This is an optimization exercise on Yosys and OpenROAD, whose aim is a short achievable clock period and few clock cycles, not a production implementation. In this exercise RTL edits were held to simulation tests only and were not proved equivalent to the original. Some runs may be left out. An edit can pass the tests and still lose a function that they never use. The clock cells of runs 3 to 5 come from the design's own scripts or RTL, not from TritonCTS. No driver is modelled on the clock port, so clock power and skew are understated where the tree is cut down; a real chip needs a root buffer or a tree.

`flow/run.sh`:
```
#!/bin/bash
# synth_recipe.tcl (not shown) runs the flow's synth.tcl, then flattens the netlist and writes it again
# the make line also repeats each setting of config.mk as NAME=value (left out here)
make -C /OpenROAD-flow-scripts/flow DESIGN_CONFIG=/design/flow/config.mk WORK_HOME=/design/flow/orfs CLKGATE_MAP_FILE= SYNTH_SCRIPT=/design/flow/synth_recipe.tcl finish
```
`flow/design.v`:
```
`timescale 1ns/1ps
module reg32 (
    input clk,
    input reset,
    input we,
    input [31:0] d,
    output [31:0] q
);
    reg [31:0] data;
    always @(posedge clk) begin
        if (reset)
            data <= 32'b0;
        else if (we)
            data <= d;
    end
    assign q = data;
endmodule
`timescale 1ns/1ps
module decoder5to32 (
    input [4:0] rd,
    input reg_write_en,
    output [31:0] dec_out
);
    assign dec_out = (reg_write_en) ? (32'b1 << rd) : 32'b0;
endmodule
`timescale 1ns/1ps
module reg_file (
    input clk,
    input reset,
    input reg_write_en,
    input [4:0] rs1,
    input [4:0] rs2,
    input [4:0] rd,
    input [31:0] wd,
    output [31:0] rdata1,
    output [31:0] rdata2
);
    wire [31:0] reg_outputs [0:31];
    wire [31:0] dec_out;
    decoder5to32 decoder_inst (
        .rd(rd),
        .reg_write_en(reg_write_en),
        .dec_out(dec_out)
    );
    genvar i;
    generate
        for (i = 0; i < 32; i = i + 1) begin : reg_gen
            if (i == 0) begin
                assign reg_outputs[0] = 32'b0;
            end else begin
                reg32 reg_inst (
                    .clk(clk),
                    .reset(reset),
                    .we(dec_out[i]),
                    .d(wd),
                    .q(reg_outputs[i])
                );
            end
        end
    endgenerate
    assign rdata1 = reg_outputs[rs1];
    assign rdata2 = reg_outputs[rs2];
endmodule
`timescale 1ns/1ps
module aluaddsub (
  input  signed [31:0] A,
  input  signed [31:0] B,
  input  [0:0]         ctrl,       
  output signed [31:0] Y,
  output               pos_overflow,
  output               neg_overflow
);
  wire signed [31:0] B_inverted;
  wire signed [31:0] adder_input_B;
  wire signed [31:0] result;
  assign B_inverted = ~B;
  assign adder_input_B = ctrl ? B : (B_inverted);
  assign result = A + adder_input_B + (ctrl ? 32'b0 : 32'b1);
  assign Y = result;
  wire pos_ovf_add = ~A[31] & ~B[31] & result[31];
  wire neg_ovf_add = A[31] & B[31] & ~result[31];
  wire pos_ovf_sub = ~A[31] & B[31] & result[31];
  wire neg_ovf_sub = A[31] & ~B[31] & ~result[31];
  assign pos_overflow = ctrl ? pos_ovf_add : pos_ovf_sub;
  assign neg_overflow = ctrl ? neg_ovf_add : neg_ovf_sub;
endmodule
`timescale 1ns/1ps
module alulogic (
  input  [31:0] A,
  input  [31:0] B,
  input  [0:0]  ctrl,  
  output [31:0] Y
);
  assign Y = (ctrl ? (A | B) : (A & B));
endmodule
`timescale 1ns/1ps
module alushift (
  input  [31:0] A,
  input  [31:0] B,
  input  ctrl,  
  output [31:0] Y
);
  wire [4:0] shamt = B[4:0];
  assign Y = ctrl ? ($unsigned(A) >> shamt) : (A << shamt);
endmodule
`timescale 1ns/1ps
module alucomp (
  input  signed [31:0] A,
  input  signed [31:0] B,
  output [31:0] Y
);
  wire signed [31:0] sub;
  wire pos_ovf, neg_ovf;
  aluaddsub u_addsub (
    .A(A),
    .B(B),
    .ctrl(1'b0),
    .Y(sub),
    .pos_overflow(pos_ovf),
    .neg_overflow(neg_ovf)
  );
  wire overflow = pos_ovf | neg_ovf;
  assign Y = (sub[31] ^ overflow) ? 32'b1 : 32'b0;
endmodule
`timescale 1ns/1ps
module rv32ialu (
  input  signed [31:0] A,
  input  signed [31:0] B,
  input  [2:0]         alu_ctrl,
  output signed [31:0] Y,
  output               zero
);
  wire signed [31:0] add_sub_result;
  wire               add_sub_zero;
  wire signed [31:0] logic_result;
  wire signed [31:0] shift_result;
  wire signed [31:0] comp_result;
  aluaddsub adder_inst (
    .A(A),
    .B(B),
    .ctrl(alu_ctrl[0]),   
    .Y(add_sub_result),
    .pos_overflow(),
    .neg_overflow()
  );
  alulogic logic_inst (
    .A(A),
    .B(B),
    .ctrl(alu_ctrl[0]),   
    .Y(logic_result)
  );
  alushift shift_inst (
    .A(A),
    .B(B),
    .ctrl(alu_ctrl[0]),   
    .Y(shift_result)
  );
  alucomp comp_inst (
    .A(A),
    .B(B),
    .Y(comp_result)
  );
  wire signed [31:0] result;
  assign result = (alu_ctrl == 3'b001) ? add_sub_result :   
                  (alu_ctrl == 3'b000) ? add_sub_result :   
                  (alu_ctrl == 3'b010) ? logic_result :     
                  (alu_ctrl == 3'b011) ? logic_result :     
                  (alu_ctrl == 3'b100) ? shift_result :     
                  (alu_ctrl == 3'b101) ? shift_result :     
                  (alu_ctrl == 3'b110) ? comp_result :      
                  32'b0;                                     
  assign Y = result;
  assign zero = (result == 32'b0);
endmodule
`timescale 1ns/1ps
module immGen (
    input  [1:0]  immSel,
    input  [31:0] instruction,
    output [31:0] immOut
);
    wire signed [31:0] imm_I = {{20{instruction[31]}}, instruction[31:20]};
    wire signed [31:0] imm_S = {{20{instruction[31]}}, instruction[31:25], instruction[11:7]};
    wire signed [31:0] imm_B = {{19{instruction[31]}}, instruction[31], instruction[7], instruction[30:25], instruction[11:8], 1'b0};
    assign immOut = (immSel == 2'b00) ? imm_I :
                    (immSel == 2'b01) ? imm_S :
                    (immSel == 2'b10) ? imm_B :
                    32'b0;
endmodule
`timescale 1ns/1ps
module PCInc (
    input  clk,
    input  [31:0] oldPC,
    output [31:0] newPC
);
    aluaddsub adder_inst (
        .A(oldPC),
        .B(32'd4),
        .ctrl(1'b1),               
        .Y(newPC),
        .pos_overflow(),
        .neg_overflow()
    );
endmodule
`timescale 1ns/1ps
module ControlUnit (
    input  [31:0] instruction,
    output        RegWrite,
    output        ALUSrc,
    output        MemWrite,
    output        MemRead,
    output [2:0]  ALUOp,
    output [1:0]  ImmSel
);
    wire [6:0] opcode = instruction[6:0];
    wire [2:0] funct3 = instruction[14:12];
    wire [6:0] funct7 = instruction[31:25];
    localparam OP_R_TYPE    = 7'b0110011;   
    localparam OP_I_TYPE    = 7'b0010011;   
    localparam OP_LW        = 7'b0000011;   
    localparam OP_SW        = 7'b0100011;   
    assign RegWrite = (opcode == OP_R_TYPE) ? 1'b1 :
                      (opcode == OP_I_TYPE) ? 1'b1 :
                      (opcode == OP_LW)    ? 1'b1 :
                      1'b0;
    assign ALUSrc = (opcode == OP_I_TYPE) ? 1'b1 :
                    (opcode == OP_LW)    ? 1'b1 :
                    (opcode == OP_SW)    ? 1'b1 :
                    1'b0;
    assign MemWrite = (opcode == OP_SW) ? 1'b1 : 1'b0;
    assign MemRead = (opcode == OP_LW) ? 1'b1 : 1'b0;
    assign ALUOp = (opcode == OP_R_TYPE) ?
                   (funct7[5] == 1'b0 ?
                       (funct3 == 3'b000 ? 3'b001 :   
                        funct3 == 3'b111 ? 3'b010 :   
                        funct3 == 3'b110 ? 3'b011 :   
                        3'b001) :                      
                       (funct3 == 3'b000 ? 3'b000 :   
                        3'b001)) :                     
                   (opcode == OP_I_TYPE) ?
                       (funct3 == 3'b000 ? 3'b001 :   
                        funct3 == 3'b111 ? 3'b010 :   
                        3'b001) :                      
                   3'b001;                            
    assign ImmSel = (opcode == OP_SW)  ? 2'b01 :   
                    (opcode == OP_LW)  ? 2'b00 :   
                    (opcode == OP_I_TYPE) ? 2'b00 :   
                    2'b00;   
endmodule
`timescale 1ns/1ps
module cpu_sc_part (
    input         clk,
    input         reset,
    output [9:0]  imem_addr,
    input  [31:0] imem_rdata,
    output [9:0]  dmem_addr,
    output [31:0] dmem_wdata,
    output        dmem_we,
    input  [31:0] dmem_rdata
);
    wire [31:0] pc;
    wire [31:0] pc_plus4;
    wire [31:0] instruction;
    wire RegWrite;
    wire ALUSrc;
    wire MemWrite;
    wire MemRead;
    wire [2:0] ALUOp;
    wire [1:0] ImmSel;
    wire [31:0] rdata1;
    wire [31:0] rdata2;
    wire [31:0] immOut;
    wire [31:0] alu_b;
    wire [31:0] alu_result;
    wire alu_zero;
    wire [31:0] mem_read_data;
    wire [31:0] wb_data;
    reg32 PC_reg (
        .clk(clk),
        .reset(reset),
        .we(1'b1),
        .d(pc_plus4),
        .q(pc)
    );
    PCInc pcinc_inst (
        .clk(clk),
        .oldPC(pc),
        .newPC(pc_plus4)
    );
    assign imem_addr   = pc[11:2];
    assign instruction = imem_rdata;
    ControlUnit CU (
        .instruction(instruction),
        .RegWrite(RegWrite),
        .ALUSrc(ALUSrc),
        .MemWrite(MemWrite),
        .MemRead(MemRead),
        .ALUOp(ALUOp),
        .ImmSel(ImmSel)
    );
    immGen IMM (
        .immSel(ImmSel),
        .instruction(instruction),
        .immOut(immOut)
    );
    reg_file RF (
        .clk(clk),
        .reset(reset),
        .reg_write_en(RegWrite),
        .rs1(instruction[19:15]),
        .rs2(instruction[24:20]),
        .rd(instruction[11:7]),
        .wd(wb_data),
        .rdata1(rdata1),
        .rdata2(rdata2)
    );
    assign alu_b = ALUSrc ? immOut : rdata2;
    rv32ialu ALU (
        .A(rdata1),
        .B(alu_b),
        .alu_ctrl(ALUOp),
        .Y(alu_result),
        .zero(alu_zero)
    );
    assign dmem_addr     = alu_result[11:2];
    assign dmem_wdata    = rdata2;
    assign dmem_we       = MemWrite;
    assign mem_read_data = dmem_rdata;
    assign wb_data = MemRead ? mem_read_data : alu_result;
endmodule
```
`flow/config.mk`:
```
export PLATFORM = sky130hd
export DESIGN_NAME = cpu_sc_part
export DESIGN_NICKNAME = cpu_sc_part
export VERILOG_FILES = /design/flow/design.v
export SDC_FILE = /design/flow/constraint.sdc
export NUM_CORES = 8
export LEC_CHECK = 0
export CAP_MARGIN = 20
export CORE_MARGIN = 2
export CORE_UTILIZATION = 40
export SETUP_SLACK_MARGIN = 0.2
export SLEW_MARGIN = 20
```
`flow/constraint.sdc`:
```
create_clock -name core_clock -period 9.0 [get_ports {clk}]
set_input_delay 1.8000 -clock core_clock [delete_from_list [all_inputs] [get_ports {clk}]]
set_output_delay 1.8000 -clock core_clock [all_outputs]
set_load 0.01 [all_outputs]
```
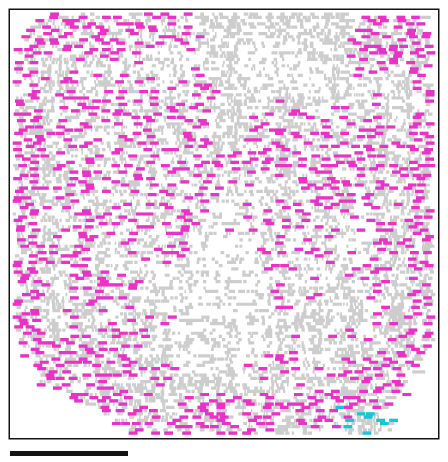
Figure 1: run 1, hierarchy map of the flops.
Bar = 100 um.
[RF] magenta | placed flops: 992 | where: all over the die
[PC_reg] cyan | placed flops: 10 | where: bottom right
Die Area: 130000 um2
post-route insts no fill: 8191
Util after Layout: 0.475

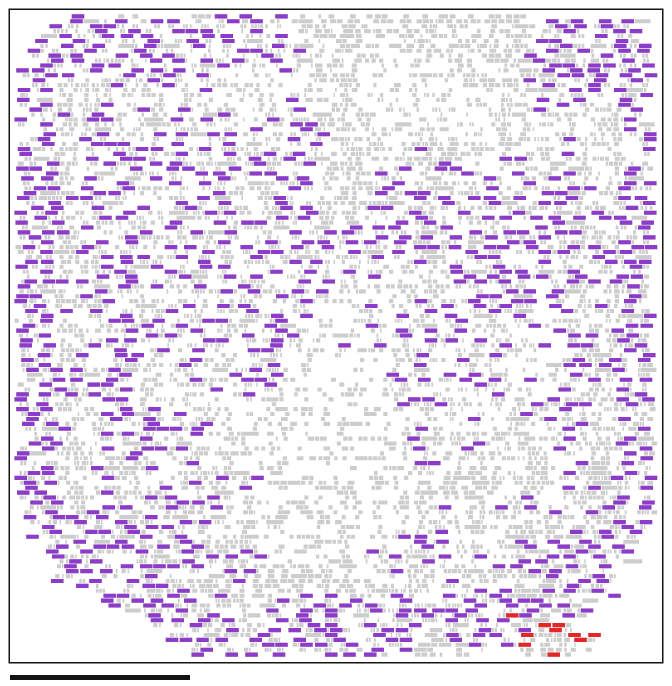
Figure 2: run 1, where the registers sit.
Bar = 100 um.
[RF.reg_gen.genblk1.reg_inst.data] purple | placed flops: 992 | where: all over the die
[PC_reg.data] red | placed flops: 10 | where: bottom right
fraction of area in registers: 0.332
area of all sequential standard cells: 20100 um2

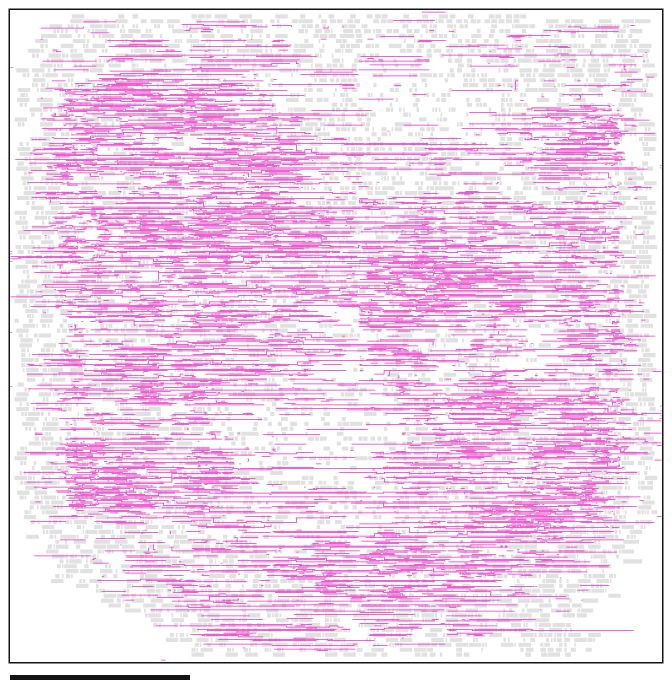
Figure 3: run 1, met3 routing.
Bar = 100 um. Cells faint in the background.
longest straight run: 219 um
main direction: horizontal
number of vias after detailed routing: 59800
Routed WL: 348 mm
met3 capacity usage during global routing: 0.215

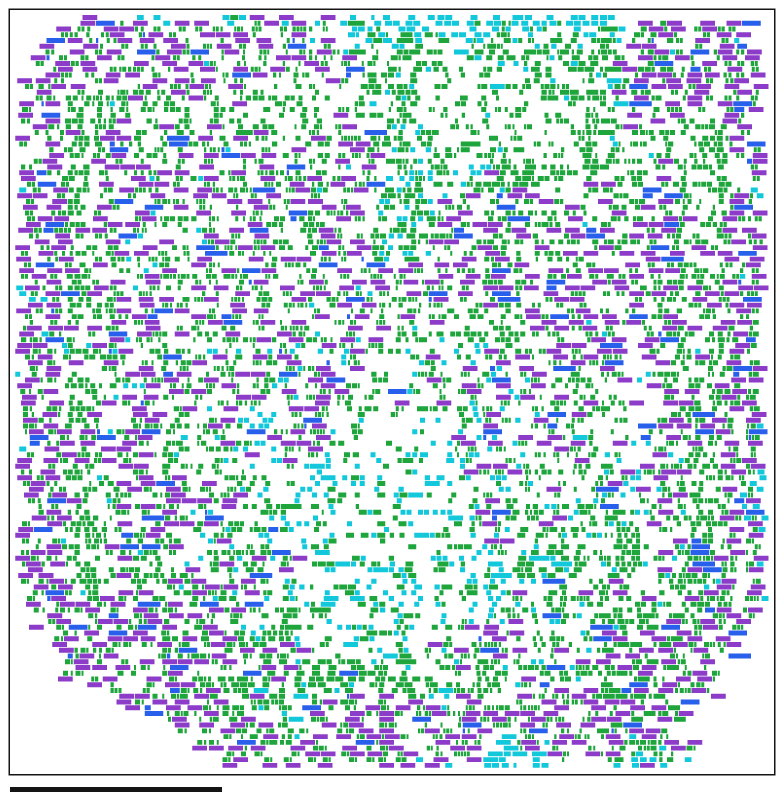
Figure 4: run 1, cell classes on the final placement.
Bar = 100 um.
[remaining logic cells] green | cells: 4691
[remaining buffers and delay cells] cyan | cells: 612
[registers] purple | cells: 1002
[clock drivers and dummy loads] blue | cells: 195
FP Rows: 131
finished layout cell area: 60400 um2

==> run summary, run 1 <==
================================================================================
Number of antenna-violating nets in the routed design .............            0
Final-report max-slew violation count .............................            0
Placement Cell Area ...............................................    56200 um2
Fraction of final layout cells with drive strength greater than 1 .        0.152
Length of the first detailed-routing pass in iterations ...........            8
Number of synthesized flops with an enable pin ....................            0
Count of sequential standard cells ................................         1002
Capturing element type of the critical path .......................   output pin
Hold crit path type ............................................... flop to flop
Proportion of synthesized chip area in sequential cells ...........        0.393
Count of hold-fix buffers inserted at cts .........................            0
Mean cell area of the mapped netlist ..............................     8.01 um2
Worst-case setup margin in the final layout .......................     0.226 ns
Post-synthesis sequential element count ...........................         1002
Number of maximum-capacitance violations ..........................            0
Met2 track utilization from global routing ........................        0.712
Clock Root Buffer .................................................    clkbuf_16
Core Box Area .....................................................   127000 um2
Placement-stage worst setup slack .................................    -0.207 ns
Average wire length per cell after detail routing .................      42.5 um
Async set or reset register ratio after synthesis .................            0
Portion of the layout cell area used by clock cells ...............       0.0645
Top library cells by usage in the layout, fill and taps aside ..... dfxtp_1 (1002), nand2_1 (845), a22oi_1 (706)
Crit path depth ...................................................           19
Reg-to-reg critical path endpoint ................................. RF.reg_gen[24].genblk1.reg_inst.data[24]$_SDFFE_PP0P_
Main area contributors after synthesis ............................ dfxtp_1 (39%), a22oi_1 (10%), nand2_1 (6.4%)
Run status ........................................................  timing/DRC/antenna clean
Post-Route Skew ...................................................    0.0763 ns
Fin nets ..........................................................         6514
================================================================================
Testbench counts for the RTL of run 1, summed over its fixed seeds: cycles 30,849.
==> run 1: logic make-up (layout without fill, tap and decap cells) <==
| family | Yosys count | count (layout) | share of synthesized area |
|---|---|---|---|
| buf+inv | 692 | 823 | 0.0637 |
| fa+ha+maj | 51 | 51 | 0.0118 |
| xor+xnor | 53 | 53 | 0.00909 |
| mux | 29 | 29 | 0.00672 |
| compound gates | 2227 | 2227 | 0.302 |
| simple gates | 2315 | 2315 | 0.214 |
| flops | 1002 | 1002 | 0.393 |
| other cells | 0 | 29 | 0 |
==> run 1: tightest hold or removal path, delay by kind of cell, from the launching register on <==
family           cells  cell delay [ns]
flip-flops           1             0.32
AND/OR/NAND/NOR      1             0.05
AO/OA/AOI/OAI        1             0.05
==> run 1: per-layer routing <==
metal,wire length (um),part of all wire,vias up
met5,432,0.0012,-
met4,38100,0.11,24
met3,51100,0.15,2032
met2,136000,0.39,5687
met1,122000,0.35,28100
li1,-,-,23900
==> run 1: flip-flops by register name, indices dropped and copies added, names as in the netlist <==
signal,cells
PC_reg.data,10
RF.reg_gen.genblk1.reg_inst.data,992
==> run 1: timing repair <==
action	CTS	global route
endpoints found under the setup margin	5	5
pin swaps	1	3
gates resized for setup	21	29
## Run 2: what changed since run 1
--- a/flow/design.v
+++ b/flow/design.v
@@ -257,73 +257,125 @@
     output        dmem_we,
     input  [31:0] dmem_rdata
 );
-    wire [31:0] pc;
-    wire [31:0] pc_plus4;
-    wire [31:0] instruction;
-    wire RegWrite;
-    wire ALUSrc;
-    wire MemWrite;
-    wire MemRead;
-    wire [2:0] ALUOp;
-    wire [1:0] ImmSel;
-    wire [31:0] rdata1;
-    wire [31:0] rdata2;
-    wire [31:0] immOut;
-    wire [31:0] alu_b;
-    wire [31:0] alu_result;
-    wire alu_zero;
-    wire [31:0] mem_read_data;
-    wire [31:0] wb_data;
-    reg32 PC_reg (
-        .clk(clk),
-        .reset(reset),
-        .we(1'b1),
-        .d(pc_plus4),
-        .q(pc)
-    );
-    PCInc pcinc_inst (
-        .clk(clk),
-        .oldPC(pc),
-        .newPC(pc_plus4)
-    );
-    assign imem_addr   = pc[11:2];
-    assign instruction = imem_rdata;
-    ControlUnit CU (
-        .instruction(instruction),
-        .RegWrite(RegWrite),
-        .ALUSrc(ALUSrc),
-        .MemWrite(MemWrite),
-        .MemRead(MemRead),
-        .ALUOp(ALUOp),
-        .ImmSel(ImmSel)
-    );
-    immGen IMM (
-        .immSel(ImmSel),
-        .instruction(instruction),
-        .immOut(immOut)
-    );
-    reg_file RF (
-        .clk(clk),
-        .reset(reset),
-        .reg_write_en(RegWrite),
-        .rs1(instruction[19:15]),
-        .rs2(instruction[24:20]),
-        .rd(instruction[11:7]),
-        .wd(wb_data),
-        .rdata1(rdata1),
-        .rdata2(rdata2)
-    );
-    assign alu_b = ALUSrc ? immOut : rdata2;
-    rv32ialu ALU (
-        .A(rdata1),
-        .B(alu_b),
-        .alu_ctrl(ALUOp),
-        .Y(alu_result),
-        .zero(alu_zero)
-    );
-    assign dmem_addr     = alu_result[11:2];
-    assign dmem_wdata    = rdata2;
-    assign dmem_we       = MemWrite;
-    assign mem_read_data = dmem_rdata;
-    assign wb_data = MemRead ? mem_read_data : alu_result;
+    reg  [9:0]  pc;
+    reg  [31:0] ir;
+    reg         e_wr;        
+    reg  [4:0]  e_rd;
+    reg         e_ld;
+    reg         e_st;
+    reg         e_and;
+    reg         e_or;
+    reg         e_sub;
+    reg         e_fa;        
+    reg         e_fb;        
+    reg  [31:0] e_a;
+    reg  [31:0] e_b;
+    reg  [9:0]  e_addr;
+    reg         w_wr;
+    reg  [4:0]  w_rd;
+    reg  [31:0] w_res;
+    reg  [9:0]  p_addr;
+    reg         p_we;
+    reg  [31:0] p_wdata;
+    reg         b_v;
+    reg  [9:0]  b_addr;
+    reg  [31:0] b_data;
+    reg  [31:0] rf [1:31];
+    wire [6:0] d_op  = ir[6:0];
+    wire [4:0] d_rd  = ir[11:7];
+    wire [2:0] d_f3  = ir[14:12];
+    wire [4:0] d_rs1 = ir[19:15];
+    wire [4:0] d_rs2 = ir[24:20];
+    wire d_isr = (d_op == 7'b0110011);
+    wire d_isi = (d_op == 7'b0010011);
+    wire d_isl = (d_op == 7'b0000011);
+    wire d_iss = (d_op == 7'b0100011);
+    wire d_wr  = (d_isr | d_isi | d_isl) & (d_rd != 5'd0);
+    wire d_and = (d_isr & ~ir[30] & (d_f3 == 3'b111)) | (d_isi & (d_f3 == 3'b111));
+    wire d_or  =  d_isr & ~ir[30] & (d_f3 == 3'b110);
+    wire d_sub =  d_isr &  ir[30] & (d_f3 == 3'b000);
+    wire [31:0] d_immi = {{20{ir[31]}}, ir[31:20]};
+    wire [11:0] d_imma = d_iss ? {ir[31:25], ir[11:7]} : ir[31:20];
+    wire [31:0] rf1 = (d_rs1 == 5'd0) ? 32'd0 : rf[d_rs1];
+    wire [31:0] rf2 = (d_rs2 == 5'd0) ? 32'd0 : rf[d_rs2];
+    wire [31:0] d_v1 = (w_wr && w_rd == d_rs1) ? w_res : rf1;
+    wire [31:0] d_v2 = (w_wr && w_rd == d_rs2) ? w_res : rf2;
+    wire [11:0] d_asum = d_v1[11:0] + d_imma;
+    wire stall = (d_isl | d_iss) & e_wr & (e_rd == d_rs1);
+    wire d_go  = ~stall;    
+    wire [31:0] x_a = e_fa ? w_res : e_a;
+    wire [31:0] x_b = e_fb ? w_res : e_b;
+    wire [31:0] x_alu = e_and ? (x_a & x_b) :
+                        e_or  ? (x_a | x_b) :
+                        e_sub ? (x_a - x_b) :
+                                (x_a + x_b);
+    wire        x_hit = b_v & (b_addr == p_addr);
+    wire [31:0] x_ld  = x_hit ? b_data : dmem_rdata;
+    wire [31:0] x_res = e_ld ? x_ld : x_alu;
+    wire        pend_v    = b_v | e_st;
+    wire [9:0]  pend_addr = b_v ? b_addr : e_addr;
+    wire [31:0] pend_data = b_v ? b_data : x_b;
+    wire        next_ld   = d_isl & d_go;
+    always @(posedge clk) begin
+        if (reset) begin
+            pc    <= 10'd0;
+            ir    <= 32'd0;
+            e_wr  <= 1'b0;
+            e_ld  <= 1'b0;
+            e_st  <= 1'b0;
+            w_wr  <= 1'b0;
+            p_we  <= 1'b0;
+            b_v   <= 1'b0;
+        end else begin
+            if (d_go) begin
+                pc <= pc + 10'd1;
+                ir <= imem_rdata;
+            end
+            e_wr <= d_go & d_wr;
+            e_ld <= d_go & d_isl;
+            e_st <= d_go & d_iss;
+            w_wr <= e_wr;
+            if (next_ld) begin
+                p_we <= 1'b0;
+                b_v  <= pend_v;
+            end else begin
+                p_we <= pend_v;
+                b_v  <= 1'b0;
+            end
+        end
+    end
+    always @(posedge clk) begin
+        e_rd   <= d_rd;
+        e_and  <= d_and;
+        e_or   <= d_or;
+        e_sub  <= d_sub;
+        e_fa   <= e_wr & (e_rd == d_rs1);
+        e_fb   <= ~d_isi & e_wr & (e_rd == d_rs2);
+        e_a    <= d_v1;
+        e_b    <= d_isi ? d_immi : d_v2;
+        e_addr <= d_asum[11:2];
+        w_rd   <= e_rd;
+        w_res  <= x_res;
+        if (next_ld) begin
+            p_addr <= d_asum[11:2];
+            b_addr <= pend_addr;
+            b_data <= pend_data;
+        end else begin
+            p_addr  <= pend_addr;
+            p_wdata <= pend_data;
+        end
+    end
+    integer i;
+    always @(posedge clk) begin
+        for (i = 1; i < 32; i = i + 1) begin
+            if (reset)
+                rf[i] <= 32'd0;
+            else if (w_wr && w_rd == i)
+                rf[i] <= w_res;
+        end
+    end
+    assign imem_addr  = pc;
+    assign dmem_addr  = p_addr;
+    assign dmem_wdata = p_wdata;
+    assign dmem_we    = p_we;
 endmodule
==> run summary, run 2 <==
================================================================================
Proportion of synthesized chip area in sequential cells ...........        0.436   was 0.393
Util after Layout .................................................        0.457   was 0.475
Post-Route Skew ...................................................    0.0411 ns   was 0.0763 ns
Compound-gate portion of the synthesized area .....................        0.257   was 0.302
Fin nets ..........................................................         7385   was 6514
Post-cts repair resize count ......................................            0   was 21
Placement-stage worst setup slack .................................      3.51 ns   was -0.207 ns
Run status ........................................................  timing/DRC/antenna clean   unchanged
Post-synthesis sequential element count ...........................         1245   was 1002
Fraction of final layout cells with drive strength greater than 1 .       0.0822   was 0.152
Mean cell area of the mapped netlist ..............................     7.77 um2   was 8.01 um2
Count of hold-fix buffers inserted at cts .........................            0   unchanged
FP Rows ...........................................................          140   was 131
Final-report max-slew violation count .............................            0   unchanged
Worst-case setup margin in the final layout .......................      3.18 ns   was 0.226 ns
Number of maximum-capacitance violations ..........................            0   unchanged
Multiplexer share of the synthesized area .........................       0.0288   was 0.00672
Main area contributors after synthesis ............................ dfxtp_1 (40%), nand2_1 (15%), a21oi_1 (9.8%)   was dfxtp_1 (39%), a22oi_1 (10%), nand2_1 (6.4%)
Length of the first detailed-routing pass in iterations ...........           12   was 8
Number of design rule violations left after detail routing ........            0   unchanged
Combinational family with the most area after synthesis ........... compound AO/OA/AOI/OAI gates   unchanged
Clock Root Buffer .................................................    clkbuf_16   unchanged
Finished layout cell area .........................................    66700 um2   was 60400 um2
Number of synthesized flops with an enable pin ....................           74   was 0
Area of all sequential standard cells .............................    25700 um2   was 20100 um2
Core Box Area .....................................................   146000 um2   was 127000 um2
Top library cells by usage in the layout, fill and taps aside ..... nand2_1 (2287), dfxtp_1 (1155), a21oi_1 (1150)   was dfxtp_1 (1002), nand2_1 (845), a22oi_1 (706)
Number of vias after detailed routing .............................        66300   was 59800
Routability Congestion ............................................         1.01   was 1.08
Xor/xnor share of the synthesized area ............................       0.0153   was 0.00909
Number of antenna-violating nets in the routed design .............            0   unchanged
Met3 capacity usage during global routing .........................        0.214   was 0.215
Adder-cell share of the synthesized area ..........................      0.00990   was 0.0118
Post-route insts no fill ..........................................         9329   was 8191
Die Area ..........................................................   150000 um2   was 130000 um2
Reg-to-reg critical path endpoint ................................. p_addr[9]$_DFF_P_   was RF.reg_gen[24].genblk1.reg_inst.data[24]$_SDFFE_PP0P_
Routed WL .........................................................       347 mm   was 348 mm
Setup total negative slack ........................................         0 ns   unchanged
Async set or reset register ratio after synthesis .................            0   unchanged
Most flops, register ..............................................           rf   was RF.reg_gen.genblk1.reg_inst.data
Simple-gate share of the synthesized area .........................        0.200   was 0.214
Hold crit path type ............................................... flop to flop   unchanged
================================================================================
Testbench counts for the RTL of run 2, summed over its fixed seeds: cycles 31,934.
run 2: routing by layer:
metal | share of wire | vias up
met1 | 0.35 | 30900
met5 | 0.0013 | -
met2 | 0.38 | 6767
li1 | - | 26200
met4 | 0.096 | 32
met3 | 0.17 | 2351
run 2: critical path: stages, from the launching register on:
cell and delay (ns):
dfxtp_2 0.31, buf_4 0.22, nand2b_1 0.62, nor2_4 0.93, buf_4 0.62, a22oi_1 0.14
nand2_1 0.11, nor3_1 0.05, a211oi_1 0.87, a21o_1 0.21, ha_1 0.29, and3_1 0.19
a211o_1 0.36, o31a_1 0.27, xor2_1 0.17, mux2_2 0.27
run 2: final cells by class:
cell class                      count  area share
Clock buffer                      207      0.0618
Clock inverter                     45     0.00814
Tap cell                         1917      0.0359
Timing Repair Buffer              287      0.0383
Inverter                           80     0.00450
Multi-Input combinational cell   5520       0.465
Antenna cell                       28     0.00105
Sequential cell                  1245       0.385
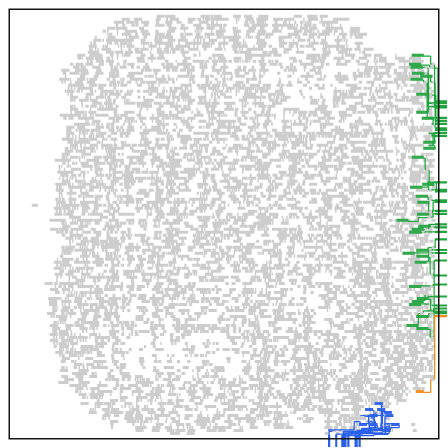
Figure 5: run 2, wires at chosen ports, followed through buffers.
[dmem_wdata] green | bits: 32 | direction: output | edge: right | end cells: 32 | buffers: 32 | wire: 807 um
[imem_addr] blue | bits: 10 | direction: output | edge: bottom | end cells: 10 | buffers: 10 | wire: 658 um
[dmem_we] orange | bits: 1 | direction: output | edge: right | end cells: 1 | buffers: 1 | wire: 77.6 um
I/O pin count: 119
Port-buffer cells: 118

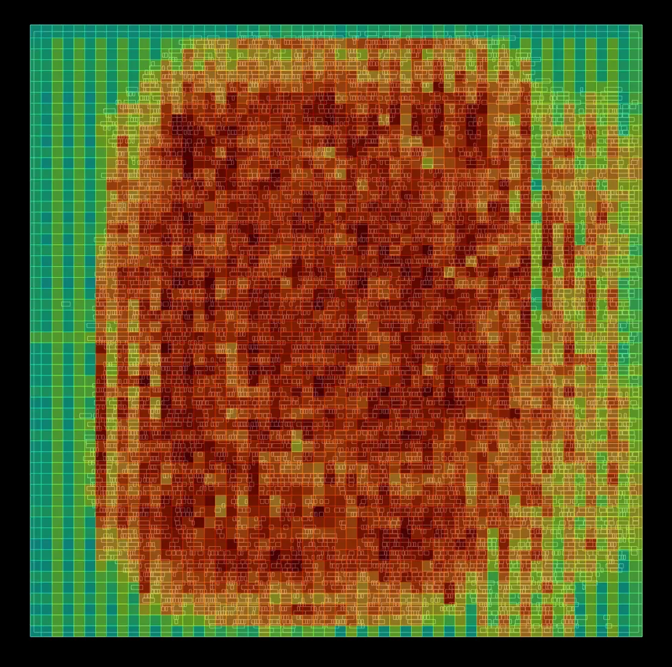
Figure 6: run 2, congestion heat map.
met2 track utilization from global routing: 0.596
global-route usage over all layers: 0.440
most crowded layer after global routing: met2
average wire length per cell after detail routing: 37.2 um

## Run 3: files that changed since run 2, shown whole
removed: flow/run.sh
==> flow/design.v <==
`timescale 1ns/1ps
module reg32 (
    input clk,
    input reset,
    input we,
    input [31:0] d,
    output [31:0] q
);
    reg [31:0] data;
    always @(posedge clk) begin
        if (reset)
            data <= 32'b0;
        else if (we)
            data <= d;
    end
    assign q = data;
endmodule
`timescale 1ns/1ps
module decoder5to32 (
    input [4:0] rd,
    input reg_write_en,
    output [31:0] dec_out
);
    assign dec_out = (reg_write_en) ? (32'b1 << rd) : 32'b0;
endmodule
`timescale 1ns/1ps
module reg_file (
    input clk,
    input reset,
    input reg_write_en,
    input [4:0] rs1,
    input [4:0] rs2,
    input [4:0] rd,
    input [31:0] wd,
    output [31:0] rdata1,
    output [31:0] rdata2
);
    wire [31:0] reg_outputs [0:31];
    wire [31:0] dec_out;
    decoder5to32 decoder_inst (
        .rd(rd),
        .reg_write_en(reg_write_en),
        .dec_out(dec_out)
    );
    genvar i;
    generate
        for (i = 0; i < 32; i = i + 1) begin : reg_gen
            if (i == 0) begin
                assign reg_outputs[0] = 32'b0;
            end else begin
                reg32 reg_inst (
                    .clk(clk),
                    .reset(reset),
                    .we(dec_out[i]),
                    .d(wd),
                    .q(reg_outputs[i])
                );
            end
        end
    endgenerate
    assign rdata1 = reg_outputs[rs1];
    assign rdata2 = reg_outputs[rs2];
endmodule
`timescale 1ns/1ps
module aluaddsub (
  input  signed [31:0] A,
  input  signed [31:0] B,
  input  [0:0]         ctrl,       
  output signed [31:0] Y,
  output               pos_overflow,
  output               neg_overflow
);
  wire signed [31:0] B_inverted;
  wire signed [31:0] adder_input_B;
  wire signed [31:0] result;
  assign B_inverted = ~B;
  assign adder_input_B = ctrl ? B : (B_inverted);
  assign result = A + adder_input_B + (ctrl ? 32'b0 : 32'b1);
  assign Y = result;
  wire pos_ovf_add = ~A[31] & ~B[31] & result[31];
  wire neg_ovf_add = A[31] & B[31] & ~result[31];
  wire pos_ovf_sub = ~A[31] & B[31] & result[31];
  wire neg_ovf_sub = A[31] & ~B[31] & ~result[31];
  assign pos_overflow = ctrl ? pos_ovf_add : pos_ovf_sub;
  assign neg_overflow = ctrl ? neg_ovf_add : neg_ovf_sub;
endmodule
`timescale 1ns/1ps
module alulogic (
  input  [31:0] A,
  input  [31:0] B,
  input  [0:0]  ctrl,  
  output [31:0] Y
);
  assign Y = (ctrl ? (A | B) : (A & B));
endmodule
`timescale 1ns/1ps
module alushift (
  input  [31:0] A,
  input  [31:0] B,
  input  ctrl,  
  output [31:0] Y
);
  wire [4:0] shamt = B[4:0];
  assign Y = ctrl ? ($unsigned(A) >> shamt) : (A << shamt);
endmodule
`timescale 1ns/1ps
module alucomp (
  input  signed [31:0] A,
  input  signed [31:0] B,
  output [31:0] Y
);
  wire signed [31:0] sub;
  wire pos_ovf, neg_ovf;
  aluaddsub u_addsub (
    .A(A),
    .B(B),
    .ctrl(1'b0),
    .Y(sub),
    .pos_overflow(pos_ovf),
    .neg_overflow(neg_ovf)
  );
  wire overflow = pos_ovf | neg_ovf;
  assign Y = (sub[31] ^ overflow) ? 32'b1 : 32'b0;
endmodule
`timescale 1ns/1ps
module rv32ialu (
  input  signed [31:0] A,
  input  signed [31:0] B,
  input  [2:0]         alu_ctrl,
  output signed [31:0] Y,
  output               zero
);
  wire signed [31:0] add_sub_result;
  wire               add_sub_zero;
  wire signed [31:0] logic_result;
  wire signed [31:0] shift_result;
  wire signed [31:0] comp_result;
  aluaddsub adder_inst (
    .A(A),
    .B(B),
    .ctrl(alu_ctrl[0]),   
    .Y(add_sub_result),
    .pos_overflow(),
    .neg_overflow()
  );
  alulogic logic_inst (
    .A(A),
    .B(B),
    .ctrl(alu_ctrl[0]),   
    .Y(logic_result)
  );
  alushift shift_inst (
    .A(A),
    .B(B),
    .ctrl(alu_ctrl[0]),   
    .Y(shift_result)
  );
  alucomp comp_inst (
    .A(A),
    .B(B),
    .Y(comp_result)
  );
  wire signed [31:0] result;
  assign result = (alu_ctrl == 3'b001) ? add_sub_result :   
                  (alu_ctrl == 3'b000) ? add_sub_result :   
                  (alu_ctrl == 3'b010) ? logic_result :     
                  (alu_ctrl == 3'b011) ? logic_result :     
                  (alu_ctrl == 3'b100) ? shift_result :     
                  (alu_ctrl == 3'b101) ? shift_result :     
                  (alu_ctrl == 3'b110) ? comp_result :      
                  32'b0;                                     
  assign Y = result;
  assign zero = (result == 32'b0);
endmodule
`timescale 1ns/1ps
module immGen (
    input  [1:0]  immSel,
    input  [31:0] instruction,
    output [31:0] immOut
);
    wire signed [31:0] imm_I = {{20{instruction[31]}}, instruction[31:20]};
    wire signed [31:0] imm_S = {{20{instruction[31]}}, instruction[31:25], instruction[11:7]};
    wire signed [31:0] imm_B = {{19{instruction[31]}}, instruction[31], instruction[7], instruction[30:25], instruction[11:8], 1'b0};
    assign immOut = (immSel == 2'b00) ? imm_I :
                    (immSel == 2'b01) ? imm_S :
                    (immSel == 2'b10) ? imm_B :
                    32'b0;
endmodule
`timescale 1ns/1ps
module PCInc (
    input  clk,
    input  [31:0] oldPC,
    output [31:0] newPC
);
    aluaddsub adder_inst (
        .A(oldPC),
        .B(32'd4),
        .ctrl(1'b1),               
        .Y(newPC),
        .pos_overflow(),
        .neg_overflow()
    );
endmodule
`timescale 1ns/1ps
module ControlUnit (
    input  [31:0] instruction,
    output        RegWrite,
    output        ALUSrc,
    output        MemWrite,
    output        MemRead,
    output [2:0]  ALUOp,
    output [1:0]  ImmSel
);
    wire [6:0] opcode = instruction[6:0];
    wire [2:0] funct3 = instruction[14:12];
    wire [6:0] funct7 = instruction[31:25];
    localparam OP_R_TYPE    = 7'b0110011;   
    localparam OP_I_TYPE    = 7'b0010011;   
    localparam OP_LW        = 7'b0000011;   
    localparam OP_SW        = 7'b0100011;   
    assign RegWrite = (opcode == OP_R_TYPE) ? 1'b1 :
                      (opcode == OP_I_TYPE) ? 1'b1 :
                      (opcode == OP_LW)    ? 1'b1 :
                      1'b0;
    assign ALUSrc = (opcode == OP_I_TYPE) ? 1'b1 :
                    (opcode == OP_LW)    ? 1'b1 :
                    (opcode == OP_SW)    ? 1'b1 :
                    1'b0;
    assign MemWrite = (opcode == OP_SW) ? 1'b1 : 1'b0;
    assign MemRead = (opcode == OP_LW) ? 1'b1 : 1'b0;
    assign ALUOp = (opcode == OP_R_TYPE) ?
                   (funct7[5] == 1'b0 ?
                       (funct3 == 3'b000 ? 3'b001 :   
                        funct3 == 3'b111 ? 3'b010 :   
                        funct3 == 3'b110 ? 3'b011 :   
                        3'b001) :                      
                       (funct3 == 3'b000 ? 3'b000 :   
                        3'b001)) :                     
                   (opcode == OP_I_TYPE) ?
                       (funct3 == 3'b000 ? 3'b001 :   
                        funct3 == 3'b111 ? 3'b010 :   
                        3'b001) :                      
                   3'b001;                            
    assign ImmSel = (opcode == OP_SW)  ? 2'b01 :   
                    (opcode == OP_LW)  ? 2'b00 :   
                    (opcode == OP_I_TYPE) ? 2'b00 :   
                    2'b00;   
endmodule
`timescale 1ns/1ps
module cpu_sc_part (
    input         clk,
    input         reset,
    output [9:0]  imem_addr,
    input  [31:0] imem_rdata,
    output [9:0]  dmem_addr,
    output [31:0] dmem_wdata,
    output        dmem_we,
    input  [31:0] dmem_rdata
);
    function [11:0] add12;
        input [11:0] a;
        input [11:0] b;
        reg   [11:0] g, p, gn, pn;
        integer l, n;
        begin
            g = a & b;
            p = a ^ b;
            for (l = 1; l < 12; l = l * 2) begin
                gn = g;
                pn = p;
                for (n = l; n < 12; n = n + 1) begin
                    gn[n] = g[n] | (p[n] & g[n-l]);
                    pn[n] = p[n] & p[n-l];
                end
                g = gn;
                p = pn;
            end
            add12 = (a ^ b) ^ {g[10:0], 1'b0};
        end
    endfunction
    reg  [9:0]  pc;
    reg         r_wr;        
    reg  [4:0]  r_rd;
    reg         r_isl;       
    reg         r_iss;       
    reg         r_add;       
    reg         r_lg;        
    reg         r_and;
    reg         r_sub;
    reg  [31:0] r_immi;
    reg  [11:0] r_imma;      
    reg  [31:1] r_s1;        
    reg  [31:1] r_s2;
    reg         r_b1, r_b2;  
    reg         r_1s, r_1l, r_1m, r_1w, r_1r;
    reg         r_2s, r_2l, r_2m, r_2w, r_2r, r_2i;    
    reg         r_3s, r_3l, r_3m, r_3w, r_3r;          
    reg         d_wr;
    reg  [4:0]  d_rd;
    reg         d_isl;
    reg         d_iss;
    reg         d_add;
    reg         d_lg;
    reg         d_and;
    reg         d_sub;
    reg  [31:0] d_immi;
    reg  [11:0] d_imma;
    reg  [31:0] d_r1;        
    reg  [31:0] d_r2;
    reg         d_1s, d_1l, d_1m, d_1w, d_1r;
    reg         d_2s, d_2l, d_2m, d_2w, d_2r, d_2i;
    reg         d_3s, d_3l, d_3m, d_3w, d_3r;
    reg         e_wr;
    reg  [4:0]  e_rd;
    reg         e_ld;
    reg         e_add;
    reg         e_lg;
    reg         e_and;
    reg  [31:0] e_p;         
    reg  [31:0] e_g;         
    reg         e_cin;       
    reg         w_wr;
    reg  [4:0]  w_rd;
    reg  [31:0] w_res;
    reg  [9:0]  p_addr;
    reg         p_we;
    reg  [31:0] p_wdata;
    reg  [31:0] rf [1:31];
    wire [31:0] f_ins = imem_rdata;
    wire [6:0]  f_op  = f_ins[6:0];
    wire [4:0]  f_rd  = f_ins[11:7];
    wire [2:0]  f_f3  = f_ins[14:12];
    wire [4:0]  f_rs1 = f_ins[19:15];
    wire [4:0]  f_rs2 = f_ins[24:20];
    wire f_isr = (f_op == 7'b0110011);
    wire f_isi = (f_op == 7'b0010011);
    wire f_isl = (f_op == 7'b0000011);
    wire f_iss = (f_op == 7'b0100011);
    wire f_and = (f_isr & ~f_ins[30] & (f_f3 == 3'b111)) | (f_isi & (f_f3 == 3'b111));
    wire f_or  =  f_isr & ~f_ins[30] & (f_f3 == 3'b110);
    wire f_r1 = r_wr & (r_rd == f_rs1);
    wire f_d1 = d_wr & (d_rd == f_rs1);
    wire f_e1 = e_wr & (e_rd == f_rs1);
    wire f_r2 = r_wr & (r_rd == f_rs2);
    wire f_d2 = d_wr & (d_rd == f_rs2);
    wire f_e2 = e_wr & (e_rd == f_rs2);
    wire f_stall = (f_isl | f_iss) & f_r1 & r_isl;
    wire [31:0] k_g [0:5];
    wire [31:0] k_p [0:5];
    assign k_g[0] = e_g;
    assign k_p[0] = e_p;
    genvar gi, gl;
    generate
        for (gl = 0; gl < 5; gl = gl + 1) begin : ks_lvl
            for (gi = 0; gi < 32; gi = gi + 1) begin : ks_bit
                if (gi >= (1 << gl)) begin : ks_op
                    assign k_g[gl+1][gi] = k_g[gl][gi] | (k_p[gl][gi] & k_g[gl][gi-(1<<gl)]);
                    assign k_p[gl+1][gi] = k_p[gl][gi] & k_p[gl][gi-(1<<gl)];
                end else begin : ks_pass
                    assign k_g[gl+1][gi] = k_g[gl][gi];
                    assign k_p[gl+1][gi] = k_p[gl][gi];
                end
            end
        end
    endgenerate
    wire [31:0] x_c   = k_g[5] | (k_p[5] & {32{e_cin}});
    wire [31:0] x_sum = e_p ^ {x_c[30:0], e_cin};
    wire [31:0] x_lg  = e_and ? e_g : (e_p | e_g);
    wire [31:0] x_ld  = dmem_rdata;
    wire [31:0] x_res = ({32{e_add}} & x_sum) |
                        ({32{e_lg}}  & x_lg)  |
                        ({32{e_ld}}  & x_ld);
    reg  [31:0] r_rf1, r_rf2;
    integer j;
    always @(*) begin
        r_rf1 = 32'd0;
        r_rf2 = 32'd0;
        for (j = 1; j < 32; j = j + 1) begin
            r_rf1 = r_rf1 | ({32{r_s1[j]}} & rf[j]);
            r_rf2 = r_rf2 | ({32{r_s2[j]}} & rf[j]);
        end
    end
    wire [31:0] d_e1 = ({32{d_1l}} & x_lg) | ({32{d_1m}} & x_ld) |
                       ({32{d_1w}} & w_res) | ({32{d_1r}} & d_r1);
    wire [31:0] d_v1 = d_1s ? x_sum : d_e1;
    wire [31:0] d_e2 = ({32{d_2l}} & x_lg) | ({32{d_2m}} & x_ld) |
                       ({32{d_2w}} & w_res) | ({32{d_2r}} & d_r2) | ({32{d_2i}} & d_immi);
    wire [31:0] d_bx = d_2s ? (x_sum ^ {32{d_sub}}) : (d_e2 ^ {32{d_sub}});
    wire [31:0] d_v3 = ({32{d_3s}} & x_sum) | ({32{d_3l}} & x_lg) | ({32{d_3m}} & x_ld) |
                       ({32{d_3w}} & w_res) | ({32{d_3r}} & d_r2);
    wire [11:0] a_rf = add12(d_r1[11:0], d_imma);
    wire [11:0] a_w  = add12(w_res[11:0], d_imma);
    wire [11:0] a_lg = add12(x_lg[11:0], d_imma);
    wire [11:0] s_cs = e_p[11:0] ^ {e_g[10:0], e_cin} ^ d_imma;
    wire [11:0] c_cs = (e_p[11:0] & {e_g[10:0], e_cin}) |
                       (e_p[11:0] & d_imma) |
                       ({e_g[10:0], e_cin} & d_imma);
    wire [11:0] a_ad = add12(s_cs, {c_cs[10:0], 1'b0});
    wire [9:0]  d_addr = ({10{d_1s}} & a_ad[11:2]) | ({10{d_1l}} & a_lg[11:2]) |
                         ({10{d_1w}} & a_w[11:2])  |
                         ({10{d_1r}} & a_rf[11:2]);
    always @(posedge clk) begin
        if (reset) begin
            pc    <= 10'd0;
            r_wr  <= 1'b0;
            r_iss <= 1'b0;
            d_wr  <= 1'b0;
            d_iss <= 1'b0;
            e_wr  <= 1'b0;
            w_wr  <= 1'b0;
            p_we  <= 1'b0;
        end else begin
            if (!f_stall)
                pc <= pc + 10'd1;
            r_wr  <= (f_isr | f_isi | f_isl) & (f_rd != 5'd0) & ~f_stall;
            r_iss <= f_iss & ~f_stall;
            d_wr  <= r_wr;
            d_iss <= r_iss;
            e_wr  <= d_wr;
            w_wr  <= e_wr;
            p_we  <= d_iss;
        end
    end
    integer k;
    always @(posedge clk) begin
        r_rd   <= f_rd;
        r_isl  <= f_isl;
        r_add  <= ~f_isl & ~f_and & ~f_or;
        r_lg   <= f_and | f_or;
        r_and  <= f_and;
        r_sub  <= f_isr & f_ins[30] & (f_f3 == 3'b000);
        r_immi <= {{20{f_ins[31]}}, f_ins[31:20]};
        r_imma <= f_iss ? {f_ins[31:25], f_ins[11:7]} : f_ins[31:20];
        for (k = 1; k < 32; k = k + 1) begin
            r_s1[k] <= (f_rs1 == k);
            r_s2[k] <= (f_rs2 == k);
        end
        r_b1   <= f_e1;
        r_b2   <= f_e2;
        r_1s   <= f_r1 & r_add;
        r_1l   <= f_r1 & r_lg;
        r_1m   <= f_r1 & r_isl;
        r_1w   <= ~f_r1 & f_d1;
        r_1r   <= ~f_r1 & ~f_d1;
        r_2s   <= ~f_isi & f_r2 & r_add;
        r_2l   <= ~f_isi & f_r2 & r_lg;
        r_2m   <= ~f_isi & f_r2 & r_isl;
        r_2w   <= ~f_isi & ~f_r2 & f_d2;
        r_2r   <= ~f_isi & ~f_r2 & ~f_d2;
        r_2i   <= f_isi;
        r_3s   <= f_r2 & r_add;
        r_3l   <= f_r2 & r_lg;
        r_3m   <= f_r2 & r_isl;
        r_3w   <= ~f_r2 & f_d2;
        r_3r   <= ~f_r2 & ~f_d2;
        d_rd   <= r_rd;
        d_isl  <= r_isl;
        d_add  <= r_add;
        d_lg   <= r_lg;
        d_and  <= r_and;
        d_sub  <= r_sub;
        d_immi <= r_immi;
        d_imma <= r_imma;
        d_r1   <= r_b1 ? w_res : r_rf1;
        d_r2   <= r_b2 ? w_res : r_rf2;
        {d_1s, d_1l, d_1m, d_1w, d_1r} <= {r_1s, r_1l, r_1m, r_1w, r_1r};
        {d_2s, d_2l, d_2m, d_2w, d_2r, d_2i} <= {r_2s, r_2l, r_2m, r_2w, r_2r, r_2i};
        {d_3s, d_3l, d_3m, d_3w, d_3r} <= {r_3s, r_3l, r_3m, r_3w, r_3r};
        e_rd   <= d_rd;
        e_ld   <= d_isl;
        e_add  <= d_add;
        e_lg   <= d_lg;
        e_and  <= d_and;
        e_p    <= d_v1 ^ d_bx;
        e_g    <= d_v1 & d_bx;
        e_cin  <= d_sub;
        p_addr  <= d_addr;
        p_wdata <= d_v3;
        w_rd   <= e_rd;
        w_res  <= x_res;
    end
    integer i;
    always @(posedge clk) begin
        for (i = 1; i < 32; i = i + 1) begin
            if (reset)
                rf[i] <= 32'd0;
            else if (w_wr && w_rd == i)
                rf[i] <= w_res;
        end
    end
    assign imem_addr  = pc;
    assign dmem_addr  = p_addr;
    assign dmem_wdata = p_wdata;
    assign dmem_we    = p_we;
endmodule
==> flow/flow/run.sh <==
#!/bin/bash
# The standard layout with two changes:
#  - the clock tree is built by flow/mycts.tcl (clock port -> 4 buffers ->
#    leaf buffers -> flip-flops) instead of TritonCTS, through ORFS's
#    PRE_CTS_TCL hook (flow/cts_hook.tcl);
#  - timing repair aims at a setup slack of SETUP_MARGIN ns at the design's
#    clock period.
# ORFS writes each step's log under orfs/logs/; the make output goes to
# standard_flow.log.
set -euo pipefail
here=$(pwd)
export MYCTS_LEAF=22 MYCTS_MID=4 MYCTS_ROOT=0
SETUP_MARGIN=6.3
bash standard.sh SETUP_SLACK_MARGIN=$SETUP_MARGIN PRE_CTS_TCL=$here/flow/cts_hook.tcl finish > standard_flow.log 2>&1
==> flow/flow/cts_hook.tcl <==
# Sourced by ORFS's cts.tcl before clock tree synthesis (PRE_CTS_TCL): builds
# the clock tree with mycts.tcl and turns the clock_tree_synthesis call that
# follows into a no-op.  The rest of cts.tcl (legalisation, timing repair)
# runs as usual.
source [file join [file dirname [info script]] mycts.tcl]
mycts_build
global_connect
set_propagated_clock [all_clocks]
rename clock_tree_synthesis {}
proc clock_tree_synthesis { args } {
  puts "clock tree built by mycts.tcl; clock_tree_synthesis $args skipped"
}
==> flow/flow/mycts.tcl <==
# Clock tree built by hand: clock port -> (optional root buffer) -> mid buffers
# -> leaf buffers -> flip-flops.  Sinks are split into leaf clusters by
# recursive bisection along the longer side; leaf buffers are grouped the same
# way under the mid buffers.  Buffers sit at the centroid of what they drive
# and are legalised by the detailed placement that follows.
#
# Settings (environment): MYCTS_LEAF  most sinks per leaf buffer
#                         MYCTS_MID   number of mid buffers
#                         MYCTS_ROOT  1: one root buffer drives the mid buffers
#                         MYCTS_BUF   buffer cell

proc mycts_env { name default } {
  if { [info exists ::env($name)] && $::env($name) != "" } { return $::env($name) }
  return $default
}

# items: list of {x y payload}; split into groups of at most max items
proc mycts_bisect { items max } {
  if { [llength $items] <= $max } { return [list $items] }
  set xs [lmap it $items { lindex $it 0 }]
  set ys [lmap it $items { lindex $it 1 }]
  set dx [expr { [tcl::mathfunc::max {*}$xs] - [tcl::mathfunc::min {*}$xs] }]
  set dy [expr { [tcl::mathfunc::max {*}$ys] - [tcl::mathfunc::min {*}$ys] }]
  set k [expr { $dx >= $dy ? 0 : 1 }]
  set sorted [lsort -integer -index $k $items]
  # split so that both halves are a whole number of groups as far as possible
  set n [llength $sorted]
  set groups [expr { ($n + $max - 1) / $max }]
  set left [expr { $groups / 2 }]
  set cut [expr { int(round(double($n) * $left / $groups)) }]
  return [concat [mycts_bisect [lrange $sorted 0 [expr { $cut - 1 }]] $max] \
            [mycts_bisect [lrange $sorted $cut end] $max]]
}

# split items into exactly n groups of nearly equal size
proc mycts_split { items n } {
  if { $n <= 1 } { return [list $items] }
  set xs [lmap it $items { lindex $it 0 }]
  set ys [lmap it $items { lindex $it 1 }]
  set dx [expr { [tcl::mathfunc::max {*}$xs] - [tcl::mathfunc::min {*}$xs] }]
  set dy [expr { [tcl::mathfunc::max {*}$ys] - [tcl::mathfunc::min {*}$ys] }]
  set k [expr { $dx >= $dy ? 0 : 1 }]
  set sorted [lsort -integer -index $k $items]
  set nl [expr { $n / 2 }]
  set cut [expr { int(round(double([llength $sorted]) * $nl / $n)) }]
  return [concat [mycts_split [lrange $sorted 0 [expr { $cut - 1 }]] $nl] \
            [mycts_split [lrange $sorted $cut end] [expr { $n - $nl }]]]
}

proc mycts_centroid { items } {
  set sx 0.0
  set sy 0.0
  foreach it $items {
    set sx [expr { $sx + [lindex $it 0] }]
    set sy [expr { $sy + [lindex $it 1] }]
  }
  set n [llength $items]
  return [list [expr { int($sx / $n) }] [expr { int($sy / $n) }]]
}

proc mycts_build { } {
  set leafmax [mycts_env MYCTS_LEAF 20]
  set nmid [mycts_env MYCTS_MID 4]
  set useroot [mycts_env MYCTS_ROOT 1]
  set bufname [mycts_env MYCTS_BUF sky130_fd_sc_hd__clkbuf_16]

  set db [ord::get_db]
  set block [ord::get_db_block]
  set master [$db findMaster $bufname]
  set clknet [$block findNet clk]
  $clknet setSigType CLOCK

  set sinks {}
  foreach it [$clknet getITerms] {
    set xy [$it getAvgXY]
    lappend sinks [list [lindex $xy 1] [lindex $xy 2] $it]
  }
  puts "mycts: [llength $sinks] sinks"

  set leaves [mycts_bisect $sinks $leafmax]
  set leafbufs {}
  set i 0
  foreach grp $leaves {
    set c [mycts_centroid $grp]
    set inst [odb::dbInst_create $block $master "mycts_leaf_$i"]
    set net [odb::dbNet_create $block "mycts_leafnet_$i"]
    $net setSigType CLOCK
    foreach it $grp {
      set iterm [lindex $it 2]
      $iterm disconnect
      $iterm connect $net
    }
    [$inst findITerm X] connect $net
    $inst setLocation [lindex $c 0] [lindex $c 1]
    $inst setPlacementStatus PLACED
    lappend leafbufs [list [lindex $c 0] [lindex $c 1] $inst]
    incr i
  }
  puts "mycts: [llength $leafbufs] leaf buffers"

  set mids [mycts_split $leafbufs $nmid]
  set midbufs {}
  set j 0
  foreach grp $mids {
    set c [mycts_centroid $grp]
    set inst [odb::dbInst_create $block $master "mycts_mid_$j"]
    set net [odb::dbNet_create $block "mycts_midnet_$j"]
    $net setSigType CLOCK
    foreach it $grp {
      [[lindex $it 2] findITerm A] connect $net
    }
    [$inst findITerm X] connect $net
    $inst setLocation [lindex $c 0] [lindex $c 1]
    $inst setPlacementStatus PLACED
    lappend midbufs [list [lindex $c 0] [lindex $c 1] $inst]
    incr j
  }
  puts "mycts: [llength $midbufs] mid buffers"

  if { $useroot } {
    set c [mycts_centroid $midbufs]
    set inst [odb::dbInst_create $block $master "mycts_root"]
    set net [odb::dbNet_create $block "mycts_rootnet"]
    $net setSigType CLOCK
    foreach it $midbufs {
      [[lindex $it 2] findITerm A] connect $net
    }
    [$inst findITerm X] connect $net
    [$inst findITerm A] connect $clknet
    $inst setLocation [lindex $c 0] [lindex $c 1]
    $inst setPlacementStatus PLACED
  } else {
    foreach it $midbufs {
      [[lindex $it 2] findITerm A] connect $clknet
    }
  }
}
==> flow/standard.sh <==
#!/bin/bash
# synth_recipe.tcl (not shown) runs the flow's synth.tcl, then flattens the netlist and writes it again
# the make line also repeats each setting of config.mk as NAME=value (left out here)
make -C /OpenROAD-flow-scripts/flow DESIGN_CONFIG=/design/flow/config.mk WORK_HOME=/design/flow/orfs CLKGATE_MAP_FILE= SYNTH_SCRIPT=/design/flow/synth_recipe.tcl "${@:-finish}"
==> flow/config.mk <==
export PLATFORM = sky130hd
export DESIGN_NAME = cpu_sc_part
export DESIGN_NICKNAME = cpu_sc_part
export VERILOG_FILES = /design/flow/design.v
export SDC_FILE = /design/flow/constraint.sdc
export NUM_CORES = 8
export LEC_CHECK = 0
export CAP_MARGIN = 20
export CELL_PAD_IN_SITES_DETAIL_PLACEMENT = 1
export CELL_PAD_IN_SITES_GLOBAL_PLACEMENT = 1
export CORE_MARGIN = 2
export CORE_UTILIZATION = 40
export SLEW_MARGIN = 20
==> run summary, run 3 <==
=========================================================================
Area of all sequential standard cells ......................    27800 um2   was 25700 um2
Placement Cell Area ........................................    64900 um2   was 61900 um2
Util after Layout ..........................................        0.451   was 0.457
Multi-input combinational cell count .......................         5561   was 5520
Number of synthesized flops with an enable pin .............            0   was 74
Number of maximum-capacitance violations ...................            0   unchanged
Combinational family with the most area after synthesis .... compound AO/OA/AOI/OAI gates   unchanged
Number of design rule violations left after detail routing .            0   unchanged
Die Area ...................................................   158000 um2   was 150000 um2
Largest cell class ......................................... multi-input combinational cells   unchanged
Met2 track utilization from global routing .................        0.689   was 0.596
Worst-case setup margin in the final layout ................      6.04 ns   was 3.18 ns
Main area contributors after synthesis ..................... dfxtp_1 (45%), nand2_1 (13%), a21oi_1 (9.5%)   was dfxtp_1 (40%), nand2_1 (15%), a21oi_1 (9.8%)
Average wire length per cell after detail routing ..........      43.0 um   was 37.2 um
Most flops, register .......................................           rf   unchanged
Length of the first detailed-routing pass in iterations ....            9   was 12
Routed length on met1 ......................................       152 mm   was 120 mm
Fraction of area in registers ..............................        0.402   was 0.385
Finished layout cell area ..................................    69300 um2   was 66700 um2
Compound-gate portion of the synthesized area ..............        0.271   was 0.257
Reg-to-reg critical path endpoint .......................... e_p[18]$_DFF_P_   was p_addr[9]$_DFF_P_
Final-report max-slew violation count ......................            0   unchanged
Adder-cell share of the synthesized area ...................       0.0206   was 0.00990
Setup total negative slack .................................         0 ns   unchanged
Multiplexer share of the synthesized area ..................      0.00176   was 0.0288
Post-route insts no fill ...................................         9615   was 9329
Mean cell area of the mapped netlist .......................     7.96 um2   was 7.77 um2
Global-route usage over all layers .........................        0.502   was 0.440
Placement-stage worst setup slack ..........................      4.52 ns   was 3.51 ns
Fraction of area in multi-input gates ......................        0.472   was 0.465
Antenna diode instance count ...............................           31   was 28
Most crowded layer after global routing ....................         met2   unchanged
Hold crit path type ........................................ flop to flop   unchanged
Routed length on met3 ......................................      60.0 mm   was 59.8 mm
Capturing element type of the critical path ................         flop   unchanged
Number of antenna-violating nets in the routed design ......            0   unchanged
Proportion of synthesized chip area in sequential cells ....        0.446   was 0.436
Post-synthesis sequential element count ....................         1376   was 1245
Async set or reset register ratio after synthesis ..........            0   unchanged
Core Box Area ..............................................   154000 um2   was 146000 um2
Well tap count .............................................         2044   was 1917
Max reg flops ..............................................          992   unchanged
Non-clock inverter count ...................................           84   was 80
Routability Congestion .....................................        0.938   was 1.01
Count of sequential standard cells .........................         1376   was 1245
Port-buffer cells ..........................................          118   unchanged
Simple-gate share of the synthesized area ..................        0.188   was 0.200
Post-Route Skew ............................................    0.0484 ns   was 0.0411 ns
Routed wire length on met2 .................................       163 mm   was 133 mm
Run status .................................................  timing/DRC/antenna clean   unchanged
=========================================================================
Testbench counts for the RTL of run 3, summed over its fixed seeds: cycles 31,255.
==> run 3: cell types whose count changed in the layout (fill, tap and decap cells not counted), moves of 93 or more <==
cell / delta
nand2_1: -140
a22o_1: +132
mux2i_1: -120
buf_4: +119
clkdlybuf4s50_1: -102
dfxtp_2: +96
a221oi_1: +93
==> run 3: logic make-up after synthesis <==
group	count (synthesis)
and+or+nand+nor	2839
AOI/OAI and AO/OA	2469
DFF	1376
buffers and inverters	824
xor gates and xnor gates	147
adders and majority gates	95
muxes	10
==> run 3: critical path, cell delays in order (launching register included) <==
cell,delay (ns)
dfxtp_4,0.37
ha_4,0.17
nor4_4,0.31
a221oi_4,0.14
a21oi_4,0.26
o22ai_4,0.15
buf_12,0.15
buf_8,0.12
a41oi_4,0.27
buf_6,0.16
xnor2_4,0.13
o21a_1,0.15
xor2_1,0.15
ha_2,0.29
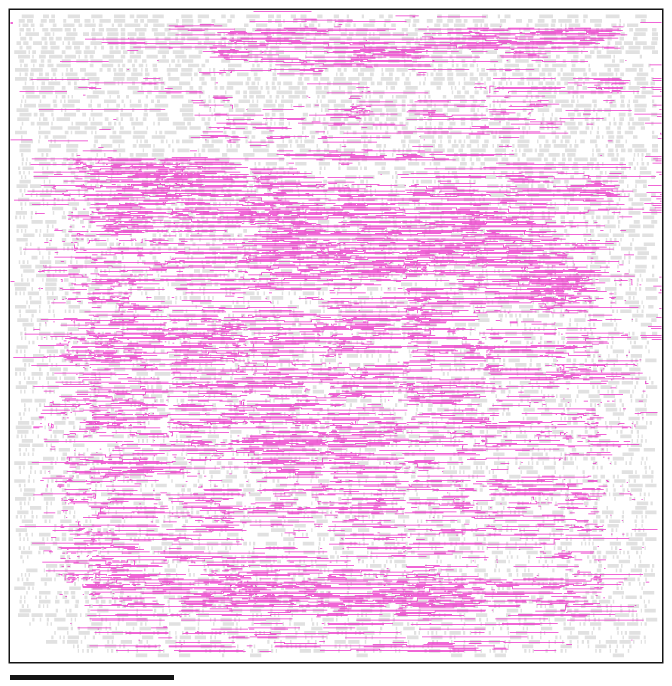
Figure 7: run 3, met3 routing.
Bar = 100 um. Cells faint in the background.
share of all routed wire: 14%
longest straight run: 182 um
main direction: horizontal
nets with wire on the layer: 1055
number of vias after detailed routing: 70400
Routed WL: 414 mm
met3 capacity usage during global routing: 0.179

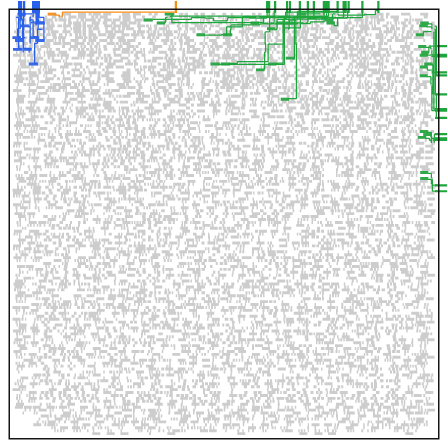
Figure 8: run 3, wires at chosen ports, followed through buffers.
[imem_addr] blue | bits: 10 | direction: output | edge: top | end cells: 10 | buffers: 10 | wire: 378 um
[dmem_we] orange | bits: 1 | direction: output | edge: top | end cells: 1 | buffers: 1 | wire: 117 um
[dmem_wdata] green | bits: 32 | direction: output | edge: 18 top, 14 right | end cells: 32 | buffers: 32 | wire: 1980 um

## Run 4: what changed since run 3
--- a/flow/design.v
+++ b/flow/design.v
@@ -310,15 +310,18 @@
     reg         d_1s, d_1l, d_1m, d_1w, d_1r;
     reg         d_2s, d_2l, d_2m, d_2w, d_2r, d_2i;
     reg         d_3s, d_3l, d_3m, d_3w, d_3r;
+    reg         d_l1s, d_l1e, d_l2s, d_l2e;
+    reg         d_qn, d_qa, d_qb, d_qc;
+    reg         d_qs;
     reg         e_wr;
     reg  [4:0]  e_rd;
     reg         e_ld;
     reg         e_add;
     reg         e_lg;
     reg         e_and;
-    reg  [31:0] e_p;         
-    reg  [31:0] e_g;         
-    reg         e_cin;       
+    reg  [31:0] e_p;
+    reg  [31:0] e_g;
+    reg         e_cin;
     reg         w_wr;
     reg  [4:0]  w_rd;
     reg  [31:0] w_res;
@@ -338,6 +341,7 @@
     wire f_iss = (f_op == 7'b0100011);
     wire f_and = (f_isr & ~f_ins[30] & (f_f3 == 3'b111)) | (f_isi & (f_f3 == 3'b111));
     wire f_or  =  f_isr & ~f_ins[30] & (f_f3 == 3'b110);
+    wire f_lg  =  f_and | f_or;
     wire f_r1 = r_wr & (r_rd == f_rs1);
     wire f_d1 = d_wr & (d_rd == f_rs1);
     wire f_e1 = e_wr & (e_rd == f_rs1);
@@ -365,7 +369,7 @@
     endgenerate
     wire [31:0] x_c   = k_g[5] | (k_p[5] & {32{e_cin}});
     wire [31:0] x_sum = e_p ^ {x_c[30:0], e_cin};
-    wire [31:0] x_lg  = e_and ? e_g : (e_p | e_g);
+    wire [31:0] x_lg  = e_and ? (e_p & e_g) : (e_p | e_g);
     wire [31:0] x_ld  = dmem_rdata;
     wire [31:0] x_res = ({32{e_add}} & x_sum) |
                         ({32{e_lg}}  & x_lg)  |
@@ -380,12 +384,32 @@
             r_rf2 = r_rf2 | ({32{r_s2[j]}} & rf[j]);
         end
     end
-    wire [31:0] d_e1 = ({32{d_1l}} & x_lg) | ({32{d_1m}} & x_ld) |
+    wire [31:0] d_ea = ({32{d_1l}} & x_lg) | ({32{d_1m}} & x_ld) |
                        ({32{d_1w}} & w_res) | ({32{d_1r}} & d_r1);
-    wire [31:0] d_v1 = d_1s ? x_sum : d_e1;
-    wire [31:0] d_e2 = ({32{d_2l}} & x_lg) | ({32{d_2m}} & x_ld) |
+    wire [31:0] d_eb = ({32{d_2l}} & x_lg) | ({32{d_2m}} & x_ld) |
                        ({32{d_2w}} & w_res) | ({32{d_2r}} & d_r2) | ({32{d_2i}} & d_immi);
-    wire [31:0] d_bx = d_2s ? (x_sum ^ {32{d_sub}}) : (d_e2 ^ {32{d_sub}});
+    wire [31:0] d_sb = {32{d_sub}};
+    wire [31:0] d_bx = d_eb ^ d_sb;              
+    wire [31:0] d_aw = ({32{d_1w}} & w_res) | ({32{d_1r}} & d_r1);
+    wire [31:0] d_bw = (({32{d_2w}} & w_res) | ({32{d_2r}} & d_r2) |
+                        ({32{d_2i}} & d_immi)) ^ d_sb;
+    wire [31:0] e_gc = {e_g[30:0], e_cin};
+    wire [31:0] q_as = e_p ^ e_gc ^ d_bw;
+    wire [31:0] q_ac = (e_p & e_gc) | (e_p & d_bw) | (e_gc & d_bw);
+    wire [31:0] q_bp = e_p ^ d_sb;
+    wire [31:0] q_bg = e_gc ^ d_sb;
+    wire [31:0] q_bs = d_aw ^ q_bp ^ q_bg;
+    wire [31:0] q_bc = (d_aw & q_bp) | (d_aw & q_bg) | (q_bp & q_bg);
+    wire [31:0] d_x  = ({32{d_qa}} & q_as) | ({32{d_qb}} & q_bs) |
+                       ({32{d_qc & ~d_sub}} & {e_p[30:0], 1'b0});
+    wire [31:0] d_y  = ({32{d_qa}} & {q_ac[30:0], 1'b0}) |
+                       ({32{d_qb}} & {q_bc[30:0], d_sub}) |
+                       ({32{d_qc & ~d_sub}} & {e_gc[30:0], 1'b0});
+    wire        d_ci = d_sub & ~d_qc;
+    wire [31:0] n_p  = ({32{d_l1s}} & x_sum) | ({32{d_l1e}} & d_ea) |
+                       ({32{d_qn}} & (d_ea ^ d_bx)) | ({32{d_qs}} & (d_x ^ d_y));
+    wire [31:0] n_g  = ({32{d_l2s}} & x_sum) | ({32{d_l2e}} & d_eb) |
+                       ({32{d_qn}} & (d_ea & d_bx)) | ({32{d_qs}} & (d_x & d_y));
     wire [31:0] d_v3 = ({32{d_3s}} & x_sum) | ({32{d_3l}} & x_lg) | ({32{d_3m}} & x_ld) |
                        ({32{d_3w}} & w_res) | ({32{d_3r}} & d_r2);
     wire [11:0] a_rf = add12(d_r1[11:0], d_imma);
@@ -466,14 +490,23 @@
         {d_1s, d_1l, d_1m, d_1w, d_1r} <= {r_1s, r_1l, r_1m, r_1w, r_1r};
         {d_2s, d_2l, d_2m, d_2w, d_2r, d_2i} <= {r_2s, r_2l, r_2m, r_2w, r_2r, r_2i};
         {d_3s, d_3l, d_3m, d_3w, d_3r} <= {r_3s, r_3l, r_3m, r_3w, r_3r};
+        d_l1s  <=  r_lg &  r_1s;
+        d_l1e  <=  r_lg & ~r_1s;
+        d_l2s  <=  r_lg &  r_2s;
+        d_l2e  <=  r_lg & ~r_2s;
+        d_qn   <= ~r_lg & ~r_1s & ~r_2s;
+        d_qs   <= ~r_lg & (r_1s | r_2s);
+        d_qa   <= ~r_lg &  r_1s & ~r_2s;
+        d_qb   <= ~r_lg & ~r_1s &  r_2s;
+        d_qc   <= ~r_lg &  r_1s &  r_2s;
         e_rd   <= d_rd;
         e_ld   <= d_isl;
         e_add  <= d_add;
         e_lg   <= d_lg;
         e_and  <= d_and;
-        e_p    <= d_v1 ^ d_bx;
-        e_g    <= d_v1 & d_bx;
-        e_cin  <= d_sub;
+        e_p    <= n_p;
+        e_g    <= n_g;
+        e_cin  <= d_ci;
         p_addr  <= d_addr;
         p_wdata <= d_v3;
         w_rd   <= e_rd;
--- a/flow/flow/run.sh
+++ b/flow/flow/run.sh
@@ -10,5 +10,5 @@
 set -euo pipefail
 here=$(pwd)
 export MYCTS_LEAF=22 MYCTS_MID=4 MYCTS_ROOT=0
-SETUP_MARGIN=6.3
+SETUP_MARGIN=6.4
 bash standard.sh SETUP_SLACK_MARGIN=$SETUP_MARGIN PRE_CTS_TCL=$here/flow/cts_hook.tcl finish > standard_flow.log 2>&1
==> run summary, run 4 <==
================================================================================
Run status ........................................................  timing/DRC/antenna clean   unchanged
Port-buffer cells .................................................          118   unchanged
Core Box Area .....................................................   165000 um2   was 154000 um2
Number of antenna-violating nets in the routed design .............            0   unchanged
Max reg flops .....................................................          992   unchanged
Post-synthesis sequential element count ...........................         1384   was 1376
Fraction of final layout cells with drive strength greater than 1 .        0.145   was 0.121
Proportion of synthesized chip area in sequential cells ...........        0.417   was 0.446
Critical Path, Cell by Cell ....................................... buf_6, or4_4, nor2_4, nand3_4, and4_4, nand3_2, xor2_1, nor2_1   was ha_4, nor4_4, a221oi_4, a21oi_4, o22ai_4, buf_12, buf_8, a41oi_4, buf_6, xnor2_4, o21a_1, xor2_1, ha_2
Number of design rule violations left after detail routing ........            0   unchanged
Kind of cell with the highest combined delay on the critical path . simple AND/OR/NAND/NOR gates   was compound AO/OA/AOI/OAI gates
FP Rows ...........................................................          149   was 144
Mean cell area of the mapped netlist ..............................     8.02 um2   was 7.96 um2
Die Area ..........................................................   170000 um2   was 158000 um2
Post-route insts no fill ..........................................        10400   was 9615
Compound-gate portion of the synthesized area .....................        0.268   was 0.271
Max stage delay cell, worst path ..................................        or4_4   was dfxtp_4
Main area contributors after synthesis ............................ dfxtp_1 (42%), nand2_1 (13%), a21oi_1 (8.6%)   was dfxtp_1 (45%), nand2_1 (13%), a21oi_1 (9.5%)
Number of vias after detailed routing .............................        75400   was 70400
Number of maximum-capacitance violations ..........................            0   unchanged
Top library cells by usage in the layout, fill and taps aside ..... nand2_1 (2254), dfxtp_1 (1227), a21oi_1 (1120)   was nand2_1 (2147), dfxtp_1 (1224), a21oi_1 (1148)
Hold crit path type ............................................... flop to flop   unchanged
Capturing element type of the critical path .......................         flop   unchanged
Crit path depth ...................................................            8   was 13
Xor/xnor share of the synthesized area ............................       0.0310   was 0.0209
================================================================================
Testbench counts for the RTL of run 4, summed over its fixed seeds: cycles 31,255.
[run 4: changes by cell type after synthesis, moves of 33 or more]
cell / before / now
a221o_1: 3 / 75
a22oi_1: 346 / 381
clkbuf_1: 683 / 723
fa_1: 11 / 73
ha_1: 84 / 135
inv_1: 84 / 144
nand2_1: 2195 / 2303
nor2_1: 169 / 136
o221ai_1: 0 / 62
xnor2_1: 68 / 165
[run 4: layout make-up]
cell class / count / area (um2) / share of cell area
antenna: 29 / 72.6 / 0.000948
multi-input combinational: 5968 / 37800 / 0.494
timing repair buffer: 579 / 5630 / 0.0736
timing repair inverter: 1 / 8.76 / 0.000114
inverter: 146 / 577 / 0.00754
sequential: 1384 / 28000 / 0.366
buffer: 67 / 1680 / 0.0219
tap: 2189 / 2740 / 0.0358
[run 4: repair_timing]
action                                   CTS  global route
cloned                                     6             7
pin swaps                                214           182
endpoints found under the setup margin  1282          1053
gates resized for setup                  887           281
setup buffers                            137            61
hold buffers                               0             0
[run 4: layer usage]
| layer | wire (um) | global-route usage |
|---|---|---|
| met4 | 38100 | 0.329 |
| met1 | 160000 | 0.614 |
| met3 | 63200 | 0.174 |
| met5 | 347 | 0.00933 |
| met2 | 177000 | 0.706 |
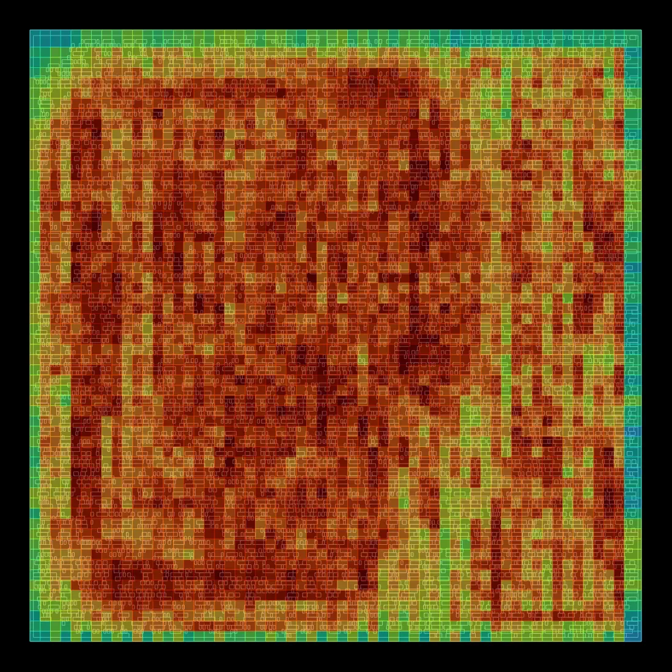
Figure 9: run 4, congestion heat map.
Util after Layout: 0.464
average wire length per cell after detail routing: 42.3 um
met3 capacity usage during global routing: 0.174
global-route usage over all layers: 0.491
M1 GR Usage: 0.614

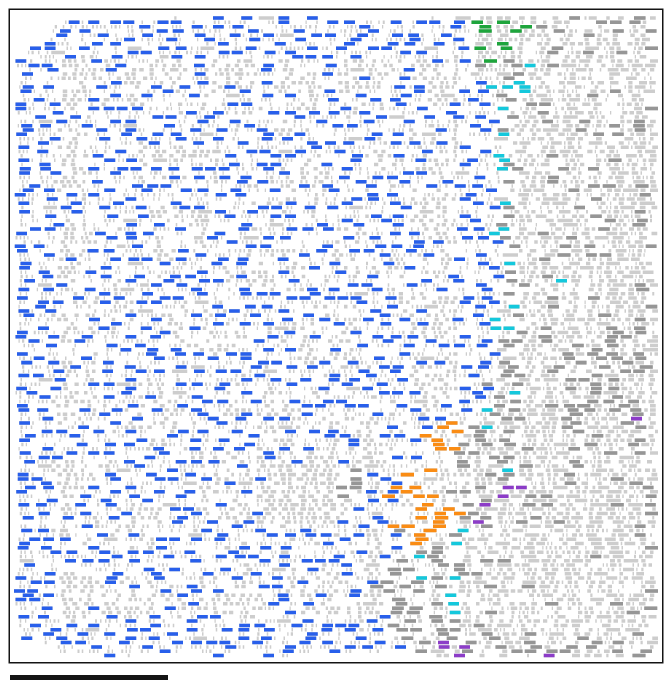
Figure 10: run 4, where the registers sit.
Bar = 100 um.
[pc] green | placed flops: 10 | where: top right
[rf] blue | placed flops: 992
[d_r1] cyan | placed flops: 32 | where: a vertical strip on the right
[r_s1] orange | placed flops: 31
[r_imma] purple | placed flops: 11 | where: bottom right
fraction of area in registers: 0.366
area of all sequential standard cells: 28000 um2

## Run 5: what changed since run 4
--- a/flow/design.v
+++ b/flow/design.v
@@ -279,6 +279,7 @@
         end
     endfunction
     reg  [9:0]  pc;
+    reg  [31:0] ib;          
     reg         r_wr;        
     reg  [4:0]  r_rd;
     reg         r_isl;       
@@ -329,26 +330,26 @@
     reg         p_we;
     reg  [31:0] p_wdata;
     reg  [31:0] rf [1:31];
-    wire [31:0] f_ins = imem_rdata;
-    wire [6:0]  f_op  = f_ins[6:0];
-    wire [4:0]  f_rd  = f_ins[11:7];
-    wire [2:0]  f_f3  = f_ins[14:12];
-    wire [4:0]  f_rs1 = f_ins[19:15];
-    wire [4:0]  f_rs2 = f_ins[24:20];
-    wire f_isr = (f_op == 7'b0110011);
-    wire f_isi = (f_op == 7'b0010011);
-    wire f_isl = (f_op == 7'b0000011);
-    wire f_iss = (f_op == 7'b0100011);
-    wire f_and = (f_isr & ~f_ins[30] & (f_f3 == 3'b111)) | (f_isi & (f_f3 == 3'b111));
-    wire f_or  =  f_isr & ~f_ins[30] & (f_f3 == 3'b110);
-    wire f_lg  =  f_and | f_or;
-    wire f_r1 = r_wr & (r_rd == f_rs1);
-    wire f_d1 = d_wr & (d_rd == f_rs1);
-    wire f_e1 = e_wr & (e_rd == f_rs1);
-    wire f_r2 = r_wr & (r_rd == f_rs2);
-    wire f_d2 = d_wr & (d_rd == f_rs2);
-    wire f_e2 = e_wr & (e_rd == f_rs2);
-    wire f_stall = (f_isl | f_iss) & f_r1 & r_isl;
+    wire [31:0] c_ins = ib;
+    wire [6:0]  c_op  = c_ins[6:0];
+    wire [4:0]  c_rd  = c_ins[11:7];
+    wire [2:0]  c_f3  = c_ins[14:12];
+    wire [4:0]  c_rs1 = c_ins[19:15];
+    wire [4:0]  c_rs2 = c_ins[24:20];
+    wire c_isr = (c_op == 7'b0110011);
+    wire c_isi = (c_op == 7'b0010011);
+    wire c_isl = (c_op == 7'b0000011);
+    wire c_iss = (c_op == 7'b0100011);
+    wire c_and = (c_isr & ~c_ins[30] & (c_f3 == 3'b111)) | (c_isi & (c_f3 == 3'b111));
+    wire c_or  =  c_isr & ~c_ins[30] & (c_f3 == 3'b110);
+    wire c_lg  =  c_and | c_or;
+    wire c_r1 = r_wr & (r_rd == c_rs1);
+    wire c_d1 = d_wr & (d_rd == c_rs1);
+    wire c_e1 = e_wr & (e_rd == c_rs1);
+    wire c_r2 = r_wr & (r_rd == c_rs2);
+    wire c_d2 = d_wr & (d_rd == c_rs2);
+    wire c_e2 = e_wr & (e_rd == c_rs2);
+    wire c_stall = (c_isl | c_iss) & c_r1 & r_isl;
     wire [31:0] k_g [0:5];
     wire [31:0] k_p [0:5];
     assign k_g[0] = e_g;
@@ -426,6 +427,7 @@
     always @(posedge clk) begin
         if (reset) begin
             pc    <= 10'd0;
+            ib    <= 32'd0;
             r_wr  <= 1'b0;
             r_iss <= 1'b0;
             d_wr  <= 1'b0;
@@ -434,10 +436,12 @@
             w_wr  <= 1'b0;
             p_we  <= 1'b0;
         end else begin
-            if (!f_stall)
+            if (!c_stall) begin
                 pc <= pc + 10'd1;
-            r_wr  <= (f_isr | f_isi | f_isl) & (f_rd != 5'd0) & ~f_stall;
-            r_iss <= f_iss & ~f_stall;
+                ib <= imem_rdata;
+            end
+            r_wr  <= (c_isr | c_isi | c_isl) & (c_rd != 5'd0) & ~c_stall;
+            r_iss <= c_iss & ~c_stall;
             d_wr  <= r_wr;
             d_iss <= r_iss;
             e_wr  <= d_wr;
@@ -447,36 +451,36 @@
     end
     integer k;
     always @(posedge clk) begin
-        r_rd   <= f_rd;
-        r_isl  <= f_isl;
-        r_add  <= ~f_isl & ~f_and & ~f_or;
-        r_lg   <= f_and | f_or;
-        r_and  <= f_and;
-        r_sub  <= f_isr & f_ins[30] & (f_f3 == 3'b000);
-        r_immi <= {{20{f_ins[31]}}, f_ins[31:20]};
-        r_imma <= f_iss ? {f_ins[31:25], f_ins[11:7]} : f_ins[31:20];
+        r_rd   <= c_rd;
+        r_isl  <= c_isl;
+        r_add  <= ~c_isl & ~c_and & ~c_or;
+        r_lg   <= c_and | c_or;
+        r_and  <= c_and;
+        r_sub  <= c_isr & c_ins[30] & (c_f3 == 3'b000);
+        r_immi <= {{20{c_ins[31]}}, c_ins[31:20]};
+        r_imma <= c_iss ? {c_ins[31:25], c_ins[11:7]} : c_ins[31:20];
         for (k = 1; k < 32; k = k + 1) begin
-            r_s1[k] <= (f_rs1 == k);
-            r_s2[k] <= (f_rs2 == k);
+            r_s1[k] <= (c_rs1 == k);
+            r_s2[k] <= (c_rs2 == k);
         end
-        r_b1   <= f_e1;
-        r_b2   <= f_e2;
-        r_1s   <= f_r1 & r_add;
-        r_1l   <= f_r1 & r_lg;
-        r_1m   <= f_r1 & r_isl;
-        r_1w   <= ~f_r1 & f_d1;
-        r_1r   <= ~f_r1 & ~f_d1;
-        r_2s   <= ~f_isi & f_r2 & r_add;
-        r_2l   <= ~f_isi & f_r2 & r_lg;
-        r_2m   <= ~f_isi & f_r2 & r_isl;
-        r_2w   <= ~f_isi & ~f_r2 & f_d2;
-        r_2r   <= ~f_isi & ~f_r2 & ~f_d2;
-        r_2i   <= f_isi;
-        r_3s   <= f_r2 & r_add;
-        r_3l   <= f_r2 & r_lg;
-        r_3m   <= f_r2 & r_isl;
-        r_3w   <= ~f_r2 & f_d2;
-        r_3r   <= ~f_r2 & ~f_d2;
+        r_b1   <= c_e1;
+        r_b2   <= c_e2;
+        r_1s   <= c_r1 & r_add;
+        r_1l   <= c_r1 & r_lg;
+        r_1m   <= c_r1 & r_isl;
+        r_1w   <= ~c_r1 & c_d1;
+        r_1r   <= ~c_r1 & ~c_d1;
+        r_2s   <= ~c_isi & c_r2 & r_add;
+        r_2l   <= ~c_isi & c_r2 & r_lg;
+        r_2m   <= ~c_isi & c_r2 & r_isl;
+        r_2w   <= ~c_isi & ~c_r2 & c_d2;
+        r_2r   <= ~c_isi & ~c_r2 & ~c_d2;
+        r_2i   <= c_isi;
+        r_3s   <= c_r2 & r_add;
+        r_3l   <= c_r2 & r_lg;
+        r_3m   <= c_r2 & r_isl;
+        r_3w   <= ~c_r2 & c_d2;
+        r_3r   <= ~c_r2 & ~c_d2;
         d_rd   <= r_rd;
         d_isl  <= r_isl;
         d_add  <= r_add;
--- a/flow/flow/run.sh
+++ b/flow/flow/run.sh
@@ -10,5 +10,5 @@
 set -euo pipefail
 here=$(pwd)
 export MYCTS_LEAF=22 MYCTS_MID=4 MYCTS_ROOT=0
-SETUP_MARGIN=6.4
+SETUP_MARGIN=6.5
 bash standard.sh SETUP_SLACK_MARGIN=$SETUP_MARGIN PRE_CTS_TCL=$here/flow/cts_hook.tcl finish > standard_flow.log 2>&1
==> run summary, run 5 <==
================================================================================
Max reg flops .....................................................          992   unchanged
Placement Cell Area ...............................................    73000 um2   was 70200 um2
Port-buffer cells .................................................          118   unchanged
Number of antenna-violating nets in the routed design .............            0   unchanged
Number of maximum-capacitance violations ..........................            0   unchanged
Placement-stage worst setup slack .................................      4.78 ns   was 4.34 ns
Post-Route Skew ...................................................    0.0853 ns   was 0.0499 ns
Compound-gate portion of the synthesized area .....................        0.263   was 0.268
Max stage delay cell, worst path ..................................     a311oi_4   was or4_4
Global-route usage over all layers ................................        0.488   was 0.491
Setup total negative slack ........................................         0 ns   unchanged
Routed length on met1 .............................................       166 mm   was 160 mm
CP Buf/Inv Count ..................................................            4   was 1
Top layer used by detailed routing ................................         met5   unchanged
Routability Congestion ............................................        0.946   was 0.949
Simple-gate share of the synthesized area .........................        0.183   was 0.178
Routed length on met3 .............................................      66.4 mm   was 63.2 mm
Kind of cell with the highest combined delay on the critical path . compound AO/OA/AOI/OAI gates   was simple AND/OR/NAND/NOR gates
Routed wire length on met2 ........................................       172 mm   was 177 mm
Crit-path max cell delay ..........................................      0.42 ns   was 0.59 ns
Proportion of synthesized chip area in sequential cells ...........        0.419   was 0.417
Hold crit path type ............................................... flop to flop   unchanged
Main area contributors after synthesis ............................ dfxtp_1 (42%), nand2_1 (13%), a21oi_1 (8.6%)   unchanged
I/O pin count .....................................................          119   unchanged
Number of synthesized flops with an enable pin ....................            0   unchanged
Multiplexer share of the synthesized area .........................      0.00115   was 0.00130
Length of the first detailed-routing pass in iterations ...........           10   was 12
Critical Path, Cell by Cell ....................................... buf_6, a311oi_4, o31ai_4, buf_6, a2111oi_4, buf_4, o31a_4, buf_12, o31ai_4, a311oi_2, xnor2_2, a221o_1   was buf_6, or4_4, nor2_4, nand3_4, and4_4, nand3_2, xor2_1, nor2_1
Fraction of final layout cells with drive strength greater than 1 .        0.202   was 0.145
Number of design rule violations left after detail routing ........            0   unchanged
Final-report max-slew violation count .............................            0   unchanged
M1 GR Usage .......................................................        0.633   was 0.614
Worst-case setup margin in the final layout .......................      6.07 ns   was 6.04 ns
Reg-to-reg critical path endpoint ................................. p_wdata[24]$_DFF_P_   was p_addr[8]$_DFF_P_
Fin nets ..........................................................         8583   was 8421
Combinational family with the most area after synthesis ........... compound AO/OA/AOI/OAI gates   unchanged
Async set or reset register ratio after synthesis .................            0   unchanged
Routed WL .........................................................       443 mm   was 439 mm
Most crowded layer after global routing ...........................         met2   unchanged
Adder-cell share of the synthesized area ..........................       0.0510   was 0.0519
Met3 capacity usage during global routing .........................        0.188   was 0.174
Most flops, register ..............................................           rf   unchanged
Die Area ..........................................................   173000 um2   was 170000 um2
Hold slack final ..................................................     0.305 ns   was 0.324 ns
Run status ........................................................  timing/DRC/antenna clean   unchanged
Post-route insts no fill ..........................................        10600   was 10400
================================================================================
Testbench counts for the RTL of run 5, summed over its fixed seeds: cycles 31,319.
run 5: cell types whose count changed after synthesis, sizes merged, moves of 9 or more:
| cell | before | now |
|---|---|---|
| a22o | 352 | 343 |
| clkbuf | 723 | 757 |
| nand3 | 133 | 142 |
| nor2 | 136 | 152 |
| a21oi | 1145 | 1168 |
| nor2b | 15 | 26 |
| a221o | 75 | 65 |
| dfxtp | 1384 | 1416 |
| buf | 67 | 53 |
| nand2 | 2303 | 2398 |
| nor3 | 105 | 115 |
| a222oi | 87 | 96 |
run 5: final cells by class:
| type | count | area, um2 | share of cell area |
|---|---|---|---|
| tap | 2204 | 2760 | 0.0345 |
| timing repair buffer | 571 | 5680 | 0.0711 |
| antenna | 54 | 135 | 0.00169 |
| multi-input combinational | 6107 | 40300 | 0.505 |
| sequential | 1416 | 28700 | 0.359 |
| buffer | 69 | 1730 | 0.0216 |
| inverter | 144 | 553 | 0.00692 |
run 5: what timing repair did:
item                                   4_1_cts  5_1_grt
setup endpoints to repair                 1221      642
gates cloned                                11        1
buffers inserted                           170       50
gates resized for setup                    906      216
pin swaps                                  225      111
endpoints found under the hold margin        0        0
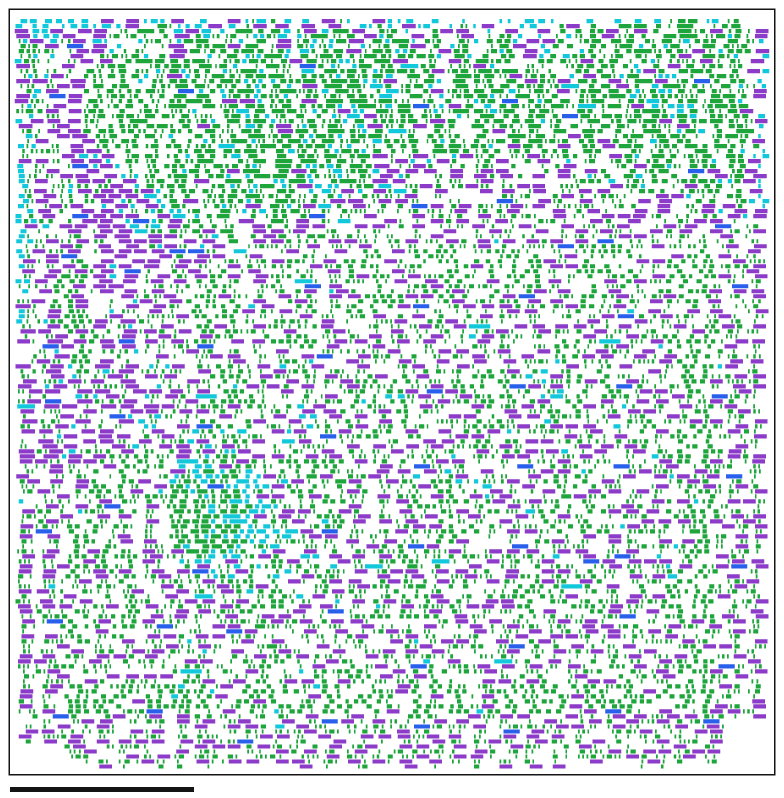
Figure 11: run 5, cell classes on the final placement.
Bar = 100 um.
[remaining buffers and delay cells] cyan | cells: 571
[clock-net drivers] blue | cells: 69
[remaining logic cells] green | cells: 6251
[registers] purple | cells: 1416
fraction of area in registers: 0.359
FP Rows: 150
Core Box Area: 168000 um2
Util after Layout: 0.477
finished layout cell area: 79900 um2

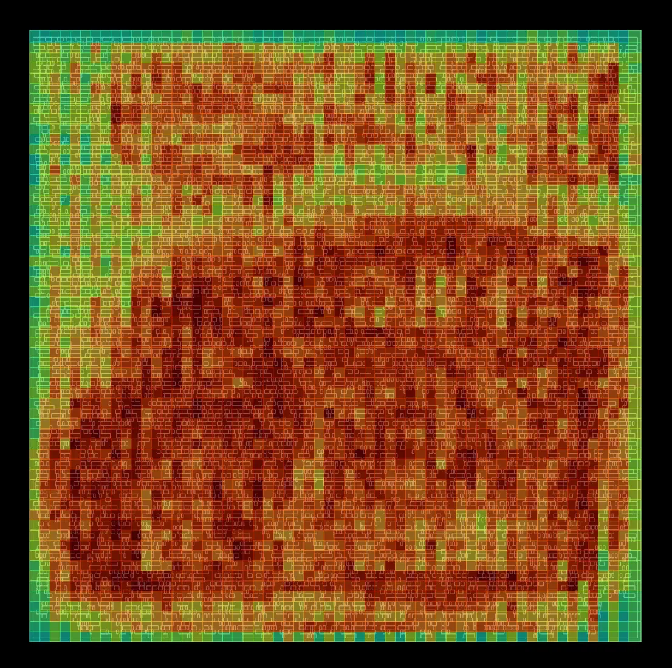
Figure 12: run 5, congestion heat map.
average wire length per cell after detail routing: 41.9 um
met2 track utilization from global routing: 0.666


==> screenshots <==
Met3 routing.
Bar = 100 um. Cells faint in the background.
shot_01.png
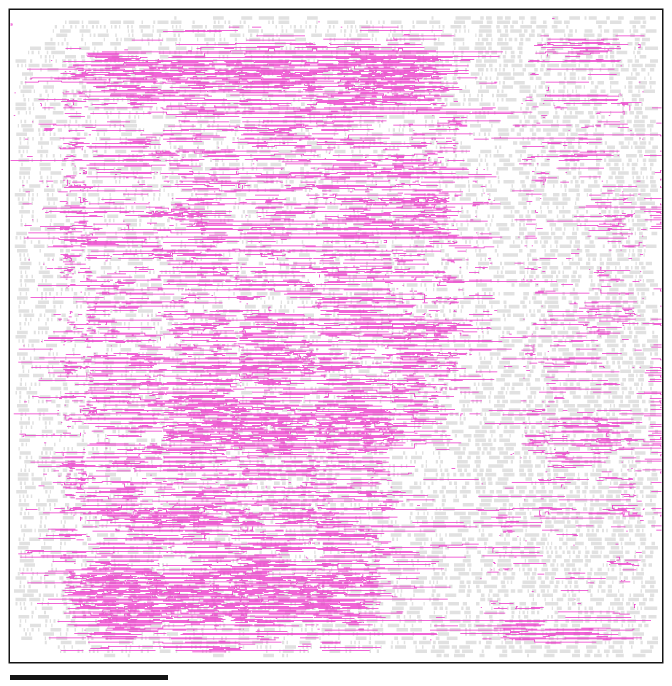
shot_02.png
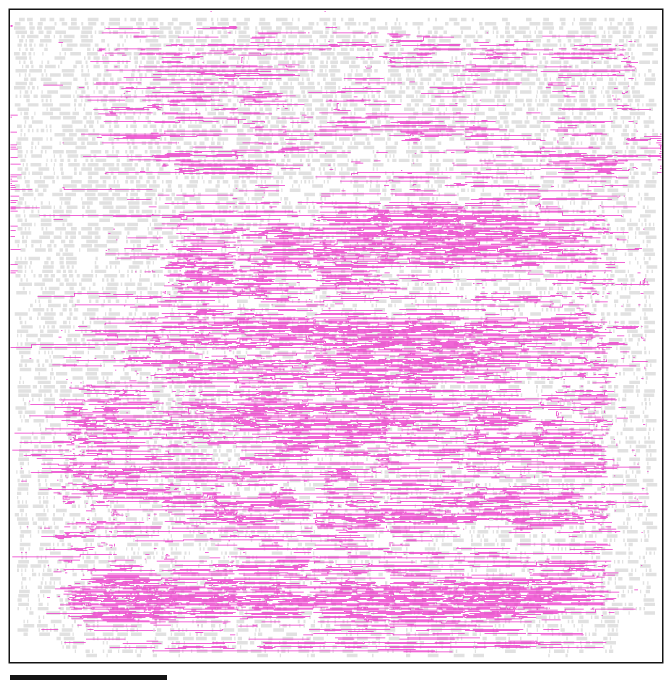
shot_03.png
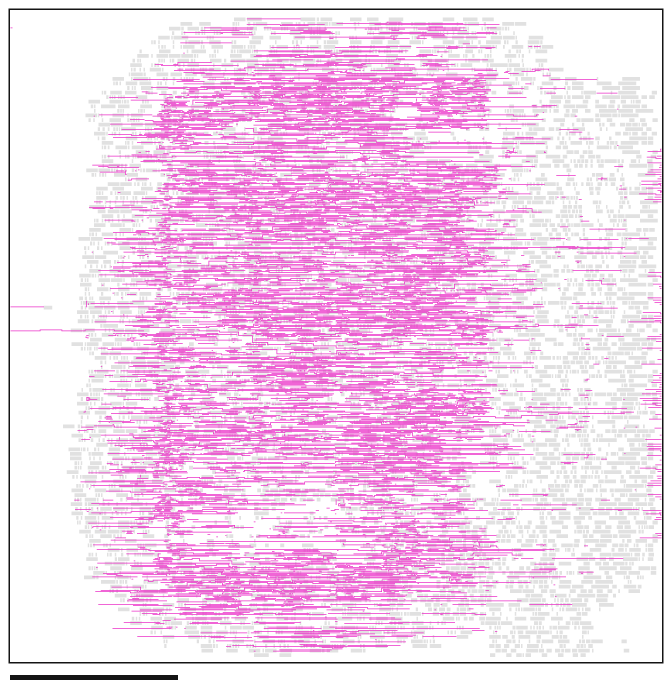
shot_02.png: run 5
shot_03.png: run 2
shot_01.png: run 4

Key to shot_03.png:
share of all routed wire: 17%
nets with wire on the layer: 1090


==> gallery <==
Cell classes on the final placement.
Bar = 100 um.
panel A
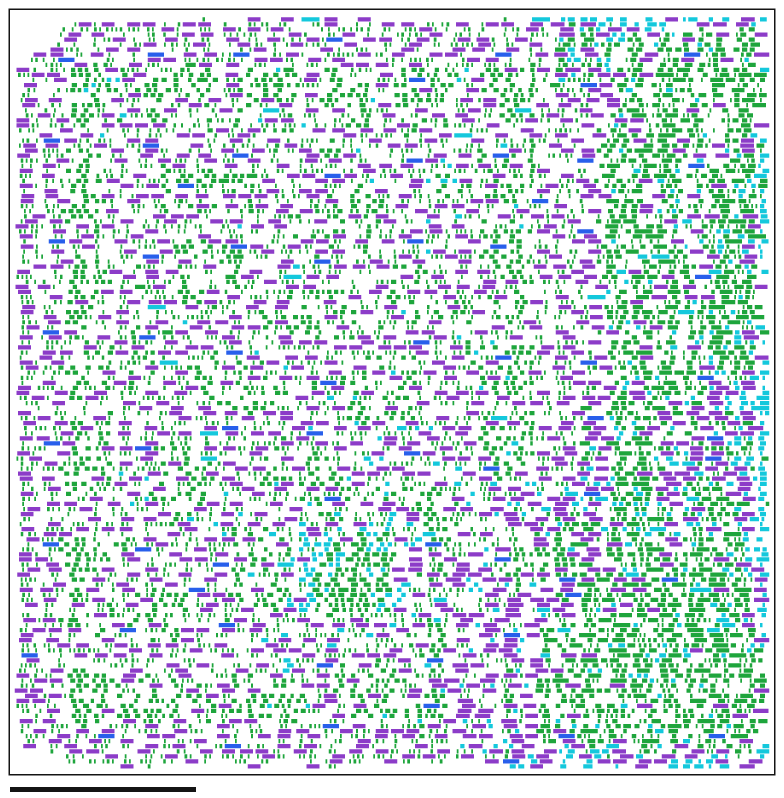
panel B
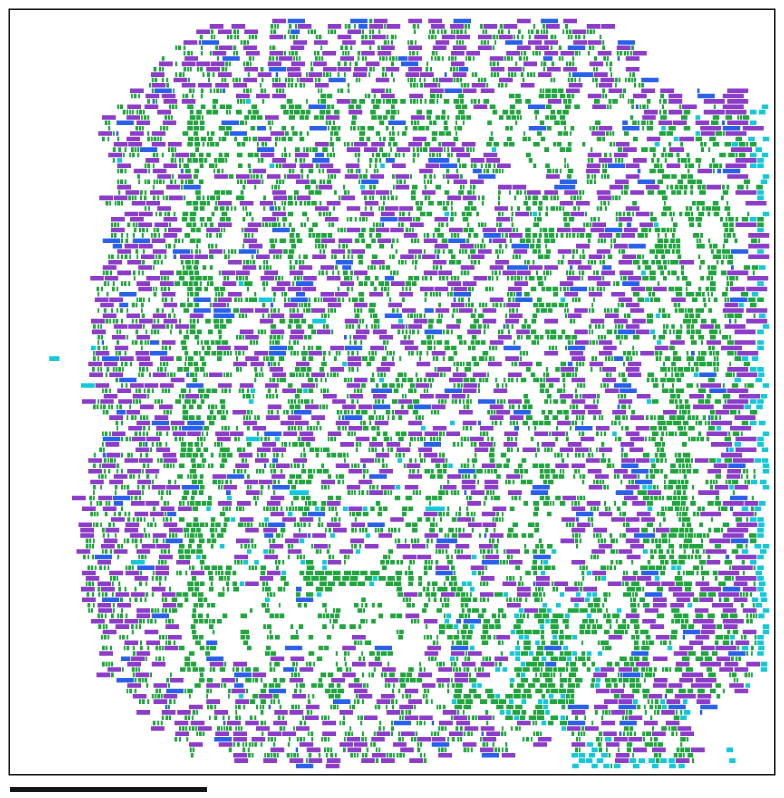
panel C
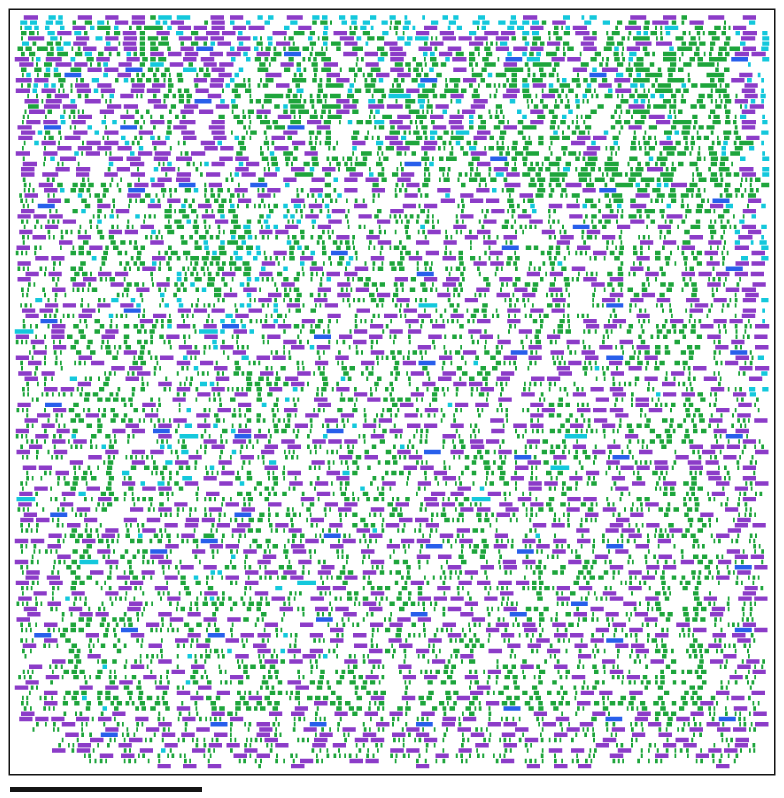
panel A: run 4
panel B: run 2
panel C: run 3

Key to panel A:
[remaining logic cells] green | cells: 6115
[registers] purple | cells: 1384
[remaining buffers and delay cells] cyan | cells: 579
[clock-net drivers] blue | cells: 67

-- afterwards: timing with drivers on the ports --
No port has a modelled driver above. Below, the same layouts with a new extraction and two added sets of constraints.
Step 1 sets driving cells, clkbuf_16 on the clock port and buf_2 on the other inputs (assumed; they add their load-dependent delay and slew).
Step 2 times the ports against the registers' clock, not the clock port: input delays grow and output delays shrink by t, the midpoint of the rising clock arrivals with the driver on.
Slacks: ideal / step 1 / step 2; pairs: ideal / step 1.
run | shift t [ns] | setup WS [ns] | pins driven straight from the clock port
run 1 | 0.885 | 0.226 / 0.201 / -0.001 | 1
run 2 | 0.891 | 3.181 / 3.181 / 3.181 | 1
run 3 | 0.769 | 6.041 / 5.909 / 5.456 | 4
run 4 | 0.764 | 6.040 / 5.939 / 5.423 | 4
run 5 | 0.766 | 6.073 / 5.949 / 5.485 | 4
With both steps, setup timing fails in run 1, where it was met with ideal ports. For run 4, which loses most, drivers alone change the setup slack by -0.101 ns; drivers and shift together by -0.617 ns.
